Source: an optimization exercise on an open RTL-to-GDS flow (aim: small area). Production flows keep margins and buffers that such runs may drop.
RTL that was checked went through simulation tests only; none was proved equivalent to the original.
Some runs may be left out. An edit can pass the tests and still lose a function that they never use.
Function not checked in runs 3, 4 and 7: the RTL went through the layout flow alone.

### Clock tree after CTS, run 1

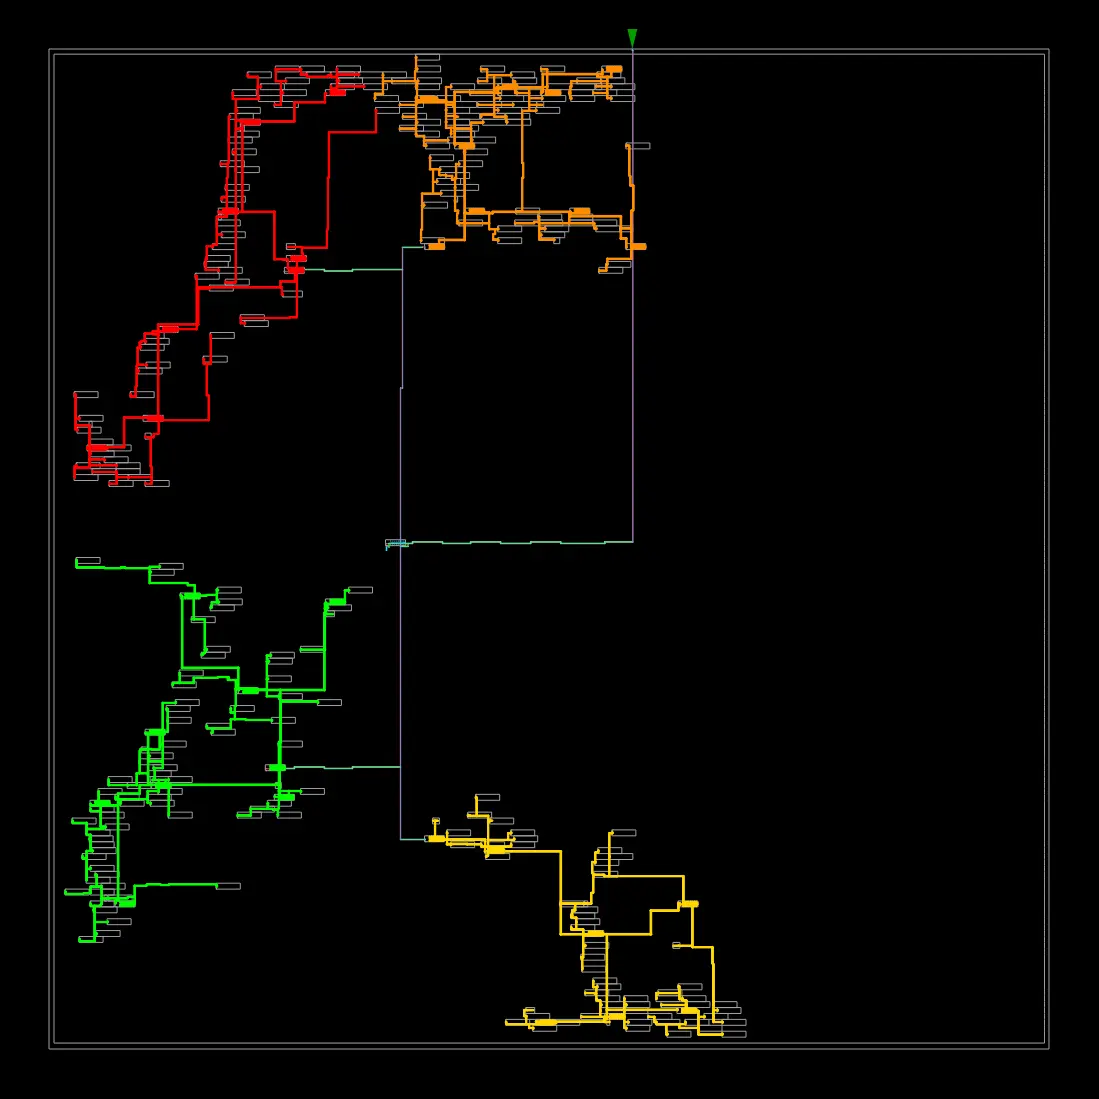
### Close-up of the layout, run 1

Region (210, 210) to (250, 250) µm. Cells in gray, sequential cells in the stronger gray; small squares are vias.
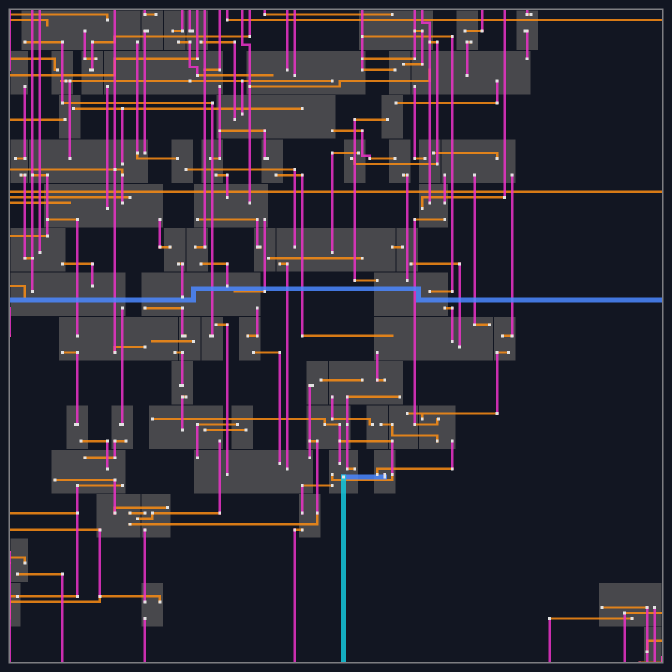
### Routing view, run 1

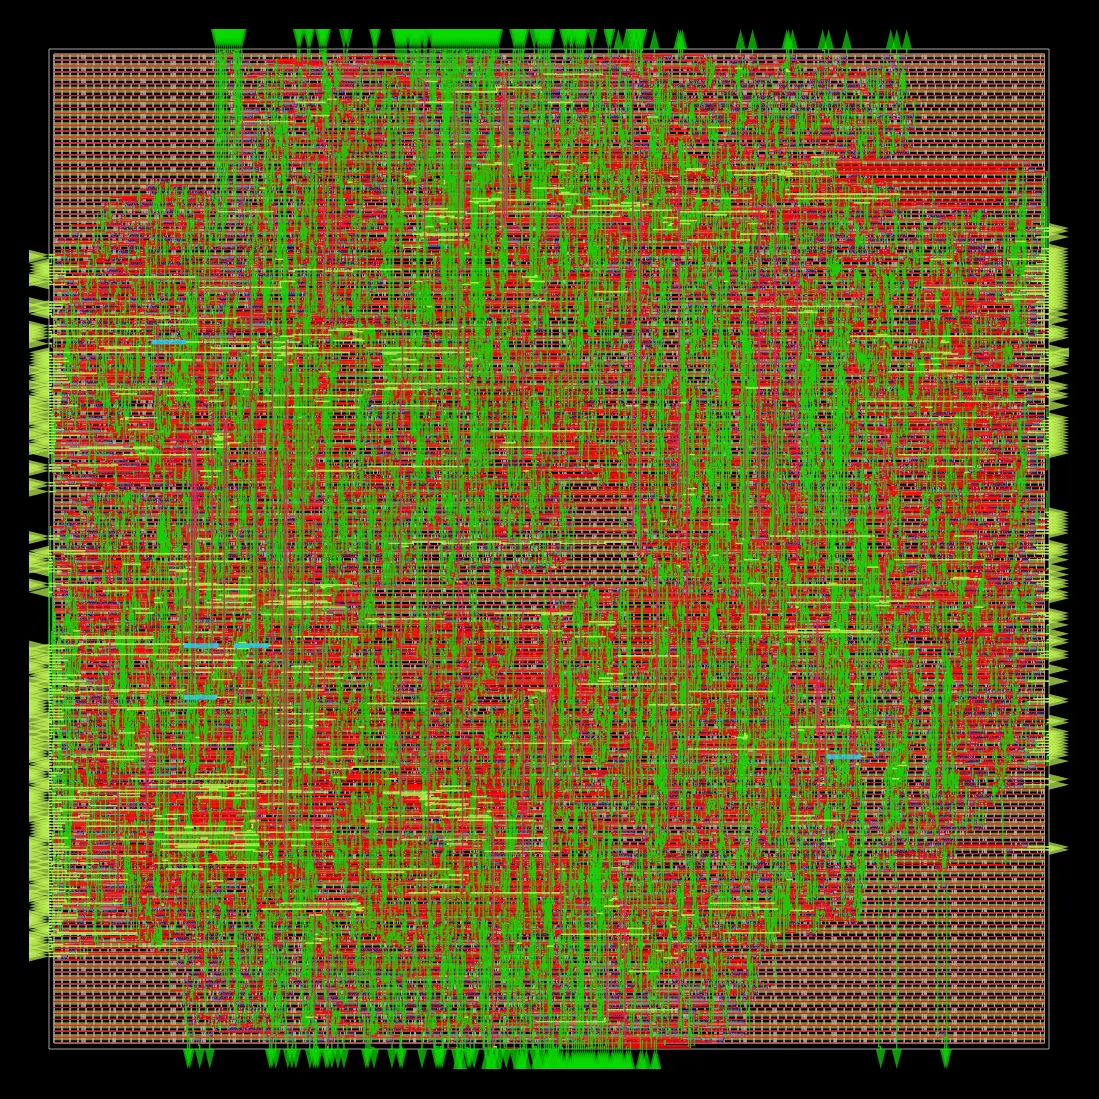
`design/flow/constraint.sdc`:
```
create_clock -name core_clock -period 25.0 [get_ports {clk}]
set_input_delay 5.0000 -clock core_clock [delete_from_list [all_inputs] [get_ports {clk}]]
set_output_delay 5.0000 -clock core_clock [all_outputs]
set_load 0.01 [all_outputs]
```
`design/flow/run.sh`:
```
#!/bin/bash
# synth_recipe.tcl (not shown) runs the flow's synth.tcl, then flattens the netlist and writes it again
# the make line also repeats each setting of config.mk as NAME=value (left out here)
make -C /OpenROAD-flow-scripts/flow DESIGN_CONFIG=/design/flow/config.mk WORK_HOME=/design/flow/orfs CLKGATE_MAP_FILE= SYNTH_SCRIPT=/design/flow/synth_recipe.tcl finish
```
`design/flow/design.v`:
```
module fft_1(reset, x_re0, x_re1, x_im0, x_im1, y_re0, y_re1, y_im0, y_im1, x_re2, x_re3, x_re4, x_re5, x_re6, x_re7, x_im2, x_im3, x_im4, x_im5, x_im6, x_im7, y_re2, y_re3, y_re4, y_re5, y_re6, y_re7,  y_im2, y_im3, y_im4, y_im5, y_im6, y_im7, clk);
  input signed [15:0] x_re0, x_re1, x_re2, x_re3, x_re4, x_re5, x_re6, x_re7;
  input signed [15:0] x_im0, x_im1, x_im2, x_im3, x_im4, x_im5, x_im6, x_im7;
  input reset;
  output wire signed [15:0] y_re0, y_re1, y_re2, y_re3, y_re4, y_re5, y_re6, y_re7;
  output wire signed [15:0] y_im0, y_im1, y_im2, y_im3, y_im4, y_im5, y_im6, y_im7;
  input clk;
  wire signed [7:0] w0_re = 8'b01111111;
  wire signed [7:0] w0_im = 8'b00000000;
  wire signed [7:0] w1_re = 8'b01011010;
  wire signed [7:0] w1_im = 8'b10100100;
  wire signed [7:0] w2_re = 8'b00000000;
  wire signed [7:0] w2_im = 8'b10000000;
  wire signed [7:0] w3_re = 8'b10100100;
  wire signed [7:0] w3_im = 8'b10100100;
  reg [15:0] temp_re [0:7];
  reg [15:0] temp_im [0:7];
  wire [15:0] temp_re_temp [0:7];
  wire [15:0] temp_im_temp [0:7];
  wire [15:0] temp_re_2 [0:7];
  wire [15:0] temp_im_2 [0:7];
  always@(posedge clk) begin
    if(reset) begin
      temp_re[0] <= x_re0;
      temp_re[1] <= x_re1;
      temp_re[2] <= x_re2;
      temp_re[3] <= x_re3;
      temp_re[4] <= x_re4;
      temp_re[5] <= x_re5;
      temp_re[6] <= x_re6;
      temp_re[7] <= x_re7;
      temp_im[0] <= x_im0;
      temp_im[1] <= x_im1;
      temp_im[2] <= x_im2;
      temp_im[3] <= x_im3;
      temp_im[4] <= x_im4;
      temp_im[5] <= x_im5;
      temp_im[6] <= x_im6;
      temp_im[7] <= x_im7;
    end
  end
  butterfly B10(
    .inRe1(temp_re[0]),
    .inRe2(temp_re[4]),
    .inIm1(temp_im[0]),
    .inIm2(temp_im[4]),
    .outRe1(temp_re_temp[0]),
    .outRe2(temp_re_temp[4]),
    .outIm1(temp_im_temp[0]),
    .outIm2(temp_im_temp[4]),
    .twiddle_re(w0_re),
    .twiddle_im(w0_im)
  );
  butterfly B11(
    .inRe1(temp_re[1]),
    .inRe2(temp_re[5]),
    .inIm1(temp_im[1]),
    .inIm2(temp_im[5]),
    .outRe1(temp_re_temp[1]),
    .outRe2(temp_re_temp[5]),
    .outIm1(temp_im_temp[1]),
    .outIm2(temp_im_temp[5]),
    .twiddle_re(w1_re),
    .twiddle_im(w1_im)
  );
  butterfly B12(
    .inRe1(temp_re[2]),
    .inRe2(temp_re[6]),
    .inIm1(temp_im[2]),
    .inIm2(temp_im[6]),
    .outRe1(temp_re_temp[2]),
    .outRe2(temp_re_temp[6]),
    .outIm1(temp_im_temp[2]),
    .outIm2(temp_im_temp[6]),
    .twiddle_re(w2_re),
    .twiddle_im(w2_im)
  );
  butterfly B13(
    .inRe1(temp_re[3]),
    .inRe2(temp_re[7]),
    .inIm1(temp_im[3]),
    .inIm2(temp_im[7]),
    .outRe1(temp_re_temp[3]),
    .outRe2(temp_re_temp[7]),
    .outIm1(temp_im_temp[3]),
    .outIm2(temp_im_temp[7]),
    .twiddle_re(w3_re),
    .twiddle_im(w3_im)
  );
  butterfly B20(
    .inRe1(temp_re_temp[0]),
    .inRe2(temp_re_temp[2]),
    .inIm1(temp_im_temp[0]),
    .inIm2(temp_im_temp[2]),
    .outRe1(temp_re_2[0]),
    .outRe2(temp_re_2[2]),
    .outIm1(temp_im_2[0]),
    .outIm2(temp_im_2[2]),
    .twiddle_re(w0_re),
    .twiddle_im(w0_im)
  );
  butterfly B21(
    .inRe1(temp_re_temp[1]),
    .inRe2(temp_re_temp[3]),
    .inIm1(temp_im_temp[1]),
    .inIm2(temp_im_temp[3]),
    .outRe1(temp_re_2[1]),
    .outRe2(temp_re_2[3]),
    .outIm1(temp_im_2[1]),
    .outIm2(temp_im_2[3]),
    .twiddle_re(w2_re),
    .twiddle_im(w2_im)
  );
  butterfly B22(
    .inRe1(temp_re_temp[4]),
    .inRe2(temp_re_temp[6]),
    .inIm1(temp_im_temp[4]),
    .inIm2(temp_im_temp[6]),
    .outRe1(temp_re_2[4]),
    .outRe2(temp_re_2[6]),
    .outIm1(temp_im_2[4]),
    .outIm2(temp_im_2[6]),
    .twiddle_re(w0_re),
    .twiddle_im(w0_im)
  );
  butterfly B23(
    .inRe1(temp_re_temp[5]),
    .inRe2(temp_re_temp[7]),
    .inIm1(temp_im_temp[5]),
    .inIm2(temp_im_temp[7]),
    .outRe1(temp_re_2[5]),
    .outRe2(temp_re_2[7]),
    .outIm1(temp_im_2[5]),
    .outIm2(temp_im_2[7]),
    .twiddle_re(w2_re),
    .twiddle_im(w2_im)
  );
  butterfly B30(
    .inRe1(temp_re_2[0]),
    .inRe2(temp_re_2[1]),
    .inIm1(temp_im_2[0]),
    .inIm2(temp_im_2[1]),
    .outRe1(y_re0),
    .outRe2(y_re4),
    .outIm1(y_im0),
    .outIm2(y_im4),
    .twiddle_re(w0_re),
    .twiddle_im(w0_im)
  );
  butterfly B31(
    .inRe1(temp_re_2[2]),
    .inRe2(temp_re_2[3]),
    .inIm1(temp_im_2[2]),
    .inIm2(temp_im_2[3]),
    .outRe1(y_re2),
    .outRe2(y_re6),
    .outIm1(y_im2),
    .outIm2(y_im6),
    .twiddle_re(w0_re),
    .twiddle_im(w0_im)
  );
  butterfly B32(
    .inRe1(temp_re_2[4]),
    .inRe2(temp_re_2[5]),
    .inIm1(temp_im_2[4]),
    .inIm2(temp_im_2[5]),
    .outRe1(y_re1),
    .outRe2(y_re5),
    .outIm1(y_im1),
    .outIm2(y_im5),
    .twiddle_re(w0_re),
    .twiddle_im(w0_im)
  );
  butterfly B33(
    .inRe1(temp_re_2[6]),
    .inRe2(temp_re_2[7]),
    .inIm1(temp_im_2[6]),
    .inIm2(temp_im_2[7]),
    .outRe1(y_re3),
    .outRe2(y_re7),
    .outIm1(y_im3),
    .outIm2(y_im7),
    .twiddle_re(w0_re),
    .twiddle_im(w0_im)
  );
endmodule
module butterfly(inRe1, inIm1, inRe2, inIm2, outRe1, outIm1, outRe2, outIm2, twiddle_re, twiddle_im);
  input signed [15:0] inRe1;
  input signed [15:0] inRe2;
  input signed [15:0] inIm1;
  input signed [15:0] inIm2;
  input signed [7:0] twiddle_re;
  input signed [7:0] twiddle_im;
  output signed [15:0] outRe1;
  output signed [15:0] outRe2;
  output signed [15:0] outIm1;
  output signed [15:0] outIm2;
  reg [23:0] temp_outRe2;
  reg [23:0] temp_outIm2;
  always@(*) begin
    temp_outRe2 <= ( (twiddle_re)*(inRe1-inRe2) - (twiddle_im)*(inIm1-inIm2) );    
    temp_outIm2 <= ( (twiddle_im)*(inRe1-inRe2) + (twiddle_re)*(inIm1-inIm2) );
  end
   assign outRe1 = (inRe1 + inRe2);
   assign outIm1 = (inIm1 + inIm2);
   assign outRe2 = {temp_outRe2[22:7]};
   assign outIm2 = {temp_outIm2[22:7]};
endmodule
```
`design/flow/config.mk`:
```
export PLATFORM = sky130hd
export DESIGN_NAME = fft_1
export DESIGN_NICKNAME = fft_1
export VERILOG_FILES = /design/flow/design.v
export SDC_FILE = /design/flow/constraint.sdc
export NUM_CORES = 4
export LEC_CHECK = 0
export CAP_MARGIN = 20
export CORE_MARGIN = 2
export CORE_UTILIZATION = 45
export PLACE_DENSITY = 0.6
export SLEW_MARGIN = 20
```
==> impl_metrics.yaml, run 1 <==
critical_path:
  path_class: "flop to output pin"
  arrival_ns: 18.83
  required_ns: 20.00
  cp_common_cell: "fa_1"
  slowest_stage: "xnor2_1"
  crit_fanout: 9
  end_kind: "output pin"
  critical_path.max_stage_delay_ns: 0.83
floorplanning:
  die_h_um: 459.3
  die-area_um2: 211000
  initial_core_util_pct: 45.15
  rows: 167
  coreArea_um2: 206700
  dieWidth_um: 459.3
  ioPinCount: 514
placement:
  numPortBuffers: 513
  gp_congestion: 0.9349
  dpl.hpwl_mm: 228.1
  place_inst: 13780
  dp_slack_ns: 1.483
final_layout:
  area_growth_pct: 10.22
  nets: 14280
  layout.cells.non_filler: 13840
  drive_gt1_share_pct: 1.563
  fill_cells: 19620
  layout_common_cells: "inv_1, ha_1, fa_1, xnor2_1, a21oi_1"
sta:
  setup_viol: 0
  max_freq_mhz: 41.96
  worst_pin_slew_ns: 1.088
  max_slew_margin_pct: 26.92
  fin_setup_tns_ns: 0
  rsz0062_at_grt: "no"
  finalMaxSlewViolations: 0
  fin_ws_ns: 1.169
  hold_viol_final: 0
  fin_crit_sh_pct: 95.33
  layout_min_cycle_time_ns: 23.83
yosys:
  synthCells: 10640
  synth-main-ff-cell: "edfxtp_1"
  synth_most_common_cell: "inv_1"
  synth.top_cell.area_share_pct: 25.28
  avgSynthCellArea_um2: 8.768
  synth-edff-count: 256
  synth_area_leaders: "fa_1, ha_1, inv_1"
  netlist_top_cells_count: "inv_1, ha_1, fa_1, xnor2_1, a21oi_1"
  netlist_area_um2: 93290
  synth_nets: 13810
  synth_area_leader_cell: "fa_1"
  seq_area_frac_synth_pct: 8.240
  yosys_warnings: 6
global_routing:
  grt-ovfl-total: 0
  grt_antenna_before_repair: 9
  grt_pass1_wl_mm: 393.3
  grt_pass1_vias: 71310
  grt_start_max_net_pins: 107
hold_path:
  hold_depth: 1
  min_to: "temp_re[6][2]$_DFFE_PP_"
routing:
  postRouteAntennaNets: 0
  num_vias: 70100
  drt_first_pass_iters: 6
  vias_per_cell: 5.065
  drc: 0
  wirelength_mm: 250.7
flow_run:
  drv_cap: 0
clocking:
  clockRootBuffer: "clkbuf_16"
  cts_buffers: 34
  path_clk_slew_ns: 0.06
  cts_tree: "built"
  post_cts_buffers: 0
  clockBufferDepth: 3
  post_cts_resized: 0
  cts_hold_buf: 0
status:
  status: "finished clean"
## Picture notes: 'Clock tree after CTS'
Max H-tree Level: 2
Clock Sinks: 256

## Picture notes: 'Close-up of the layout'
layer	color
M1	orange
M3	blue
M2	magenta
M4	cyan
sequential cells in the window	0
cells with their middle in the window	63
most frequent	inv_1 (31), fa_1 (13), ha_1 (8)

## Picture notes: 'Routing view'
wire length per cell: 18.11 µm
GRT Resource Usage Total: 23.74%
WL met3: 10.16 mm
WL met2: 116.8 mm
DR top layer: met5

## run 1: sequential cells by signal (all words and copies together) (netlist names)
name and flops:
temp_im 128, temp_re 128
## run 1: through the flow
step	hold WS, ns	area [µm²]
6_report	4.922	102800
5_1_grt	4.951	102800
4_1_cts	4.935	102800
3_5_place_dp	5.558	101600
3_3_place_gp	5.553	101600
2_1_floorplan	5.099	93290
## run 1: worst max path at each step
stage / endpoint / start / slack [ns]
global route: y_im7[15] / temp_im[4][1]$_DFFE_PP_ / 0.02
floorplan: y_re7[15] / temp_re[0][0]$_DFFE_PP_ / 3.70
finish: y_im7[15] / temp_im[4][0]$_DFFE_PP_ / 1.17
global placement: y_re7[15] / temp_re[0][0]$_DFFE_PP_ / 1.56
CTS: y_re7[15] / temp_re[0][0]$_DFFE_PP_ / 0.84
detailed placement: y_re7[15] / temp_re[0][0]$_DFFE_PP_ / 1.48
## run 1: cells by family after synthesis
| group | after synthesis | share of synthesized area, % |
|---|---|---|
| adders and majority gates | 2919 | 48.62 |
| AOI/OAI and AO/OA | 1877 | 12.92 |
| and+or+nand+nor | 1554 | 8.020 |
| xor gates and xnor gates | 1061 | 10.08 |
| muxes | 19 | 0.2132 |
| buffers and inverters | 2954 | 11.90 |
| DFF | 256 | 8.240 |
## run 1: layout make-up
| type | instances | area, µm² | area share, % |
|---|---|---|---|
| clock inverter | 22 | 239.0 | 0.2324 |
| tap | 2704 | 3383 | 3.290 |
| clock buffer | 39 | 890.9 | 0.8663 |
| inverter | 2843 | 10670 | 10.38 |
| antenna | 4 | 10.01 | 0.009734 |
| timing repair buffer | 544 | 5383 | 5.234 |
| multi-input combinational | 7430 | 74570 | 72.51 |
| sequential | 256 | 7687 | 7.476 |
## run 1: per-layer routing
metal / up-vias / routed length [µm] / global-route usage [%]
met3: 179 / 10160 / 1.885
met2: 1322 / 116800 / 39.73
met4: 10 / 6562 / 5.769
met1: 33850 / 117100 / 33.20
li1: 34750 / - / -
met5: - / 68 / 0
## run 1: worst max-delay path, delay by kind of cell (launching register included)
kind	cells	cell delay, ns
AOI/OAI and AO/OA	20	3.72
xor gates and xnor gates	7	3.01
adders and majority gates	18	7.85
buffers and inverters	10	1.27
DFF	1	0.41
and+or+nand+nor	9	1.97
### Cells colored by class, run 1

Drawn at 1 px/µm.
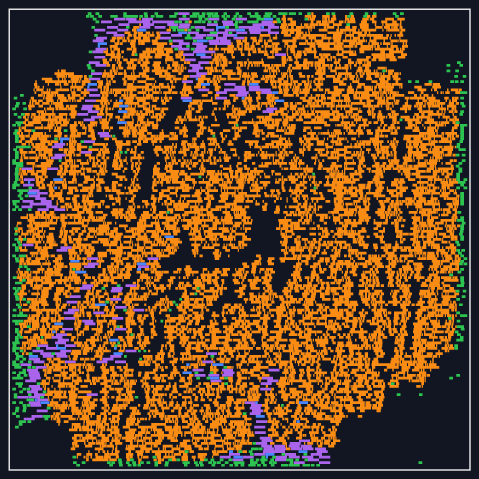

==> run 2: a larger rewrite; changed files in full <==
==> design/flow/design.v <==
module fft1_rca #(parameter N = 16) (
  input  [N-1:0] a,
  input  [N-1:0] b,
  input          ci,
  output [N-1:0] s
);
  wire [N:0] c;
  assign c[0] = ci;
  genvar i;
  generate
    for (i = 0; i < N; i = i + 1) begin : g_bit
      wire p = a[i] ^ b[i];
      assign s[i]   = p ^ c[i];
      assign c[i+1] = (a[i] & b[i]) | (p & c[i]);
    end
  endgenerate
endmodule
module fft1_sub17 (
  input  [15:0] u,
  input  [15:0] v,
  output [16:0] d
);
  fft1_rca #(17) add (.a({u[15], u}), .b(~{v[15], v}), .ci(1'b1), .s(d));
endmodule
module fft1_scale127 (
  input  [16:0] d,
  output [15:0] y
);
  fft1_rca #(16) add (.a(d[15:0]), .b(~{{6{d[16]}}, d[16:7]}), .ci(~|d[6:0]), .s(y));
endmodule
module fft1_bf_w0 (
  input  [15:0] ar, ai, br, bi,
  output [15:0] sr, si, dr_o, di_o
);
  wire [16:0] dr, di;
  fft1_rca #(16) add_r (.a(ar), .b(br), .ci(1'b0), .s(sr));
  fft1_rca #(16) add_i (.a(ai), .b(bi), .ci(1'b0), .s(si));
  fft1_sub17 sub_r (.u(ar), .v(br), .d(dr));
  fft1_sub17 sub_i (.u(ai), .v(bi), .d(di));
  fft1_scale127 sc_r (.d(dr), .y(dr_o));
  fft1_scale127 sc_i (.d(di), .y(di_o));
endmodule
module fft1_bf_w2 (
  input  [15:0] ar, ai, br, bi,
  output [15:0] sr, si, dr_o, di_o
);
  fft1_rca #(16) add_r (.a(ar), .b(br), .ci(1'b0), .s(sr));
  fft1_rca #(16) add_i (.a(ai), .b(bi), .ci(1'b0), .s(si));
  fft1_rca #(16) sub_r (.a(ai), .b(~bi), .ci(1'b1), .s(dr_o));
  fft1_rca #(16) sub_i (.a(br), .b(~ar), .ci(1'b1), .s(di_o));
endmodule
module fft1_bf_w1 (
  input  [15:0] ar, ai, br, bi,
  output [15:0] sr, si, dr_o, di_o
);
  wire [16:0] dr, di;
  wire [17:0] s, t;
  wire [21:0] s5, s45, x, t5, t45, y;
  fft1_rca #(16) add_r (.a(ar), .b(br), .ci(1'b0), .s(sr));
  fft1_rca #(16) add_i (.a(ai), .b(bi), .ci(1'b0), .s(si));
  fft1_sub17 sub_r (.u(ar), .v(br), .d(dr));
  fft1_sub17 sub_i (.u(ai), .v(bi), .d(di));
  fft1_rca #(18) add_s (.a({dr[16], dr}), .b({di[16], di}), .ci(1'b0), .s(s));
  fft1_rca #(18) add_t (.a({di[16], di}), .b(~{dr[16], dr}), .ci(1'b1), .s(t));
  fft1_rca #(22) m5s  (.a({{4{s[17]}}, s}), .b({{2{s[17]}}, s, 2'b00}), .ci(1'b0), .s(s5));
  fft1_rca #(22) m45s (.a(s5), .b({s5[18:0], 3'b000}), .ci(1'b0), .s(s45));
  fft1_rca #(22) ax   (.a(s45), .b({{5{di[16]}}, di}), .ci(1'b0), .s(x));
  fft1_rca #(22) m5t  (.a({{4{t[17]}}, t}), .b({{2{t[17]}}, t, 2'b00}), .ci(1'b0), .s(t5));
  fft1_rca #(22) m45t (.a(t5), .b({t5[18:0], 3'b000}), .ci(1'b0), .s(t45));
  fft1_rca #(22) ay   (.a(t45), .b(~{{5{dr[16]}}, dr}), .ci(1'b1), .s(y));
  assign dr_o = x[21:6];
  assign di_o = y[21:6];
endmodule
module fft1_bf_w3 (
  input  [15:0] ar, ai, br, bi,
  output [15:0] sr, si, dr_o, di_o
);
  wire [16:0] dr, di;
  wire [17:0] s, t;
  wire [20:0] t3, t23, s3, s23n;
  fft1_rca #(16) add_r (.a(ar), .b(br), .ci(1'b0), .s(sr));
  fft1_rca #(16) add_i (.a(ai), .b(bi), .ci(1'b0), .s(si));
  fft1_sub17 sub_r (.u(ar), .v(br), .d(dr));
  fft1_sub17 sub_i (.u(ai), .v(bi), .d(di));
  fft1_rca #(18) add_s (.a({dr[16], dr}), .b({di[16], di}), .ci(1'b0), .s(s));
  fft1_rca #(18) add_t (.a({di[16], di}), .b(~{dr[16], dr}), .ci(1'b1), .s(t));
  fft1_rca #(21) m3t  (.a({{3{t[17]}}, t}), .b({{2{t[17]}}, t, 1'b0}), .ci(1'b0), .s(t3));
  fft1_rca #(21) m23t (.a({t3[17:0], 3'b000}), .b(~{{3{t[17]}}, t}), .ci(1'b1), .s(t23));
  fft1_rca #(21) m3s  (.a({{3{s[17]}}, s}), .b({{2{s[17]}}, s, 1'b0}), .ci(1'b0), .s(s3));
  fft1_rca #(21) m23s (.a({{3{s[17]}}, s}), .b(~{s3[17:0], 3'b000}), .ci(1'b1), .s(s23n));
  assign dr_o = t23[20:5];
  assign di_o = s23n[20:5];
endmodule
module fft_1(reset, x_re0, x_re1, x_im0, x_im1, y_re0, y_re1, y_im0, y_im1, x_re2, x_re3, x_re4, x_re5, x_re6, x_re7, x_im2, x_im3, x_im4, x_im5, x_im6, x_im7, y_re2, y_re3, y_re4, y_re5, y_re6, y_re7,  y_im2, y_im3, y_im4, y_im5, y_im6, y_im7, clk);
  input signed [15:0] x_re0, x_re1, x_re2, x_re3, x_re4, x_re5, x_re6, x_re7;
  input signed [15:0] x_im0, x_im1, x_im2, x_im3, x_im4, x_im5, x_im6, x_im7;
  input reset;
  output wire signed [15:0] y_re0, y_re1, y_re2, y_re3, y_re4, y_re5, y_re6, y_re7;
  output wire signed [15:0] y_im0, y_im1, y_im2, y_im3, y_im4, y_im5, y_im6, y_im7;
  input clk;
  reg [15:0] temp_re [0:7];
  reg [15:0] temp_im [0:7];
  always @(posedge clk) begin
    if (reset) begin
      temp_re[0] <= x_re0; temp_re[1] <= x_re1; temp_re[2] <= x_re2; temp_re[3] <= x_re3;
      temp_re[4] <= x_re4; temp_re[5] <= x_re5; temp_re[6] <= x_re6; temp_re[7] <= x_re7;
      temp_im[0] <= x_im0; temp_im[1] <= x_im1; temp_im[2] <= x_im2; temp_im[3] <= x_im3;
      temp_im[4] <= x_im4; temp_im[5] <= x_im5; temp_im[6] <= x_im6; temp_im[7] <= x_im7;
    end
  end
  wire [15:0] ar [0:7];
  wire [15:0] ai [0:7];
  wire [15:0] br [0:7];
  wire [15:0] bi [0:7];
  fft1_bf_w0 B10 (.ar(temp_re[0]), .ai(temp_im[0]), .br(temp_re[4]), .bi(temp_im[4]),
                  .sr(ar[0]), .si(ai[0]), .dr_o(ar[4]), .di_o(ai[4]));
  fft1_bf_w1 B11 (.ar(temp_re[1]), .ai(temp_im[1]), .br(temp_re[5]), .bi(temp_im[5]),
                  .sr(ar[1]), .si(ai[1]), .dr_o(ar[5]), .di_o(ai[5]));
  fft1_bf_w2 B12 (.ar(temp_re[2]), .ai(temp_im[2]), .br(temp_re[6]), .bi(temp_im[6]),
                  .sr(ar[2]), .si(ai[2]), .dr_o(ar[6]), .di_o(ai[6]));
  fft1_bf_w3 B13 (.ar(temp_re[3]), .ai(temp_im[3]), .br(temp_re[7]), .bi(temp_im[7]),
                  .sr(ar[3]), .si(ai[3]), .dr_o(ar[7]), .di_o(ai[7]));
  fft1_bf_w0 B20 (.ar(ar[0]), .ai(ai[0]), .br(ar[2]), .bi(ai[2]),
                  .sr(br[0]), .si(bi[0]), .dr_o(br[2]), .di_o(bi[2]));
  fft1_bf_w2 B21 (.ar(ar[1]), .ai(ai[1]), .br(ar[3]), .bi(ai[3]),
                  .sr(br[1]), .si(bi[1]), .dr_o(br[3]), .di_o(bi[3]));
  fft1_bf_w0 B22 (.ar(ar[4]), .ai(ai[4]), .br(ar[6]), .bi(ai[6]),
                  .sr(br[4]), .si(bi[4]), .dr_o(br[6]), .di_o(bi[6]));
  fft1_bf_w2 B23 (.ar(ar[5]), .ai(ai[5]), .br(ar[7]), .bi(ai[7]),
                  .sr(br[5]), .si(bi[5]), .dr_o(br[7]), .di_o(bi[7]));
  fft1_bf_w0 B30 (.ar(br[0]), .ai(bi[0]), .br(br[1]), .bi(bi[1]),
                  .sr(y_re0), .si(y_im0), .dr_o(y_re4), .di_o(y_im4));
  fft1_bf_w0 B31 (.ar(br[2]), .ai(bi[2]), .br(br[3]), .bi(bi[3]),
                  .sr(y_re2), .si(y_im2), .dr_o(y_re6), .di_o(y_im6));
  fft1_bf_w0 B32 (.ar(br[4]), .ai(bi[4]), .br(br[5]), .bi(bi[5]),
                  .sr(y_re1), .si(y_im1), .dr_o(y_re5), .di_o(y_im5));
  fft1_bf_w0 B33 (.ar(br[6]), .ai(bi[6]), .br(br[7]), .bi(bi[7]),
                  .sr(y_re3), .si(y_im3), .dr_o(y_re7), .di_o(y_im7));
endmodule
### Cells colored by class, run 2

Drawn at 1 px/µm.
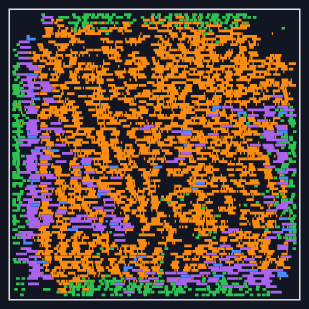
class	color	cells	share of their area
remaining buffers and delay cells	green	515	12%
clock drivers and dummy loads	blue	58	2.5%
remaining logic cells	orange	2465	67%
registers	purple	256	18%
Placeable Area: 80420 µm²
post-route cell area: 44000 µm²
post-route core utilization: 54.72%
Rows: 104

==> run 2 against run 1 <==
Net effect:
- via count down 71%
- worst hold slack worse by 0.018 ns
- non-clock buffer count down 29
- utilization up 5.0 points
- synthesized cell count down 74%
- critical path type unchanged
==> impl_metrics.yaml, run 2 <==
global_routing:
  grt_pass1_vias: 24650
  grt-ovfl-total: 0
  track_usage_pct: 28.14
  grt_start_max_net_pins: 100
  grt_pass1_wl_mm: 161.7
  grt_antenna_before_repair: 2
sta:
  fin_crit_sh_pct: 94.50
  max_slew_margin_pct: 28.83
  setup_viol: 0
  hold_viol_final: 0
  rsz0062_at_grt: "no"
  max_freq_mhz: 42.33
  fin_ws_ns: 1.376
  layout_min_cycle_time_ns: 23.62
  finalMaxSlewViolations: 0
  fin_setup_tns_ns: 0
  worst_pin_slew_ns: 1.068
routing:
  first_iter_violations: 1133
  postRouteAntennaNets: 0
  drt_first_pass_iters: 7
  vias_per_cell: 4.733
  wirelength_mm: 111.3
  num_vias: 20610
  wire_per_inst_um: 25.57
  drc: 0
placement:
  dpl.hpwl_mm: 104.6
  dp_slack_ns: 1.965
  numPortBuffers: 513
  gp_congestion: 0.9549
final_layout:
  layout_common_cells: "inv_1, fa_1, clkdlybuf4s50_1, edfxtp_1, ha_1"
  area_growth_pct: 20.47
  antenna-diode-count: 0
  fill_cells: 6841
  largest_registers: "temp_im: 128 flops, temp_re: 128 flops"
  drive_gt1_share_pct: 1.730
  nets: 4738
  final_common_cell: "inv_1"
  seq_area_um2: 7687
  multi_input_area_um2: 24530
floorplanning:
  ioPinCount: 514
  die-area_um2: 83460
  die_h_um: 288.9
  dieWidth_um: 288.9
  initial_core_util_pct: 45.42
yosys:
  yosys_warnings: 5
  synth_cell_types: 25
  async_flop_share_pct: 0
  synth_area_leaders: "fa_1, edfxtp_1, inv_1"
  synth.top_cell.area_share_pct: 61.39
  synthCells: 2729
  synth_nets: 4198
  avgSynthCellArea_um2: 13.38
  netlist_top_cells_count: "inv_1, fa_1, edfxtp_1, ha_1, xnor2_1"
  netlist_area_um2: 36530
  ys_ff_latch: 256
  synth_area_leader_cell: "fa_1"
  seq_area_frac_synth_pct: 21.05
  synth-main-ff-cell: "edfxtp_1"
  synth_most_common_cell: "inv_1"
  synth-edff-count: 256
clocking:
  post_cts_resized: 0
  clockRootBuffer: "clkbuf_16"
  path_clk_slew_ns: 0.07
  cts_tree: "built"
  h-tree-depth: 1
  cts_buffers: 31
  clockBufferDepth: 3
  clock_sinks: 256
  post_cts_buffers: 0
  cts_hold_buf: 0
critical_path:
  crit_family: "adder cells"
  startpoint_type: "flop"
  end_kind: "output pin"
  arrival_ns: 18.62
  critPathBufInv: 11
  cp_common_cell: "fa_1"
  critical_path.max_stage_delay_ns: 0.62
  required_ns: 20.00
  slowest_stage: "fa_1"
  crit_fanout: 2
  path_class: "flop to output pin"
flow_run:
  drv_cap: 0
hold_path:
  min_to: "temp_im[4][0]$_DFFE_PP_"
  hp-start: "reset"
  hold_depth: 1
  min_path_type: "input pin to flop"
status:
  status: "finished clean"
### Close-up of the layout, run 2

Region (124, 124) to (164, 164) µm. Cells in gray, sequential cells in the stronger gray; small squares are vias.
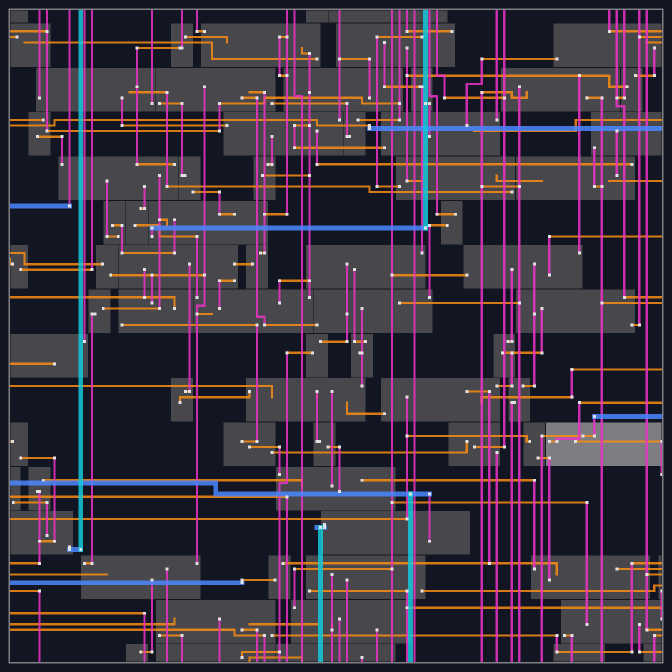
layer	color
M3	blue
M1	orange
M2	magenta
M4	cyan
most frequent	fa_1 (31), inv_1 (24), xnor2_1 (2)
cells with their middle in the window	60
sequential cells in the window	1
netlist names of flops here include	temp_im (1)

[run 2: worst max-delay path by stage]
stage | from | to | slack, ns | cells past startpoint
final | temp_im[4][0]$_DFFE_PP_ | y_im7[15] | 1.38 | 54
after global routing | temp_im[4][0]$_DFFE_PP_ | y_im7[15] | 0.59 | 54
after CTS | temp_im[4][0]$_DFFE_PP_ | y_im7[15] | 1.31 | 54
after detailed placement | temp_im[4][0]$_DFFE_PP_ | y_im7[15] | 1.96 | 54
after global placement | temp_im[0][0]$_DFFE_PP_ | y_im7[15] | 2.21 | 55
after floorplan | temp_im[4][0]$_DFFE_PP_ | y_im7[15] | 3.49 | 53
[run 2: routing by layer]
| metal | track usage, % | share of wire [%] | wire length (µm) | up-vias |
|---|---|---|---|---|
| met4 | 9.807 | 4.4 | 4890 | 2 |
| met2 | 46.58 | 49 | 54820 | 718 |
| met3 | 6.331 | 7.6 | 8445 | 148 |
| met1 | 36.91 | 39 | 43180 | 11190 |
| li1 | - | - | - | 8552 |
| met5 | 0 | 0.0063 | 7 | - |
[run 2: kinds of logic (layout without fill, tap and decap cells)]
group,Yosys count,count (layout),share of synthesized area (%)
and+or+nand+nor,34,34,0.5789
xor gates and xnor gates,77,77,1.888
adders and majority gates,1211,1211,64.50
DFF,256,256,21.05
AOI/OAI and AO/OA,12,12,0.1953
buffers and inverters,1139,1704,11.79
[run 2: final cells by class]
| cell class | count | area share, % |
|---|---|---|
| multi-input combinational | 1334 | 55.75 |
| sequential | 256 | 17.47 |
| timing repair buffer | 515 | 11.72 |
| inverter | 1131 | 9.648 |
| tap | 1060 | 3.014 |
| clock buffer | 34 | 1.789 |
| clock inverter | 24 | 0.6085 |
[run 2: metrics by stage]
stage	util (%)	instances	cell area, µm²	hold slack [ns]
4_1_cts	54.72	4354	44000	4.915
3_3_place_gp	53.40	4296	42950	5.555
3_5_place_dp	53.40	4296	42950	5.558
5_1_grt	54.72	4354	44000	4.926
2_1_floorplan	-	2729	36530	5.099
6_report	54.72	4354	44000	4.904
### Routing view, run 2

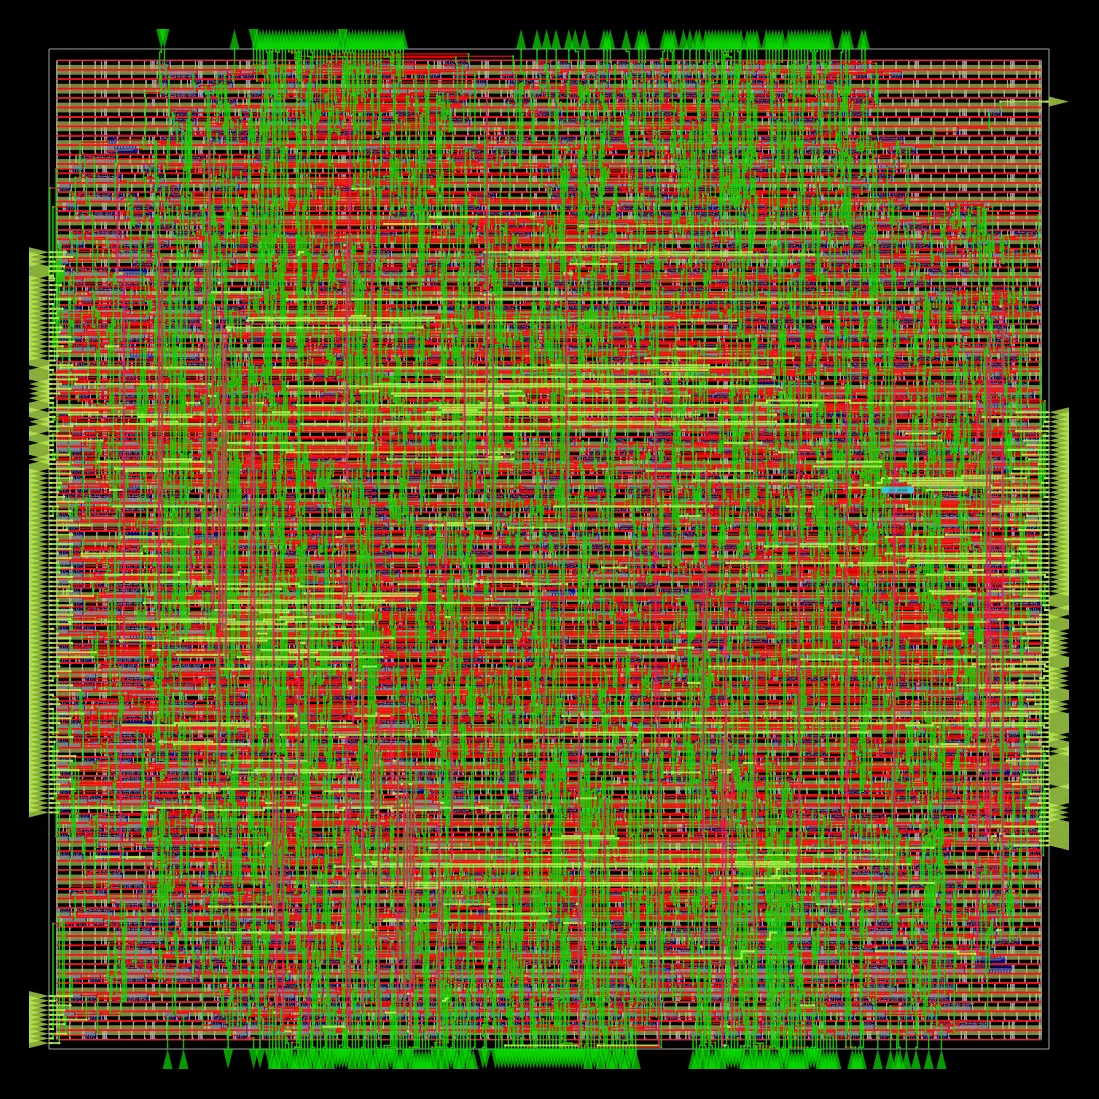

==> run 3: too many edits to list; what changed since run 2 <==
design/flow/design.v: 139 -> 3666 lines; modules unchanged: 0
  fft1_fa: new, 4 lines
  fft_1: edited, 46 -> 3662 lines
  removed: fft1_rca, fft1_sub17, fft1_scale127, fft1_bf_w0, fft1_bf_w2, fft1_bf_w1, fft1_bf_w3
==> module fft1_fa as of run 3 <==
module fft1_fa (input a, input b, input c, output s, output co);
  assign s = a ^ b ^ c;
  assign co = (a & b) | (a & c) | (b & c);
endmodule
==> design/flow/flow/run.sh (new file) <==
#!/bin/bash
# Standard ORFS layout, with the port buffers made of the smallest buffer
# (buffer_ports otherwise picks clkdlybuf4s50_1, a delay cell).
set -euo pipefail
export BUFFER_PORTS_ARGS="-buffer_cell sky130_fd_sc_hd__buf_1"
bash standard.sh > standard.log 2>&1
==> design/flow/standard.sh (new file) <==
#!/bin/bash
# synth_recipe.tcl (not shown) runs the flow's synth.tcl, then flattens the netlist and writes it again
# the make line also repeats each setting of config.mk as NAME=value (left out here)
make -C /OpenROAD-flow-scripts/flow DESIGN_CONFIG=/design/flow/config.mk WORK_HOME=/design/flow/orfs CLKGATE_MAP_FILE= SYNTH_SCRIPT=/design/flow/synth_recipe.tcl "${@:-finish}"
--- a/design/flow/config.mk
+++ b/design/flow/config.mk
@@ -8,5 +8,9 @@
 export CAP_MARGIN = 20
 export CORE_MARGIN = 2
-export CORE_UTILIZATION = 45
-export PLACE_DENSITY = 0.6
+export CORE_UTILIZATION = 60
+export CTS_BUF_LIST = sky130_fd_sc_hd__clkbuf_8
+export CTS_CLUSTER_DIAMETER = 60
+export CTS_CLUSTER_SIZE = 16
+export PLACE_DENSITY = 0.7
 export SLEW_MARGIN = 20
+export SYNTH_HIERARCHICAL = 1
removed: design/flow/run.sh
### Routing view, run 3

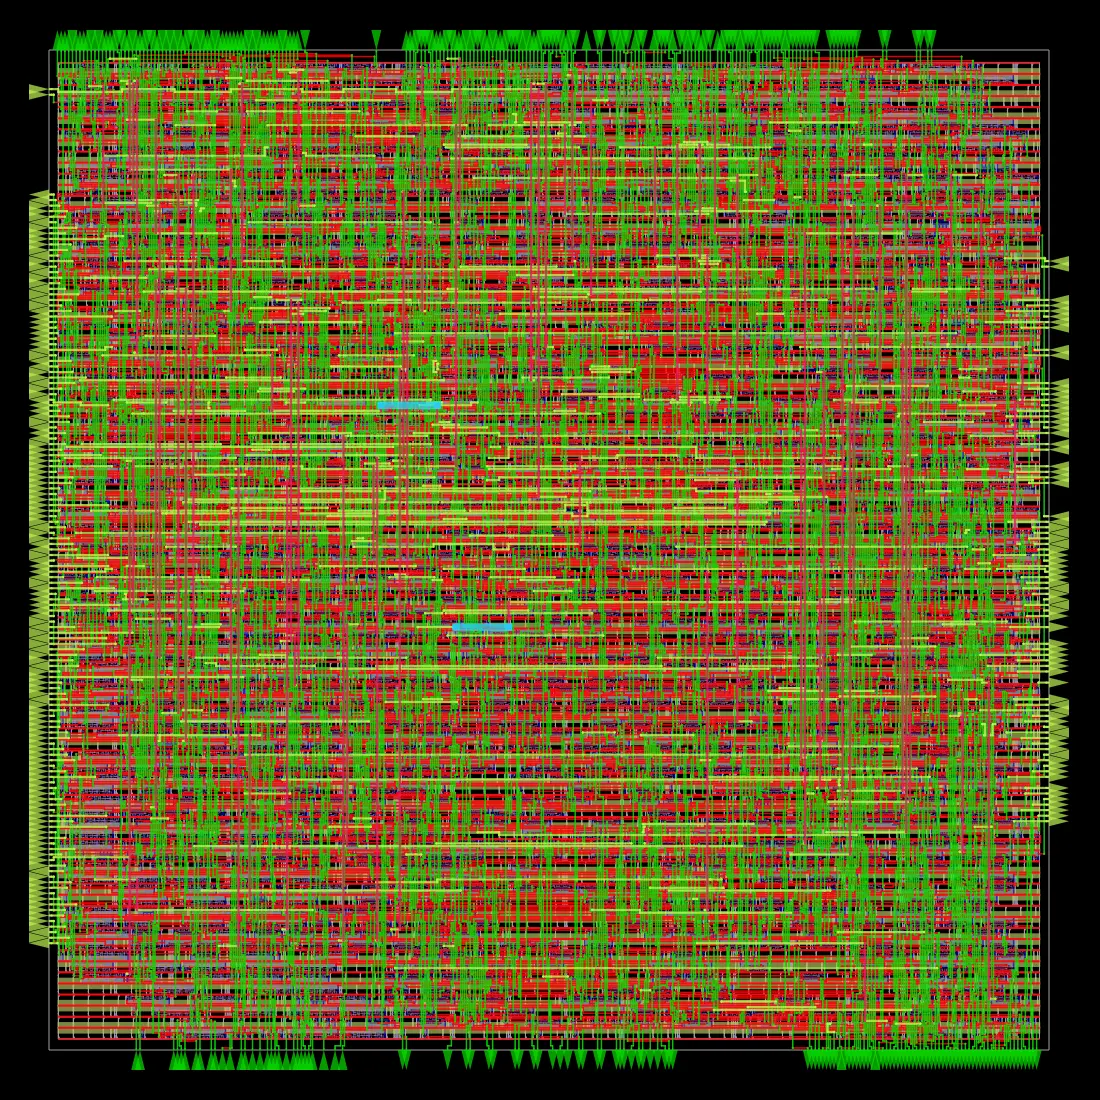
Vias: 19270
Met1 Wirelength: 39.05 mm
WL met3: 8.759 mm
final WL: 100.9 mm

==> run 3 against run 2 <==
Net effect:
- still clean on timing, DRC and antenna
- non-clock buffer count increased by 5
- final cell count decreased by 19%
- sequential share of layout area increased by 2.5 points
- first-iteration DRC count increased by 23%
- fmax decreased by 2.0%
- critical path type unchanged
- critical endpoint is now y_re7[15]
==> impl_metrics.yaml, run 3 <==
status:
  status: "finished clean"
final_layout:
  layout.cells.non_filler: 3527
  post-route-util_pct: 66.96
  nets: 4178
  largest_registers: "temp_im: 128 flops, temp_re: 128 flops"
  area_growth_pct: 10.45
  final_common_cell: "fa_1"
  layout_common_cells: "fa_1, inv_1, buf_1, edfxtp_1, ha_1"
  drive_gt1_share_pct: 2.572
yosys:
  seq_area_frac_synth_pct: 22.02
  synth_area_leaders: "fa_1, edfxtp_1, inv_1"
  synthCells: 2184
  synth_most_common_cell: "fa_1"
  ys_ff_latch: 256
  netlist_top_cells_count: "fa_1, inv_1, edfxtp_1, ha_1, xnor2_1"
  synth-main-ff-cell: "edfxtp_1"
  synth_area_leader_cell: "fa_1"
  synth.top_cell.area_share_pct: 64.34
  yosys_warnings: 11
  avgSynthCellArea_um2: 15.99
  synth_nets: 3625
  async_flop_share_pct: 0
  synth-edff-count: 256
  netlist_area_um2: 34910
  synth_cell_types: 27
sta:
  fin_crit_sh_pct: 96.47
  max_freq_mhz: 41.46
  layout_min_cycle_time_ns: 24.12
  max_slew_margin_pct: 27.74
  finalMaxSlewViolations: 0
  worst_pin_slew_ns: 1.084
  hold_viol_final: 0
  setup_viol: 0
  rsz0062_at_grt: "no"
  fin_setup_tns_ns: 0
routing:
  drt_first_pass_iters: 5
  vias_per_cell: 5.464
  wire_per_inst_um: 28.61
  first_iter_violations: 1391
  postRouteAntennaNets: 0
  drc: 0
placement:
  numPortBuffers: 513
  gp_congestion: 0.9943
  dpl.hpwl_mm: 95.39
  place_inst: 3469
critical_path:
  arrival_ns: 19.12
  startpoint_type: "flop"
  cp_common_cell: "fa_1"
  crit_family: "adder cells"
  end_kind: "output pin"
  slowest_stage: "fa_1"
  path_class: "flop to output pin"
  required_ns: 20.00
  critPathBufInv: 6
  critical_path.max_stage_delay_ns: 0.57
  crit_fanout: 6
global_routing:
  busiest_layer: "met2"
  grt_start_max_net_pins: 82
  track_usage_pct: 35.71
  use_met2_pct: 55.92
  grt_use_met3_pct: 9.042
  grt-ovfl-total: 0
  met1_usage_pct: 49.61
  grt_pass1_vias: 22650
  grt_pass1_wl_mm: 146.1
  grt_antenna_before_repair: 7
clocking:
  post_cts_buffers: 0
  clock_sinks: 256
  cts_buffers: 31
  h-tree-depth: 1
  post_cts_resized: 0
  path_clk_slew_ns: 0.10
  cts_tree: "built"
  clockRootBuffer: "clkbuf_8"
  cts_hold_buf: 0
  clockBufferDepth: 3
floorplanning:
  rows: 88
  initial_core_util_pct: 60.63
  dieWidth_um: 245.2
  ioPinCount: 514
  die_h_um: 245.2
  die-area_um2: 60130
hold_path:
  min_path_type: "input pin to flop"
flow_run:
  drv_cap: 0
### Cells colored by class, run 3

Drawn at 1.5 px/µm.
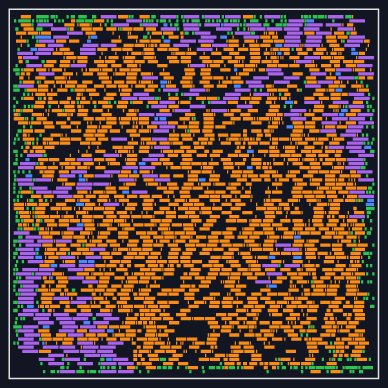
class	color	cells	share of their area
remaining logic cells	orange	1928	72%
registers	purple	256	20%
remaining buffers and delay cells	green	520	5.3%
clock drivers and dummy loads	blue	56	1.9%
Placeable Area: 57590 µm²
fraction of area in registers: 19.94%

-- run 3: layout make-up --
type / instances / area (µm²)
Antenna cell: 2 / 5.005
Clock buffer: 31 / 426.7
Clock inverter: 25 / 276.5
Fill cell: 4315 / 19030
Inverter: 569 / 2136
Multi-Input combinational cell: 1359 / 25090
Sequential cell: 256 / 7687
Tap cell: 765 / 957.2
Timing Repair Buffer: 520 / 1982
-- run 3: Yosys stat by module, one instance, submodules excluded --
module | copies in the design | cell area, µm²
fft1_fa | 1122 | 20.02
fft_1 | 1 | 12450
-- run 3: worst paths after layout --
kind                               startpoint                 endpoint  cells after the start
worst min-delay path                 x_re2[5]  temp_re[2][5]$_DFFE_PP_                      1
worst max-delay path  temp_re[0][0]$_DFFE_PP_                y_re7[15]                     53
-- run 3: cells by family (layout without fill, tap and decap cells) --
group                    Yosys count  in the layout  synth area share [%]
XOR/XNOR                         124            124                 4.279
buffers and inverters            569           1145                 6.118
AO/OA/AOI/OAI                      5              5                0.1183
adder cells (fa/ha/maj)         1192           1192                 66.78
other                              0              2                     0
AND/OR/NAND/NOR                   38             38                0.6845
flip-flops                       256            256                 22.02
-- run 3: metal layers --
layer	vias to the layer above	part of all wire, %
met5	-	0.026
met4	4	4.5
met3	151	8.7
met2	842	48
met1	10730	39
li1	7542	-
-- run 3: metrics by stage --
stage                     hold WS, ns  instance area, µm²  worst slack [ns]
after floorplan                 5.099               34910             2.557
after global placement          5.168               37850             1.850
after detailed placement        5.170               37850             1.416
after CTS                       4.450               38550            0.7309
after global routing            4.457               38560           0.04423
final                           4.478               38560            0.8814
### Close-up of the layout, run 3

Region (103, 103) to (143, 143) µm. Cells in gray, sequential cells in the stronger gray; small squares are vias.
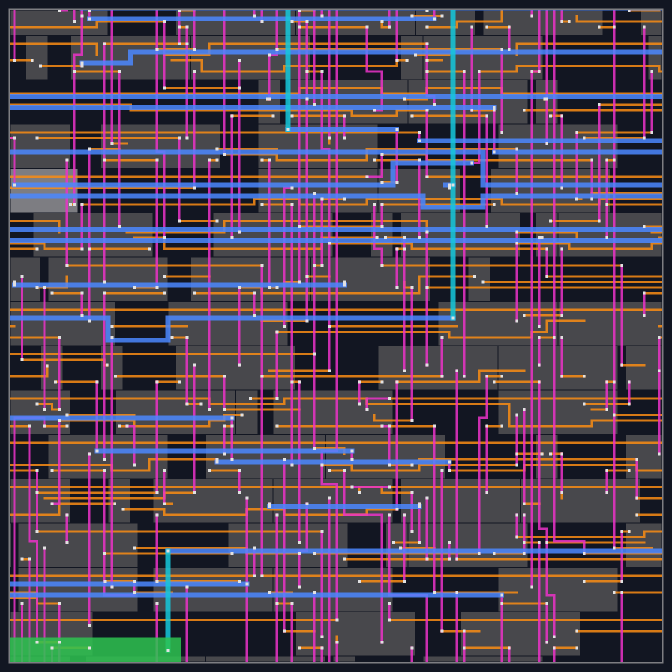

==> run 4: changes to the inputs <==
--- a/design/flow/config.mk
+++ b/design/flow/config.mk
@@ -10,5 +10,5 @@
 export CORE_UTILIZATION = 60
-export CTS_BUF_LIST = sky130_fd_sc_hd__clkbuf_8
-export CTS_CLUSTER_DIAMETER = 60
-export CTS_CLUSTER_SIZE = 16
+export CTS_BUF_LIST = sky130_fd_sc_hd__clkbuf_4
+export CTS_CLUSTER_DIAMETER = 50
+export CTS_CLUSTER_SIZE = 10
 export PLACE_DENSITY = 0.7
### Close-up of the layout, run 4

Region (103, 103) to (143, 143) µm. Cells in gray, sequential cells in the stronger gray; small squares are vias.
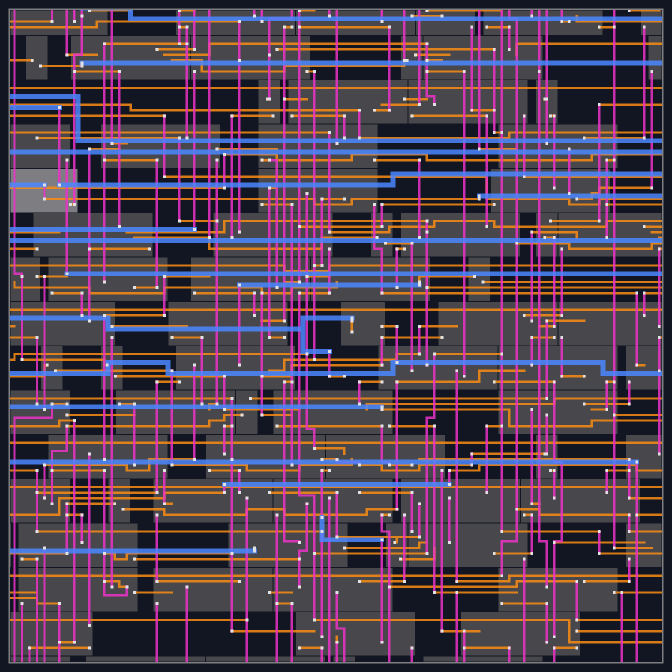
layer	color
M1	orange
M2	magenta
M3	blue
cells with their middle in the window	66
most frequent	fa_1 (51), inv_1 (13)
sequential cells in the window	0

### Gate families picked out, run 4

Drawn at 1.5 px/µm.
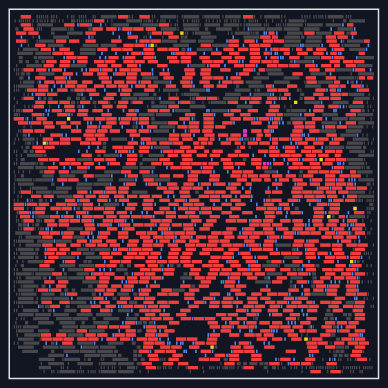
family	color	cells	most used
fa/ha/maj cells	red	1192	fa_1
aoi and oai cells	magenta	4	a2111oi_0
inv cells	blue	569	inv_1
and/or cells	yellow	11	or4_1
multi-input combinational area share: 65.23%
most common cell after layout, fill and taps aside: fa_1

==> run 4 against run 3 <==
Net effect:
- still clean on timing, DRC and antenna
- non-clock buffer count unchanged
- final area decreased by 0.20%
- die area unchanged
- synthesized cell count unchanged
- wire length increased by 0.21%
- area after synthesis unchanged
- fmax decreased by 0.54%
- critical path depth decreased by 3
- sequential cell count unchanged
- setup slack got worse by 0.13 ns
- critical path type unchanged
- largest cell class unchanged
- highest routed layer is now met4
==> impl_metrics.yaml, run 4 <==
global_routing:
  grt_pass1_vias: 22710
  track_usage_pct: 35.93
  grt-ovfl-total: 0
  grt_pass1_wl_mm: 146.4
  grt_start_max_net_pins: 82
  grt_antenna_before_repair: 6
final_layout:
  drive_gt1_share_pct: 3.207
  fill_cells: 4334
  layout_common_cells: "fa_1, inv_1, buf_1, edfxtp_1, ha_1"
  multi_input_area_um2: 25100
  nets: 4190
  design_area_um2: 38480
  largest_registers: "temp_im: 128 flops, temp_re: 128 flops"
  seq_area_um2: 7687
  area_growth_pct: 10.23
clocking:
  clockRootBuffer: "clkbuf_4"
  clock_sinks: 256
  clockBufferDepth: 3
  path_clk_slew_ns: 0.11
  cts_hold_buf: 0
  h-tree-depth: 2
  cts_buffers: 43
  post_cts_resized: 0
  cts_tree: "built"
  post_cts_buffers: 0
yosys:
  synth_area_leader_cell: "fa_1"
  synth_cell_types: 27
  synth_nets: 3625
  synth-main-ff-cell: "edfxtp_1"
  synth-edff-count: 256
  synthCells: 2184
  yosys_warnings: 11
  synth_most_common_cell: "fa_1"
  synth.top_cell.area_share_pct: 64.34
  synth_area_leaders: "fa_1, edfxtp_1, inv_1"
  netlist_top_cells_count: "fa_1, inv_1, edfxtp_1, ha_1, xnor2_1"
  seq_area_frac_synth_pct: 22.02
  netlist_area_um2: 34910
  async_flop_share_pct: 0
  ys_ff_latch: 256
  avgSynthCellArea_um2: 15.99
critical_path:
  path_class: "flop to output pin"
  slowest_stage: "fa_1"
  critical_path.max_stage_delay_ns: 0.67
  crit_family: "adder cells"
  end_kind: "output pin"
  crit_fanout: 2
  cp_common_cell: "fa_1"
  required_ns: 20.00
  arrival_ns: 19.25
  startpoint_type: "flop"
  critPathBufInv: 6
floorplanning:
  rows: 88
  ioPinCount: 514
  die-area_um2: 60130
  dieWidth_um: 245.2
  initial_core_util_pct: 60.63
  coreArea_um2: 57590
  die_h_um: 245.2
routing:
  wire_per_inst_um: 28.53
  postRouteAntennaNets: 0
  first_iter_violations: 1354
  wirelength_mm: 101.1
  num_vias: 19300
  drt_first_pass_iters: 7
  vias_per_cell: 5.447
  drc: 0
status:
  status: "finished clean"
placement:
  dpl.hpwl_mm: 95.39
  gp_congestion: 0.9943
  postPlaceCellArea_um2: 37850
  numPortBuffers: 513
sta:
  worst_pin_slew_ns: 1.080
  rsz0062_at_grt: "no"
  max_freq_mhz: 41.24
  fin_setup_tns_ns: 0
  layout_min_cycle_time_ns: 24.25
  hold_viol_final: 0
  setup_viol: 0
  max_slew_margin_pct: 27.97
  finalMaxSlewViolations: 0
  fin_crit_sh_pct: 97.00
hold_path:
  min_path_type: "input pin to flop"
flow_run:
  drv_cap: 0
-- run 4: cell count changes in the layout (fill, tap and decap cells not counted), sizes merged --
cell / delta
diode: +2
clkbuf: +18
bufinv: +2
clkinv: +4
inv: -9
-- run 4: logic make-up after synthesis --
group                      after synthesis  synth area share (%)
and+or+nand+nor                         38                0.6845
xor gates and xnor gates               124                 4.279
DFF                                    256                 22.02
AOI/OAI and AO/OA                        5                0.1183
buffers and inverters                  569                 6.118
adders and majority gates             1192                 66.78
-- run 4: metal layers --
| layer | vias up | track usage (%) | routed length [µm] |
|---|---|---|---|
| met5 | - | 0 | 0 |
| met4 | 0 | 14.06 | 4430 |
| met3 | 141 | 8.725 | 8861 |
| met2 | 866 | 55.77 | 48720 |
| met1 | 10720 | 50.18 | 39090 |
| li1 | 7574 | - | - |
-- run 4: per-module statistics from Yosys (local to each module, per instance) --
module,area [µm²],times used,flops+latches,cells inside
fft_1,12450,1,256,1062
fft1_fa,20.02,1122,0,1
-- run 4: cell type report --
| cell class | instances | share of cell area (%) |
|---|---|---|
| Timing Repair Buffer | 520 | 5.150 |
| Tap cell | 765 | 2.487 |
| Multi-Input combinational cell | 1359 | 65.23 |
| Clock buffer | 49 | 0.9559 |
| Sequential cell | 256 | 19.98 |
| Antenna cell | 4 | 0.02601 |
| Inverter | 569 | 5.550 |
| Clock inverter | 22 | 0.6210 |
-- run 4: worst paths after layout --
kind	startpoint	end	slack, ns	cells past startpoint
worst max-delay path	temp_im[0][0]$_DFFE_PP_	y_im7[15]	0.75	50
worst min-delay path	x_im7[7]	temp_im[7][7]$_DFFE_PP_	4.33	1
-- run 4: through the flow --
| step | std cells | setup slack (ns) | utilization, % | hold slack [ns] |
|---|---|---|---|---|
| 2_1_floorplan | 2184 | 2.557 | - | 5.099 |
| 5_1_grt | 3541 | 0.05624 | 66.82 | 4.305 |
| 4_1_cts | 3540 | 0.5530 | 66.78 | 4.256 |
| 6_report | 3544 | 0.7507 | 66.83 | 4.331 |
| 3_3_place_gp | 3469 | 1.850 | 65.73 | 5.168 |
| 3_5_place_dp | 3469 | 1.416 | 65.73 | 5.170 |
### Clock tree after CTS, run 4

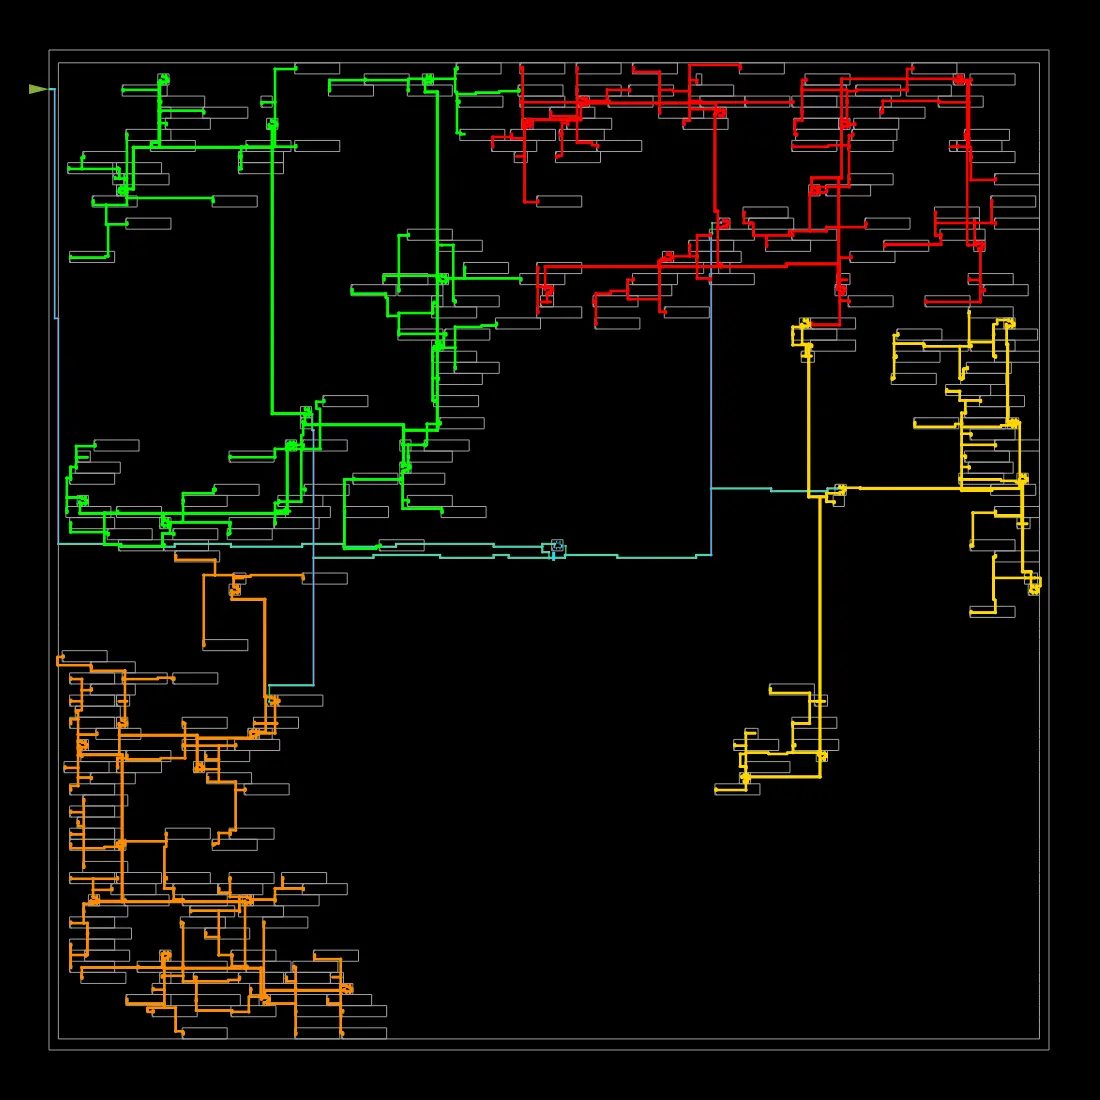

--- run 5: outline of the changes from run 4 ---
design/flow/design.v: 3666 -> 3728 lines; modules unchanged: 1
  fft_1: edited, 3662 -> 3724 lines
==> design/flow/config.mk (replaced) <==
export PLATFORM = sky130hd
export DESIGN_NAME = fft_1
export DESIGN_NICKNAME = fft_1
export VERILOG_FILES = /design/flow/design.v
export SDC_FILE = /design/flow/constraint.sdc
export NUM_CORES = 4
export LEC_CHECK = 0
export CAP_MARGIN = 20
export CORE_MARGIN = 2
export CORE_UTILIZATION = 45
export PLACE_DENSITY = 0.6
export SLEW_MARGIN = 20
export SYNTH_HIERARCHICAL = 1
### Clock tree after CTS, run 5

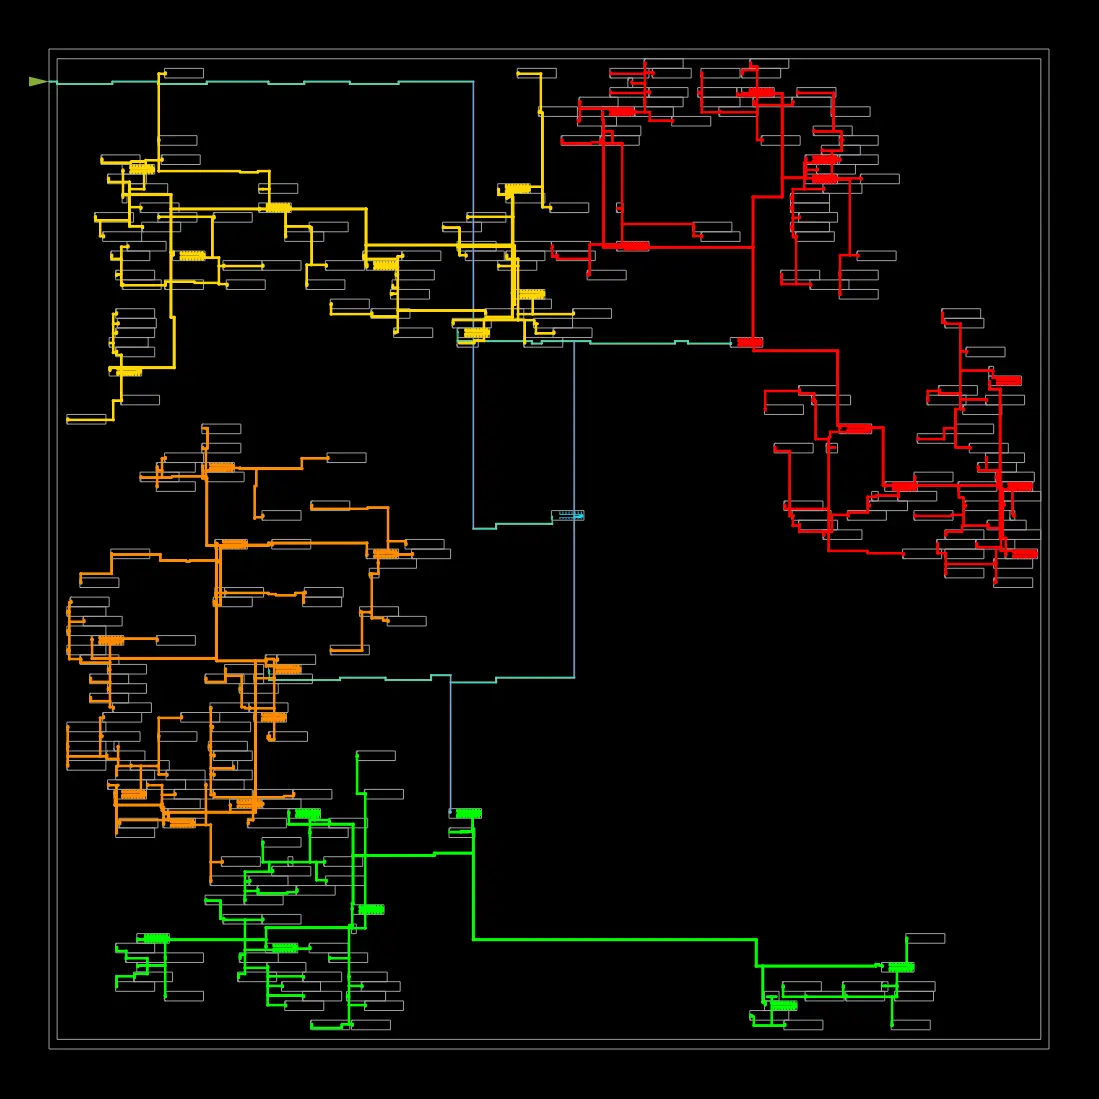
FFs & Latches: 256
cts bufs inserted: 36
Root Buffer: clkbuf_16

==> run 5 against run 4 <==
Net effect:
- largest cell class unchanged
- critical path type unchanged
- final cell count up 8.3%
- fmax up 0.32%
- still clean
==> impl_metrics.yaml, run 5 <==
final_layout:
  design_area_um2: 39520
  largest_registers: "temp_im: 128 flops, temp_re: 128 flops"
  nets: 4206
  drive_gt1_share_pct: 2.723
  layout_common_cells: "fa_1, inv_1, buf_1, edfxtp_1, ha_1"
  area_growth_pct: 12.90
global_routing:
  grt_antenna_before_repair: 6
  grt_pass1_vias: 22680
  grt-ovfl-total: 0
  grt_pass1_wl_mm: 155.1
  track_usage_pct: 27.95
yosys:
  synth_most_common_cell: "fa_1"
  synth-edff-count: 256
  avgSynthCellArea_um2: 15.87
  synth-main-ff-cell: "edfxtp_1"
  synth_area_leaders: "fa_1, edfxtp_1, inv_1"
  yosys_warnings: 11
  synth.top_cell.area_share_pct: 64.16
  netlist_top_cells_count: "fa_1, inv_1, edfxtp_1, ha_1, xnor2_1"
  synth_cell_types: 24
  netlist_area_um2: 35010
  synthCells: 2206
  seq_area_frac_synth_pct: 21.96
  async_flop_share_pct: 0
clocking:
  clock_sinks: 256
  post_cts_buffers: 0
  cts_hold_buf: 0
  clockBufferDepth: 3
  path_clk_slew_ns: 0.06
floorplanning:
  dieWidth_um: 282.9
  coreArea_um2: 77210
  die-area_um2: 80040
  ioPinCount: 514
  die_h_um: 282.9
  rows: 102
sta:
  hold_viol_final: 0
  worst_pin_slew_ns: 1.035
  finalMaxSlewViolations: 0
  layout_min_cycle_time_ns: 24.17
  rsz0062_at_grt: "no"
  fin_ws_ns: 0.8274
  setup_viol: 0
routing:
  drt_first_pass_iters: 5
  drc: 0
  postRouteAntennaNets: 0
  first_iter_violations: 1396
  vias_per_cell: 4.992
hold_path:
  min_path_type: "input pin to flop"
critical_path:
  slowest_stage: "fa_1"
  end_kind: "output pin"
  arrival_ns: 19.17
  crit_fanout: 2
  critical_path.max_stage_delay_ns: 0.61
  cp_common_cell: "fa_1"
  critPathBufInv: 6
placement:
  postPlaceCellArea_um2: 38290
  dpl.hpwl_mm: 100.9
flow_run:
  drv_cap: 0
status:
  status: "finished clean"
### Routing view, run 5

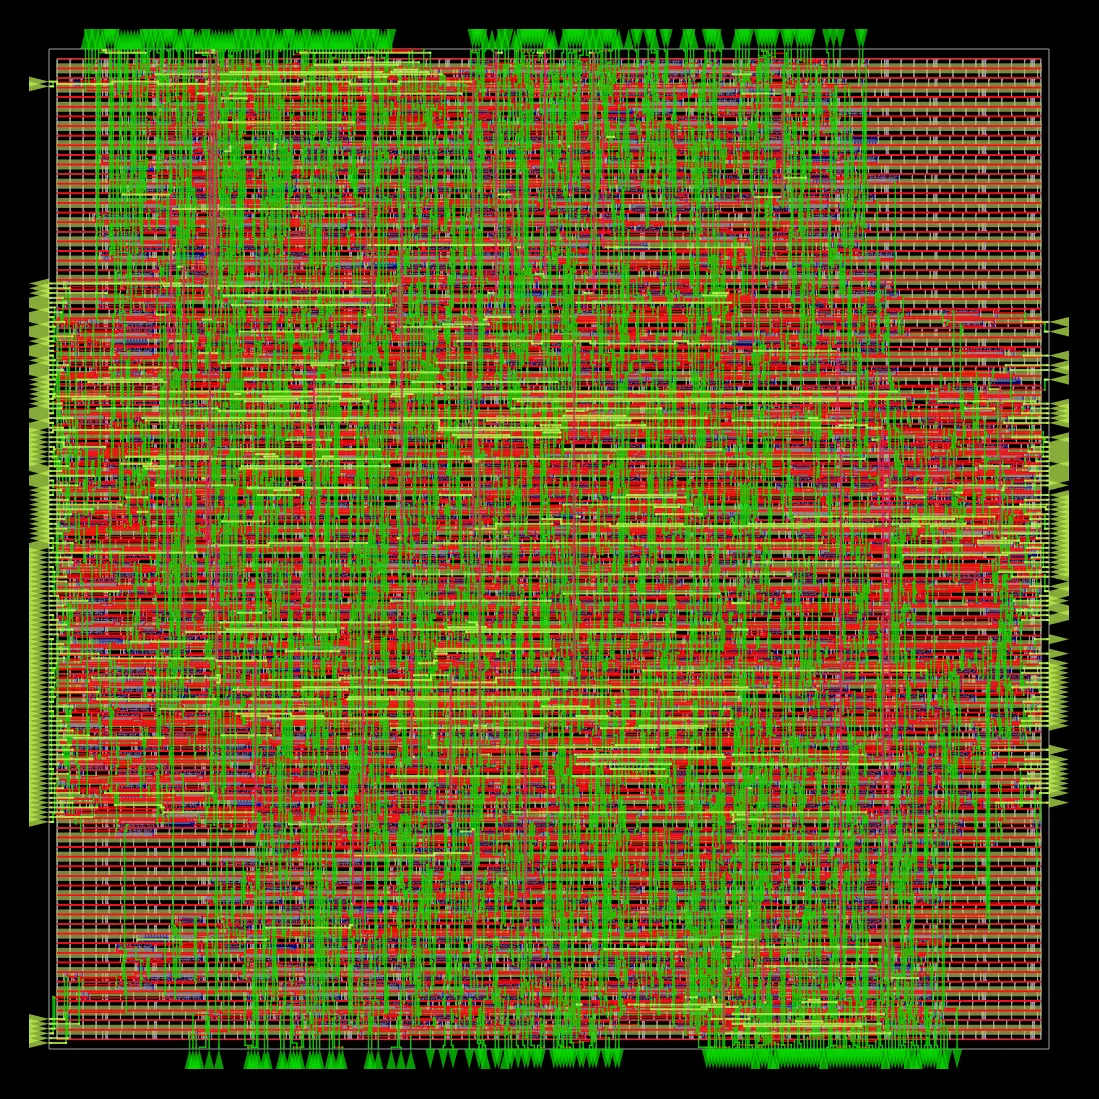
final WL: 107.2 mm
wire length per cell: 27.93 µm
Met1 Wirelength: 42.56 mm
Vias: 19150

-- run 5: path summary, 6_finish.rpt --
check	startpoint	end	slack (ns)	cells past startpoint
min	x_re0[3]	temp_re[0][3]$_DFFE_PP_	4.60	1
max	temp_re[0][0]$_DFFE_PP_	y_re7[15]	0.83	50
-- run 5: final cells by class --
cell class / count / area (µm²)
timing repair buffer: 520 / 1982
clock buffer: 41 / 919.6
fill: 6637 / 37690
inverter: 601 / 2256
clock inverter: 24 / 290.3
tap: 1040 / 1301
antenna: 6 / 15.01
sequential: 256 / 7687
multi-input combinational: 1349 / 25070
-- run 5: layer usage --
metal | GRT usage, % | part of all wire [%] | vias up
li1 | - | - | 7610
met1 | 38.16 | 40 | 10780
met2 | 46.64 | 51 | 657
met3 | 5.692 | 7.4 | 105
met4 | 6.396 | 2.3 | 0
met5 | 0 | 0 | -
-- run 5: cells by family after synthesis --
group / synth area share (%)
flops: 21.96
xor+xnor: 4.171
simple gates: 0.6612
buf+inv: 6.444
fa+ha+maj: 66.61
compound gates: 0.1573
-- run 5: modules after synthesis (local to each module, per instance) --
module	cell area, µm²	times used
fft_1	12550	1
fft1_fa	20.02	1122
-- run 5: metrics by stage --
step	util, %	cells
finish	51.19	3837
global route	51.18	3836
CTS	51.16	3831
detailed placement	49.59	3766
global placement	49.59	3766
floorplan	-	2206
### Signal wires on met3, run 5

Drawn at 2 px/µm.
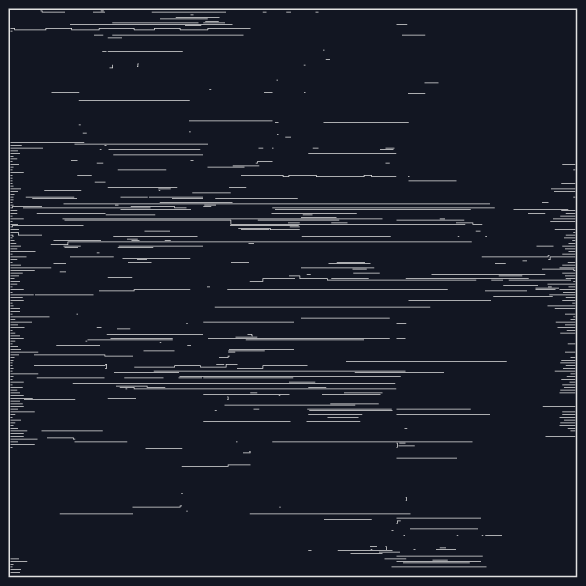

==> run 6: changes to the inputs <==
==> design/flow/run.sh (new file) <==
#!/bin/bash
# synth_recipe.tcl (not shown) runs the flow's synth.tcl, then flattens the netlist and writes it again
# the make line also repeats each setting of config.mk as NAME=value (left out here)
make -C /OpenROAD-flow-scripts/flow DESIGN_CONFIG=/design/flow/config.mk WORK_HOME=/design/flow/orfs CLKGATE_MAP_FILE= SYNTH_SCRIPT=/design/flow/synth_recipe.tcl finish
removed: design/flow/flow/run.sh
removed: design/flow/standard.sh
### Signal wires on met3, run 6

Drawn at 2 px/µm.
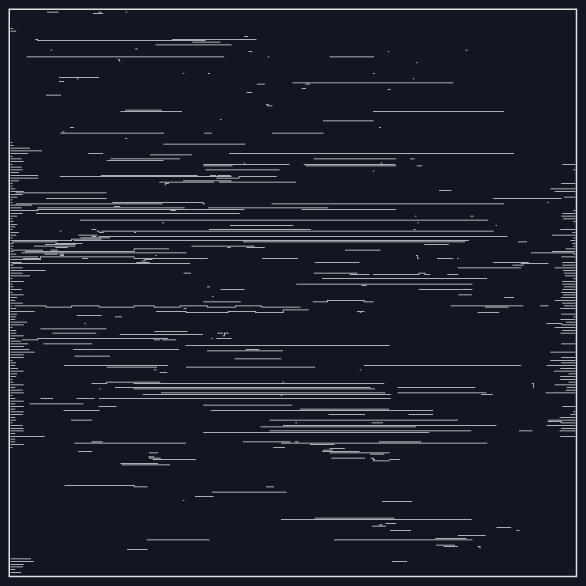
wire length on this layer	8860 µm
share of all routed wire	8.2%
final WL: 108.5 mm
GR Layer Usage met3: 7.931%
Vias: 18920

### Routing view, run 6

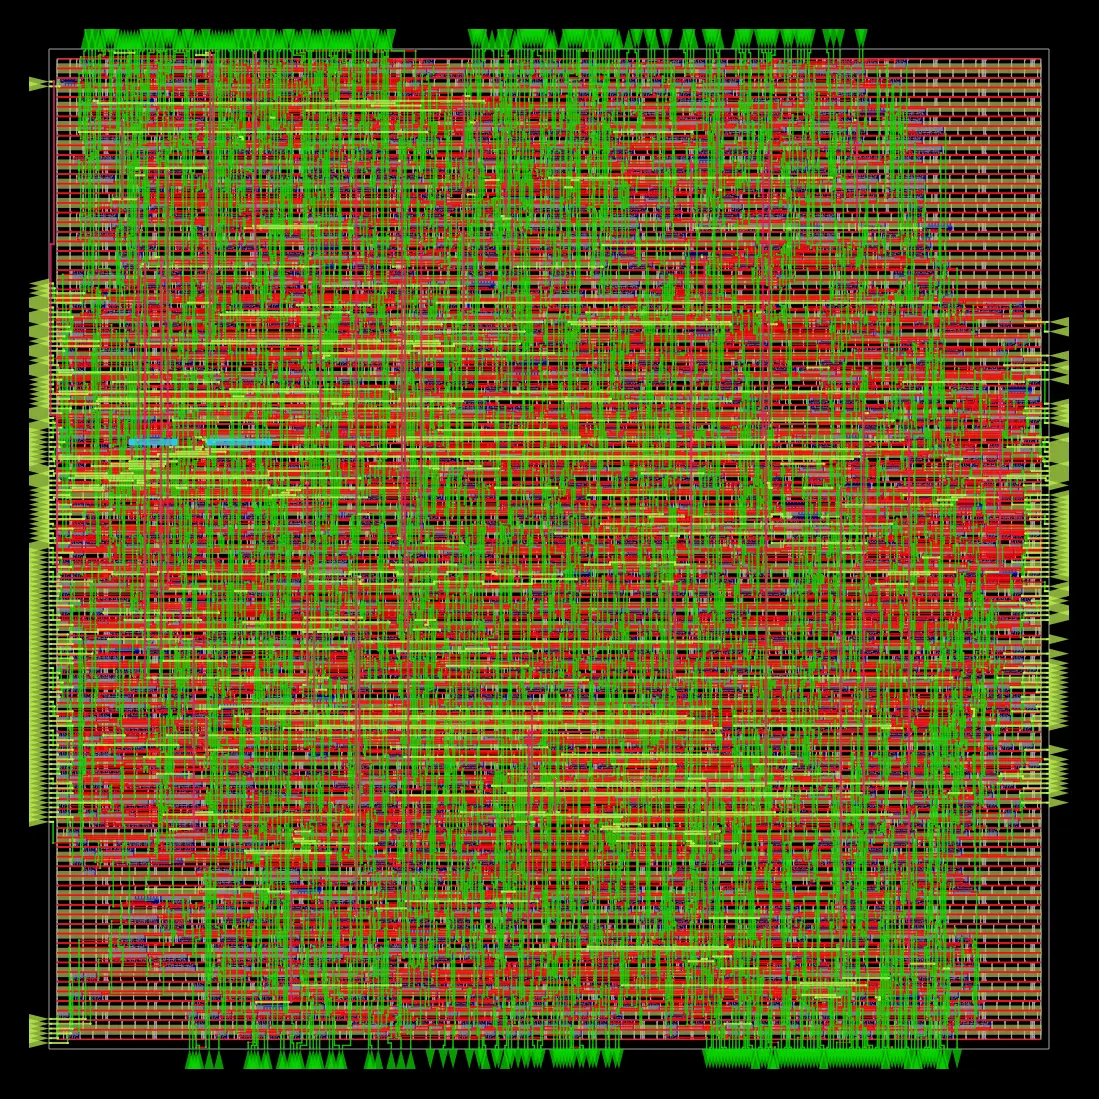
wire length per cell: 28.32 µm
GRT Resource Usage Total: 28.40%
Met1 Wirelength: 42.68 mm
WL met2: 54.10 mm
WL met3: 8.856 mm

==> run 6 against run 5 <==
Net effect:
- highest routed layer is now met5
- global-route usage up 0.45 points
- non-clock buffer count up 1
- sequential cell count unchanged
- still clean
- area after synthesis unchanged
- worst hold slack better by 0.31 ns
- first-iteration DRC count down 17%
- final cell count down 0.13%
- largest cell class unchanged
- critical path type unchanged
==> impl_metrics.yaml, run 6 <==
clocking:
  clock_sinks: 256
  cts_tree: "built"
  h-tree-depth: 2
  cts_buffers: 34
  clockRootBuffer: "clkbuf_16"
  path_clk_slew_ns: 0.06
  cts_hold_buf: 0
  clockBufferDepth: 3
global_routing:
  grt-ovfl-total: 0
  grt_antenna_before_repair: 7
  grt_pass1_wl_mm: 156.8
  grt_pass1_vias: 22640
  grt_start_max_net_pins: 79
floorplanning:
  die_h_um: 282.9
  rows: 102
  initial_core_util_pct: 45.34
  coreArea_um2: 77210
  ioPinCount: 514
  dieWidth_um: 282.9
  die-area_um2: 80040
yosys:
  yosys_warnings: 11
  synth-main-ff-cell: "edfxtp_1"
  synth_nets: 3648
  synth_cell_types: 24
  synth_area_leaders: "fa_1, edfxtp_1, inv_1"
  synthCells: 2206
  synth.top_cell.area_share_pct: 64.16
  synth-edff-count: 256
  synth_area_leader_cell: "fa_1"
  async_flop_share_pct: 0
  netlist_top_cells_count: "fa_1, inv_1, edfxtp_1, ha_1, xnor2_1"
  avgSynthCellArea_um2: 15.87
  seq_area_frac_synth_pct: 21.96
  ys_ff_latch: 256
  synth_most_common_cell: "fa_1"
  netlist_area_um2: 35010
critical_path:
  slowest_stage: "fa_1"
  path_class: "flop to output pin"
  cp_common_cell: "fa_1"
  crit_fanout: 2
  crit_family: "adder cells"
  critPathBufInv: 6
  required_ns: 20.00
  end_kind: "output pin"
  startpoint_type: "flop"
  arrival_ns: 19.33
  critical_path.max_stage_delay_ns: 0.68
placement:
  dpl.hpwl_mm: 102.4
  postPlaceCellArea_um2: 41500
  numPortBuffers: 513
  gp_congestion: 0.9299
status:
  status: "finished clean"
routing:
  drc: 0
  drt_first_pass_iters: 5
  postRouteAntennaNets: 0
  first_iter_violations: 1155
  vias_per_cell: 4.937
sta:
  layout_min_cycle_time_ns: 24.33
  max_slew_margin_pct: 34.87
  hold_viol_final: 0
  fin_crit_sh_pct: 97.34
  max_freq_mhz: 41.09
  fin_setup_tns_ns: 0
  setup_viol: 0
  rsz0062_at_grt: "no"
  finalMaxSlewViolations: 0
  worst_pin_slew_ns: 0.9736
final_layout:
  drive_gt1_share_pct: 3.122
  layout_common_cells: "fa_1, inv_1, clkdlybuf4s50_1, edfxtp_1, ha_1"
  largest_registers: "temp_im: 128 flops, temp_re: 128 flops"
  design_area_um2: 42770
  nets: 4205
  area_growth_pct: 22.17
  final_common_cell: "fa_1"
flow_run:
  drv_cap: 0
hold_path:
  min_path_type: "input pin to flop"
## run 6: cell types whose count changed in the layout (fill, tap and decap cells not counted), sizes merged
cell,previous run,this run
clkinvlp,5,1
bufinv,5,6
clkinv,11,15
clkbuf,42,37
clkdlybuf4s50,0,512
buf,519,8
inv,604,603
diode,6,5
## run 6: final cells by class
type | instances | area (µm²)
multi-input combinational | 1349 | 25120
antenna | 5 | 12.51
tap | 1040 | 1301
fill | 6298 | 34440
clock buffer | 36 | 858.3
sequential | 256 | 7687
inverter | 601 | 2256
timing repair buffer | 521 | 5200
clock inverter | 24 | 337.8
## run 6: per-module statistics from Yosys, one instance, submodules excluded
module,times used,cell area [µm²],cells
fft1_fa,1122,20.02,1
fft_1,1,12550,1084
## run 6: metal layers
layer / GRT usage [%] / vias to the layer above / share of wire, %
met5: 0 / - / 0.026
met4: 7.181 / 4 / 2.6
met3: 7.931 / 112 / 8.2
met2: 46.65 / 641 / 50
met1: 37.64 / 10560 / 39
li1: - / 7597 / -
## run 6: timing repair
action / CTS / global route
setup buffers: 0 / 0
endpoints found under the hold margin: 0 / 0
setup endpoints to repair: 0 / 2
gates resized for setup: 0 / 15
## run 6: cells by family (layout without fill, tap and decap cells)
kind of cell    count (synthesis)  after routing  synth area share [%]
buf+inv                       601           1182                 6.444
flops                         256            256                 21.96
simple gates                   34             34                0.6612
fa+ha+maj                    1192           1192                 66.61
compound gates                  7              7                0.1573
xor+xnor                      116            116                 4.171
other cells                     0              5                     0
## run 6: worst paths after layout
check	from	end	slack [ns]	cells after the start
worst max-delay path	temp_re[0][0]$_DFFE_PP_	y_re7[15]	0.67	50
worst min-delay path	reset	temp_re[7][8]$_DFFE_PP_	4.91	1
## run 6: through the flow
step                instances  utilization [%]  hold slack, ns  setup slack [ns]
floorplan                2206                -           5.099             2.488
global placement         3766            53.75           5.524             1.270
detailed placement       3766            53.75           5.517            0.8960
CTS                      3826            55.30           4.918            0.3024
global route             3832            55.39           4.945           0.01177
finish                   3832            55.39           4.911            0.6653
### Cells colored by class, run 6

Drawn at 1.5 px/µm.
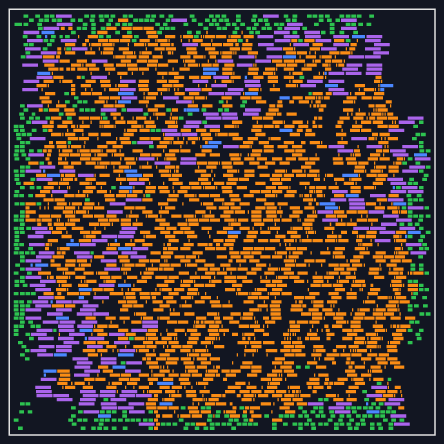

==> run 7: too many edits to list; what changed since run 6 <==
design/flow/design.v: 3728 -> 4065 lines; modules unchanged: 1
  fft1_x2: new, 3 lines
  fft1_xn2: new, 3 lines
  fft1_an2: new, 3 lines
  fft1_nd2: new, 3 lines
  fft1_or2: new, 3 lines
  fft1_nr2: new, 3 lines
  fft1_or4: new, 3 lines
  fft1_or3: new, 3 lines
  fft1_nd4: new, 3 lines
  fft1_nd3: new, 3 lines
  fft1_nd2b: new, 3 lines
  fft1_mj: new, 3 lines
  fft_1: edited, 3724 -> 4025 lines
==> module fft1_xn2 as of run 7 <==
module fft1_xn2 (input a, input b, output y);
  assign y = ~(a ^ b);
endmodule
==> module fft1_nr2 as of run 7 <==
module fft1_nr2 (input a, input b, output y);
  assign y = ~(a | b);
endmodule
==> module fft1_mj as of run 7 <==
module fft1_mj (input a, input b, input c, output y);
  assign y = (a & b) | (a & c) | (b & c);
endmodule
==> module fft1_or2 as of run 7 <==
module fft1_or2 (input a, input b, output y);
  assign y = a | b;
endmodule
==> module fft1_x2 as of run 7 <==
module fft1_x2 (input a, input b, output y);
  assign y = a ^ b;
endmodule
==> module fft1_nd2b as of run 7 <==
module fft1_nd2b (input a, input b, output y);
  assign y = a | ~b;
endmodule
==> module fft1_nd2 as of run 7 <==
module fft1_nd2 (input a, input b, output y);
  assign y = ~(a & b);
endmodule
==> module fft1_or3 as of run 7 <==
module fft1_or3 (input a, input b, input c, output y);
  assign y = a | b | c;
endmodule
==> module fft1_nd4 as of run 7 <==
module fft1_nd4 (input a, input b, input c, input d, output y);
  assign y = ~(a & b & c & d);
endmodule
==> module fft1_an2 as of run 7 <==
module fft1_an2 (input a, input b, output y);
  assign y = a & b;
endmodule
==> module fft1_or4 as of run 7 <==
module fft1_or4 (input a, input b, input c, input d, output y);
  assign y = a | b | c | d;
endmodule
==> module fft1_nd3 as of run 7 <==
module fft1_nd3 (input a, input b, input c, output y);
  assign y = ~(a & b & c);
endmodule
==> design/flow/flow/run.sh (new file) <==
#!/bin/bash
# Standard ORFS layout, with the port buffers made of the smallest buffer
# (buffer_ports otherwise picks clkdlybuf4s50_1, a delay cell).
set -euo pipefail
export BUFFER_PORTS_ARGS="-buffer_cell sky130_fd_sc_hd__buf_1"
bash standard.sh > standard.log 2>&1
==> design/flow/standard.sh (new file) <==
#!/bin/bash
# synth_recipe.tcl (not shown) runs the flow's synth.tcl, then flattens the netlist and writes it again
# the make line also repeats each setting of config.mk as NAME=value (left out here)
make -C /OpenROAD-flow-scripts/flow DESIGN_CONFIG=/design/flow/config.mk WORK_HOME=/design/flow/orfs CLKGATE_MAP_FILE= SYNTH_SCRIPT=/design/flow/synth_recipe.tcl "${@:-finish}"
--- a/design/flow/config.mk
+++ b/design/flow/config.mk
@@ -8,6 +8,9 @@
 export CAP_MARGIN = 20
 export CORE_MARGIN = 2
-export CORE_UTILIZATION = 45
-export PLACE_DENSITY = 0.6
+export CORE_UTILIZATION = 60
+export CTS_BUF_LIST = sky130_fd_sc_hd__clkbuf_4
+export CTS_CLUSTER_DIAMETER = 50
+export CTS_CLUSTER_SIZE = 10
+export PLACE_DENSITY = 0.7
 export SLEW_MARGIN = 20
 export SYNTH_HIERARCHICAL = 1
removed: design/flow/run.sh
### Cells colored by class, run 7

Drawn at 1.5 px/µm.
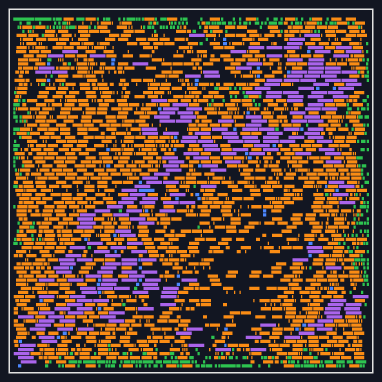
class	color	cells	share of their area
registers	purple	252	21%
clock drivers and dummy loads	blue	62	1.3%
remaining buffers and delay cells	green	526	5.6%
remaining logic cells	orange	1896	72%
fraction of area in registers: 20.28%
post-route core utilization: 67.32%
post-route cell area: 37310 µm²
Rows: 86

==> run 7 against run 6 <==
Net effect:
- setup slack gained 6.4 ns
- area after synthesis shrank 3.5%
- still clean
- utilization grew 12 points
- critical path depth shrank 13
- non-clock buffer count grew 5
- critical path type is now input pin to flop
==> impl_metrics.yaml, run 7 <==
final_layout:
  drive_gt1_share_pct: 3.472
  largest_reg_flops: 252
  final_common_cell: "fa_1"
  nets: 4069
  area_growth_pct: 10.38
  top_register: "stage2"
  layout_common_cells: "fa_1, buf_1, inv_1, edfxtp_1, xor2_1"
  largest_registers: "stage2: 252 flops"
  fill_cells: 4046
sta:
  finalMaxSlewViolations: 0
  hold_viol_final: 0
  worst_pin_slew_ns: 1.042
  rsz0062_at_grt: "no"
  fin_setup_tns_ns: 0
  max_slew_margin_pct: 30.02
  fin_crit_sh_pct: 71.58
  layout_min_cycle_time_ns: 17.89
  setup_viol: 0
  max_freq_mhz: 55.88
clocking:
  clockBufferDepth: 3
  cts_hold_buf: 0
  post_cts_resized: 0
  cts_buffers: 39
  path_clk_slew_ns: 0.12
  cts_tree: "built"
  post_cts_buffers: 0
  h-tree-depth: 2
  clock_sinks: 252
  clockRootBuffer: "clkbuf_4"
routing:
  drc: 0
  vias_per_cell: 5.424
  postRouteAntennaNets: 0
  first_iter_violations: 1208
  num_vias: 18910
  wire_per_inst_um: 27.04
  drt_first_pass_iters: 5
  wirelength_mm: 94.25
floorplanning:
  die_h_um: 241.3
  ioPinCount: 514
  initial_core_util_pct: 60.99
  dieWidth_um: 241.3
  die-area_um2: 58240
  coreArea_um2: 55420
critical_path:
  cp_common_cell: "fa_1"
  crit_fanout: 4
  critPathBufInv: 4
  startpoint_type: "input pin"
  end_kind: "flop"
  critical_path.max_stage_delay_ns: 0.63
  arrival_ns: 18.48
  required_ns: 25.59
  slowest_stage: "fa_1"
  path_class: "input pin to flop"
  crit_family: "adder cells"
yosys:
  ys_ff_latch: 252
  synth_cell_types: 13
  yosys_warnings: 7
  synth_area_leaders: "fa_1, edfxtp_1, inv_1"
  synth.top_cell.area_share_pct: 64.92
  synthCells: 2148
  seq_area_frac_synth_pct: 22.39
  synth_area_leader_cell: "fa_1"
  async_flop_share_pct: 0
  netlist_top_cells_count: "fa_1, inv_1, edfxtp_1, xor2_1, xnor2_1"
  synth-edff-count: 252
  synth-main-ff-cell: "edfxtp_1"
  synth_most_common_cell: "fa_1"
  netlist_area_um2: 33800
  synth_nets: 3502
  avgSynthCellArea_um2: 15.73
placement:
  dpl.hpwl_mm: 88.22
  gp_congestion: 0.9907
  numPortBuffers: 513
  postPlaceCellArea_um2: 36760
global_routing:
  grt-ovfl-total: 0
  grt_antenna_before_repair: 7
  busiest_layer: "met2"
  grt_pass1_wl_mm: 136.8
  grt_start_max_net_pins: 76
  grt_use_met3_pct: 5.845
  met1_usage_pct: 46.39
  grt_pass1_vias: 21590
  use_met2_pct: 58.48
  track_usage_pct: 34.57
flow_run:
  drv_cap: 0
status:
  status: "finished clean"
hold_path:
  min_path_type: "input pin to flop"
### Gate families picked out, run 7

Drawn at 1.5 px/µm.
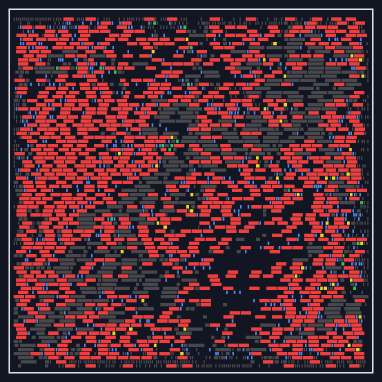
family	color	cells
and/or cells	yellow	48
inv cells	blue	480
nand cells	green	19
fa/ha/maj cells	red	1109
multi-input combinational area share: 65.62%
Non-Filler Instances: 3486

run 7: cell types whose count changed in the layout (fill, tap and decap cells not counted), sizes merged, moves of 26 or more:
cell,change
nor2,+38
xor2,+80
inv,-118
xnor2,+35
ha,-62
clkdlybuf4s50,-512
fa,-26
buf,+517
run 7: per-stage QoR:
step           util (%)  cells  hold WS (ns)  setup WS, ns
5_1_grt           67.32   3485         4.845         6.717
3_5_place_dp      66.34   3422         5.626         6.038
3_3_place_gp      66.34   3422         5.595         6.332
4_1_cts           67.22   3484         4.785         6.884
2_1_floorplan         -   2148         5.113         6.781
6_report          67.32   3486         4.837         7.105
run 7: kinds of logic after synthesis:
| kind of cell | after synthesis | share of synthesized area, % |
|---|---|---|
| xor+xnor | 202 | 5.235 |
| flops | 252 | 22.39 |
| buf+inv | 480 | 5.331 |
| fa+ha+maj | 1109 | 65.35 |
| simple gates | 105 | 1.692 |
run 7: Yosys stat by module, one instance, submodules excluded:
module | copies in the design | area (µm²) | cells | flops+latches
fft1_an2 | 6 | 6.256 | 1 | 0
fft1_fa | 1096 | 20.02 | 1 | 0
fft1_mj | 13 | 11.26 | 1 | 0
fft1_nd2 | 3 | 3.754 | 1 | 0
fft1_nd2b | 16 | 6.256 | 1 | 0
fft1_nr2 | 38 | 3.754 | 1 | 0
fft1_or2 | 14 | 6.256 | 1 | 0
fft1_or3 | 14 | 6.256 | 1 | 0
fft1_or4 | 14 | 7.507 | 1 | 0
fft1_x2 | 108 | 8.758 | 1 | 0
fft1_xn2 | 94 | 8.758 | 1 | 0
fft_1 | 1 | 9369 | 732 | 252
run 7: worst paths after layout:
path / slack, ns / cells past startpoint / start / to
min: 4.84 / 3 / x_re6[4] / stage2[147]$_DFFE_PP_
max: 7.11 / 37 / x_im4[0] / stage2[221]$_DFFE_PP_
run 7: area by class of cell:
class | instances | area [µm²] | share of cell area [%]
clock inverters | 19 | 165.2 | 0.4427
flip-flops and latches | 252 | 7567 | 20.28
repair buffers | 526 | 2027 | 5.433
well taps | 748 | 935.9 | 2.509
multi-input cells | 1416 | 24480 | 65.62
diodes | 2 | 5.005 | 0.01342
inverters | 480 | 1802 | 4.830
clock buffers | 43 | 322.8 | 0.8653
run 7: per-layer routing:
metal,share of wire [%],vias to the layer above
met3,7.2,132
li1,-,7479
met1,37,10560
met2,52,742
met5,0,-
met4,3.8,0

[separate check: timing with driven ports]
In the flow no input, the clock included, has a driving cell. The finished layouts below were timed again as built, in two steps. Step 1 (the two cells are an assumption about what drives the block):
set clk [get_ports {clk}]
set_driving_cell -lib_cell sky130_fd_sc_hd__clkbuf_16 $clk
set_driving_cell -lib_cell sky130_fd_sc_hd__buf_2 [delete_from_list [all_inputs] $clk]
Step 2 times the ports against the registers' clock, not the clock port: input delays grow and output delays shrink by t, the midpoint of the rising clock arrivals with the driver on. Slacks: ideal ports / drivers / drivers and shift; pairs: ideal ports / drivers.
run | t (ns) | setup WS [ns] | latest minus earliest clock arrival (ns) | slew at the worst register clock pin (ns)
run 1 | 0.647 | 1.169 / 1.091 / 1.737 | 0.031 / 0.031 | 0.07 / 0.07
run 2 | 0.663 | 1.376 / 1.314 / 1.977 | 0.021 / 0.021 | 0.07 / 0.07
run 3 | 0.717 | 0.881 / 0.820 / 1.537 | 0.049 / 0.048 | 0.10 / 0.10
run 4 | 0.837 | 0.751 / 0.690 / 1.526 | 0.103 / 0.103 | 0.11 / 0.11
run 5 | 0.627 | 0.827 / 0.756 / 1.383 | 0.024 / 0.024 | 0.06 / 0.06
run 6 | 0.635 | 0.665 / 0.597 / 1.233 | 0.035 / 0.035 | 0.08 / 0.08
run 7 | 0.820 | 7.105 / 7.134 / 6.315 | 0.113 / 0.113 | 0.12 / 0.12
After both steps setup and hold are still met in every run listed. For run 7, which loses most, drivers alone change the setup slack by +0.029 ns; drivers and shift together by -0.790 ns.
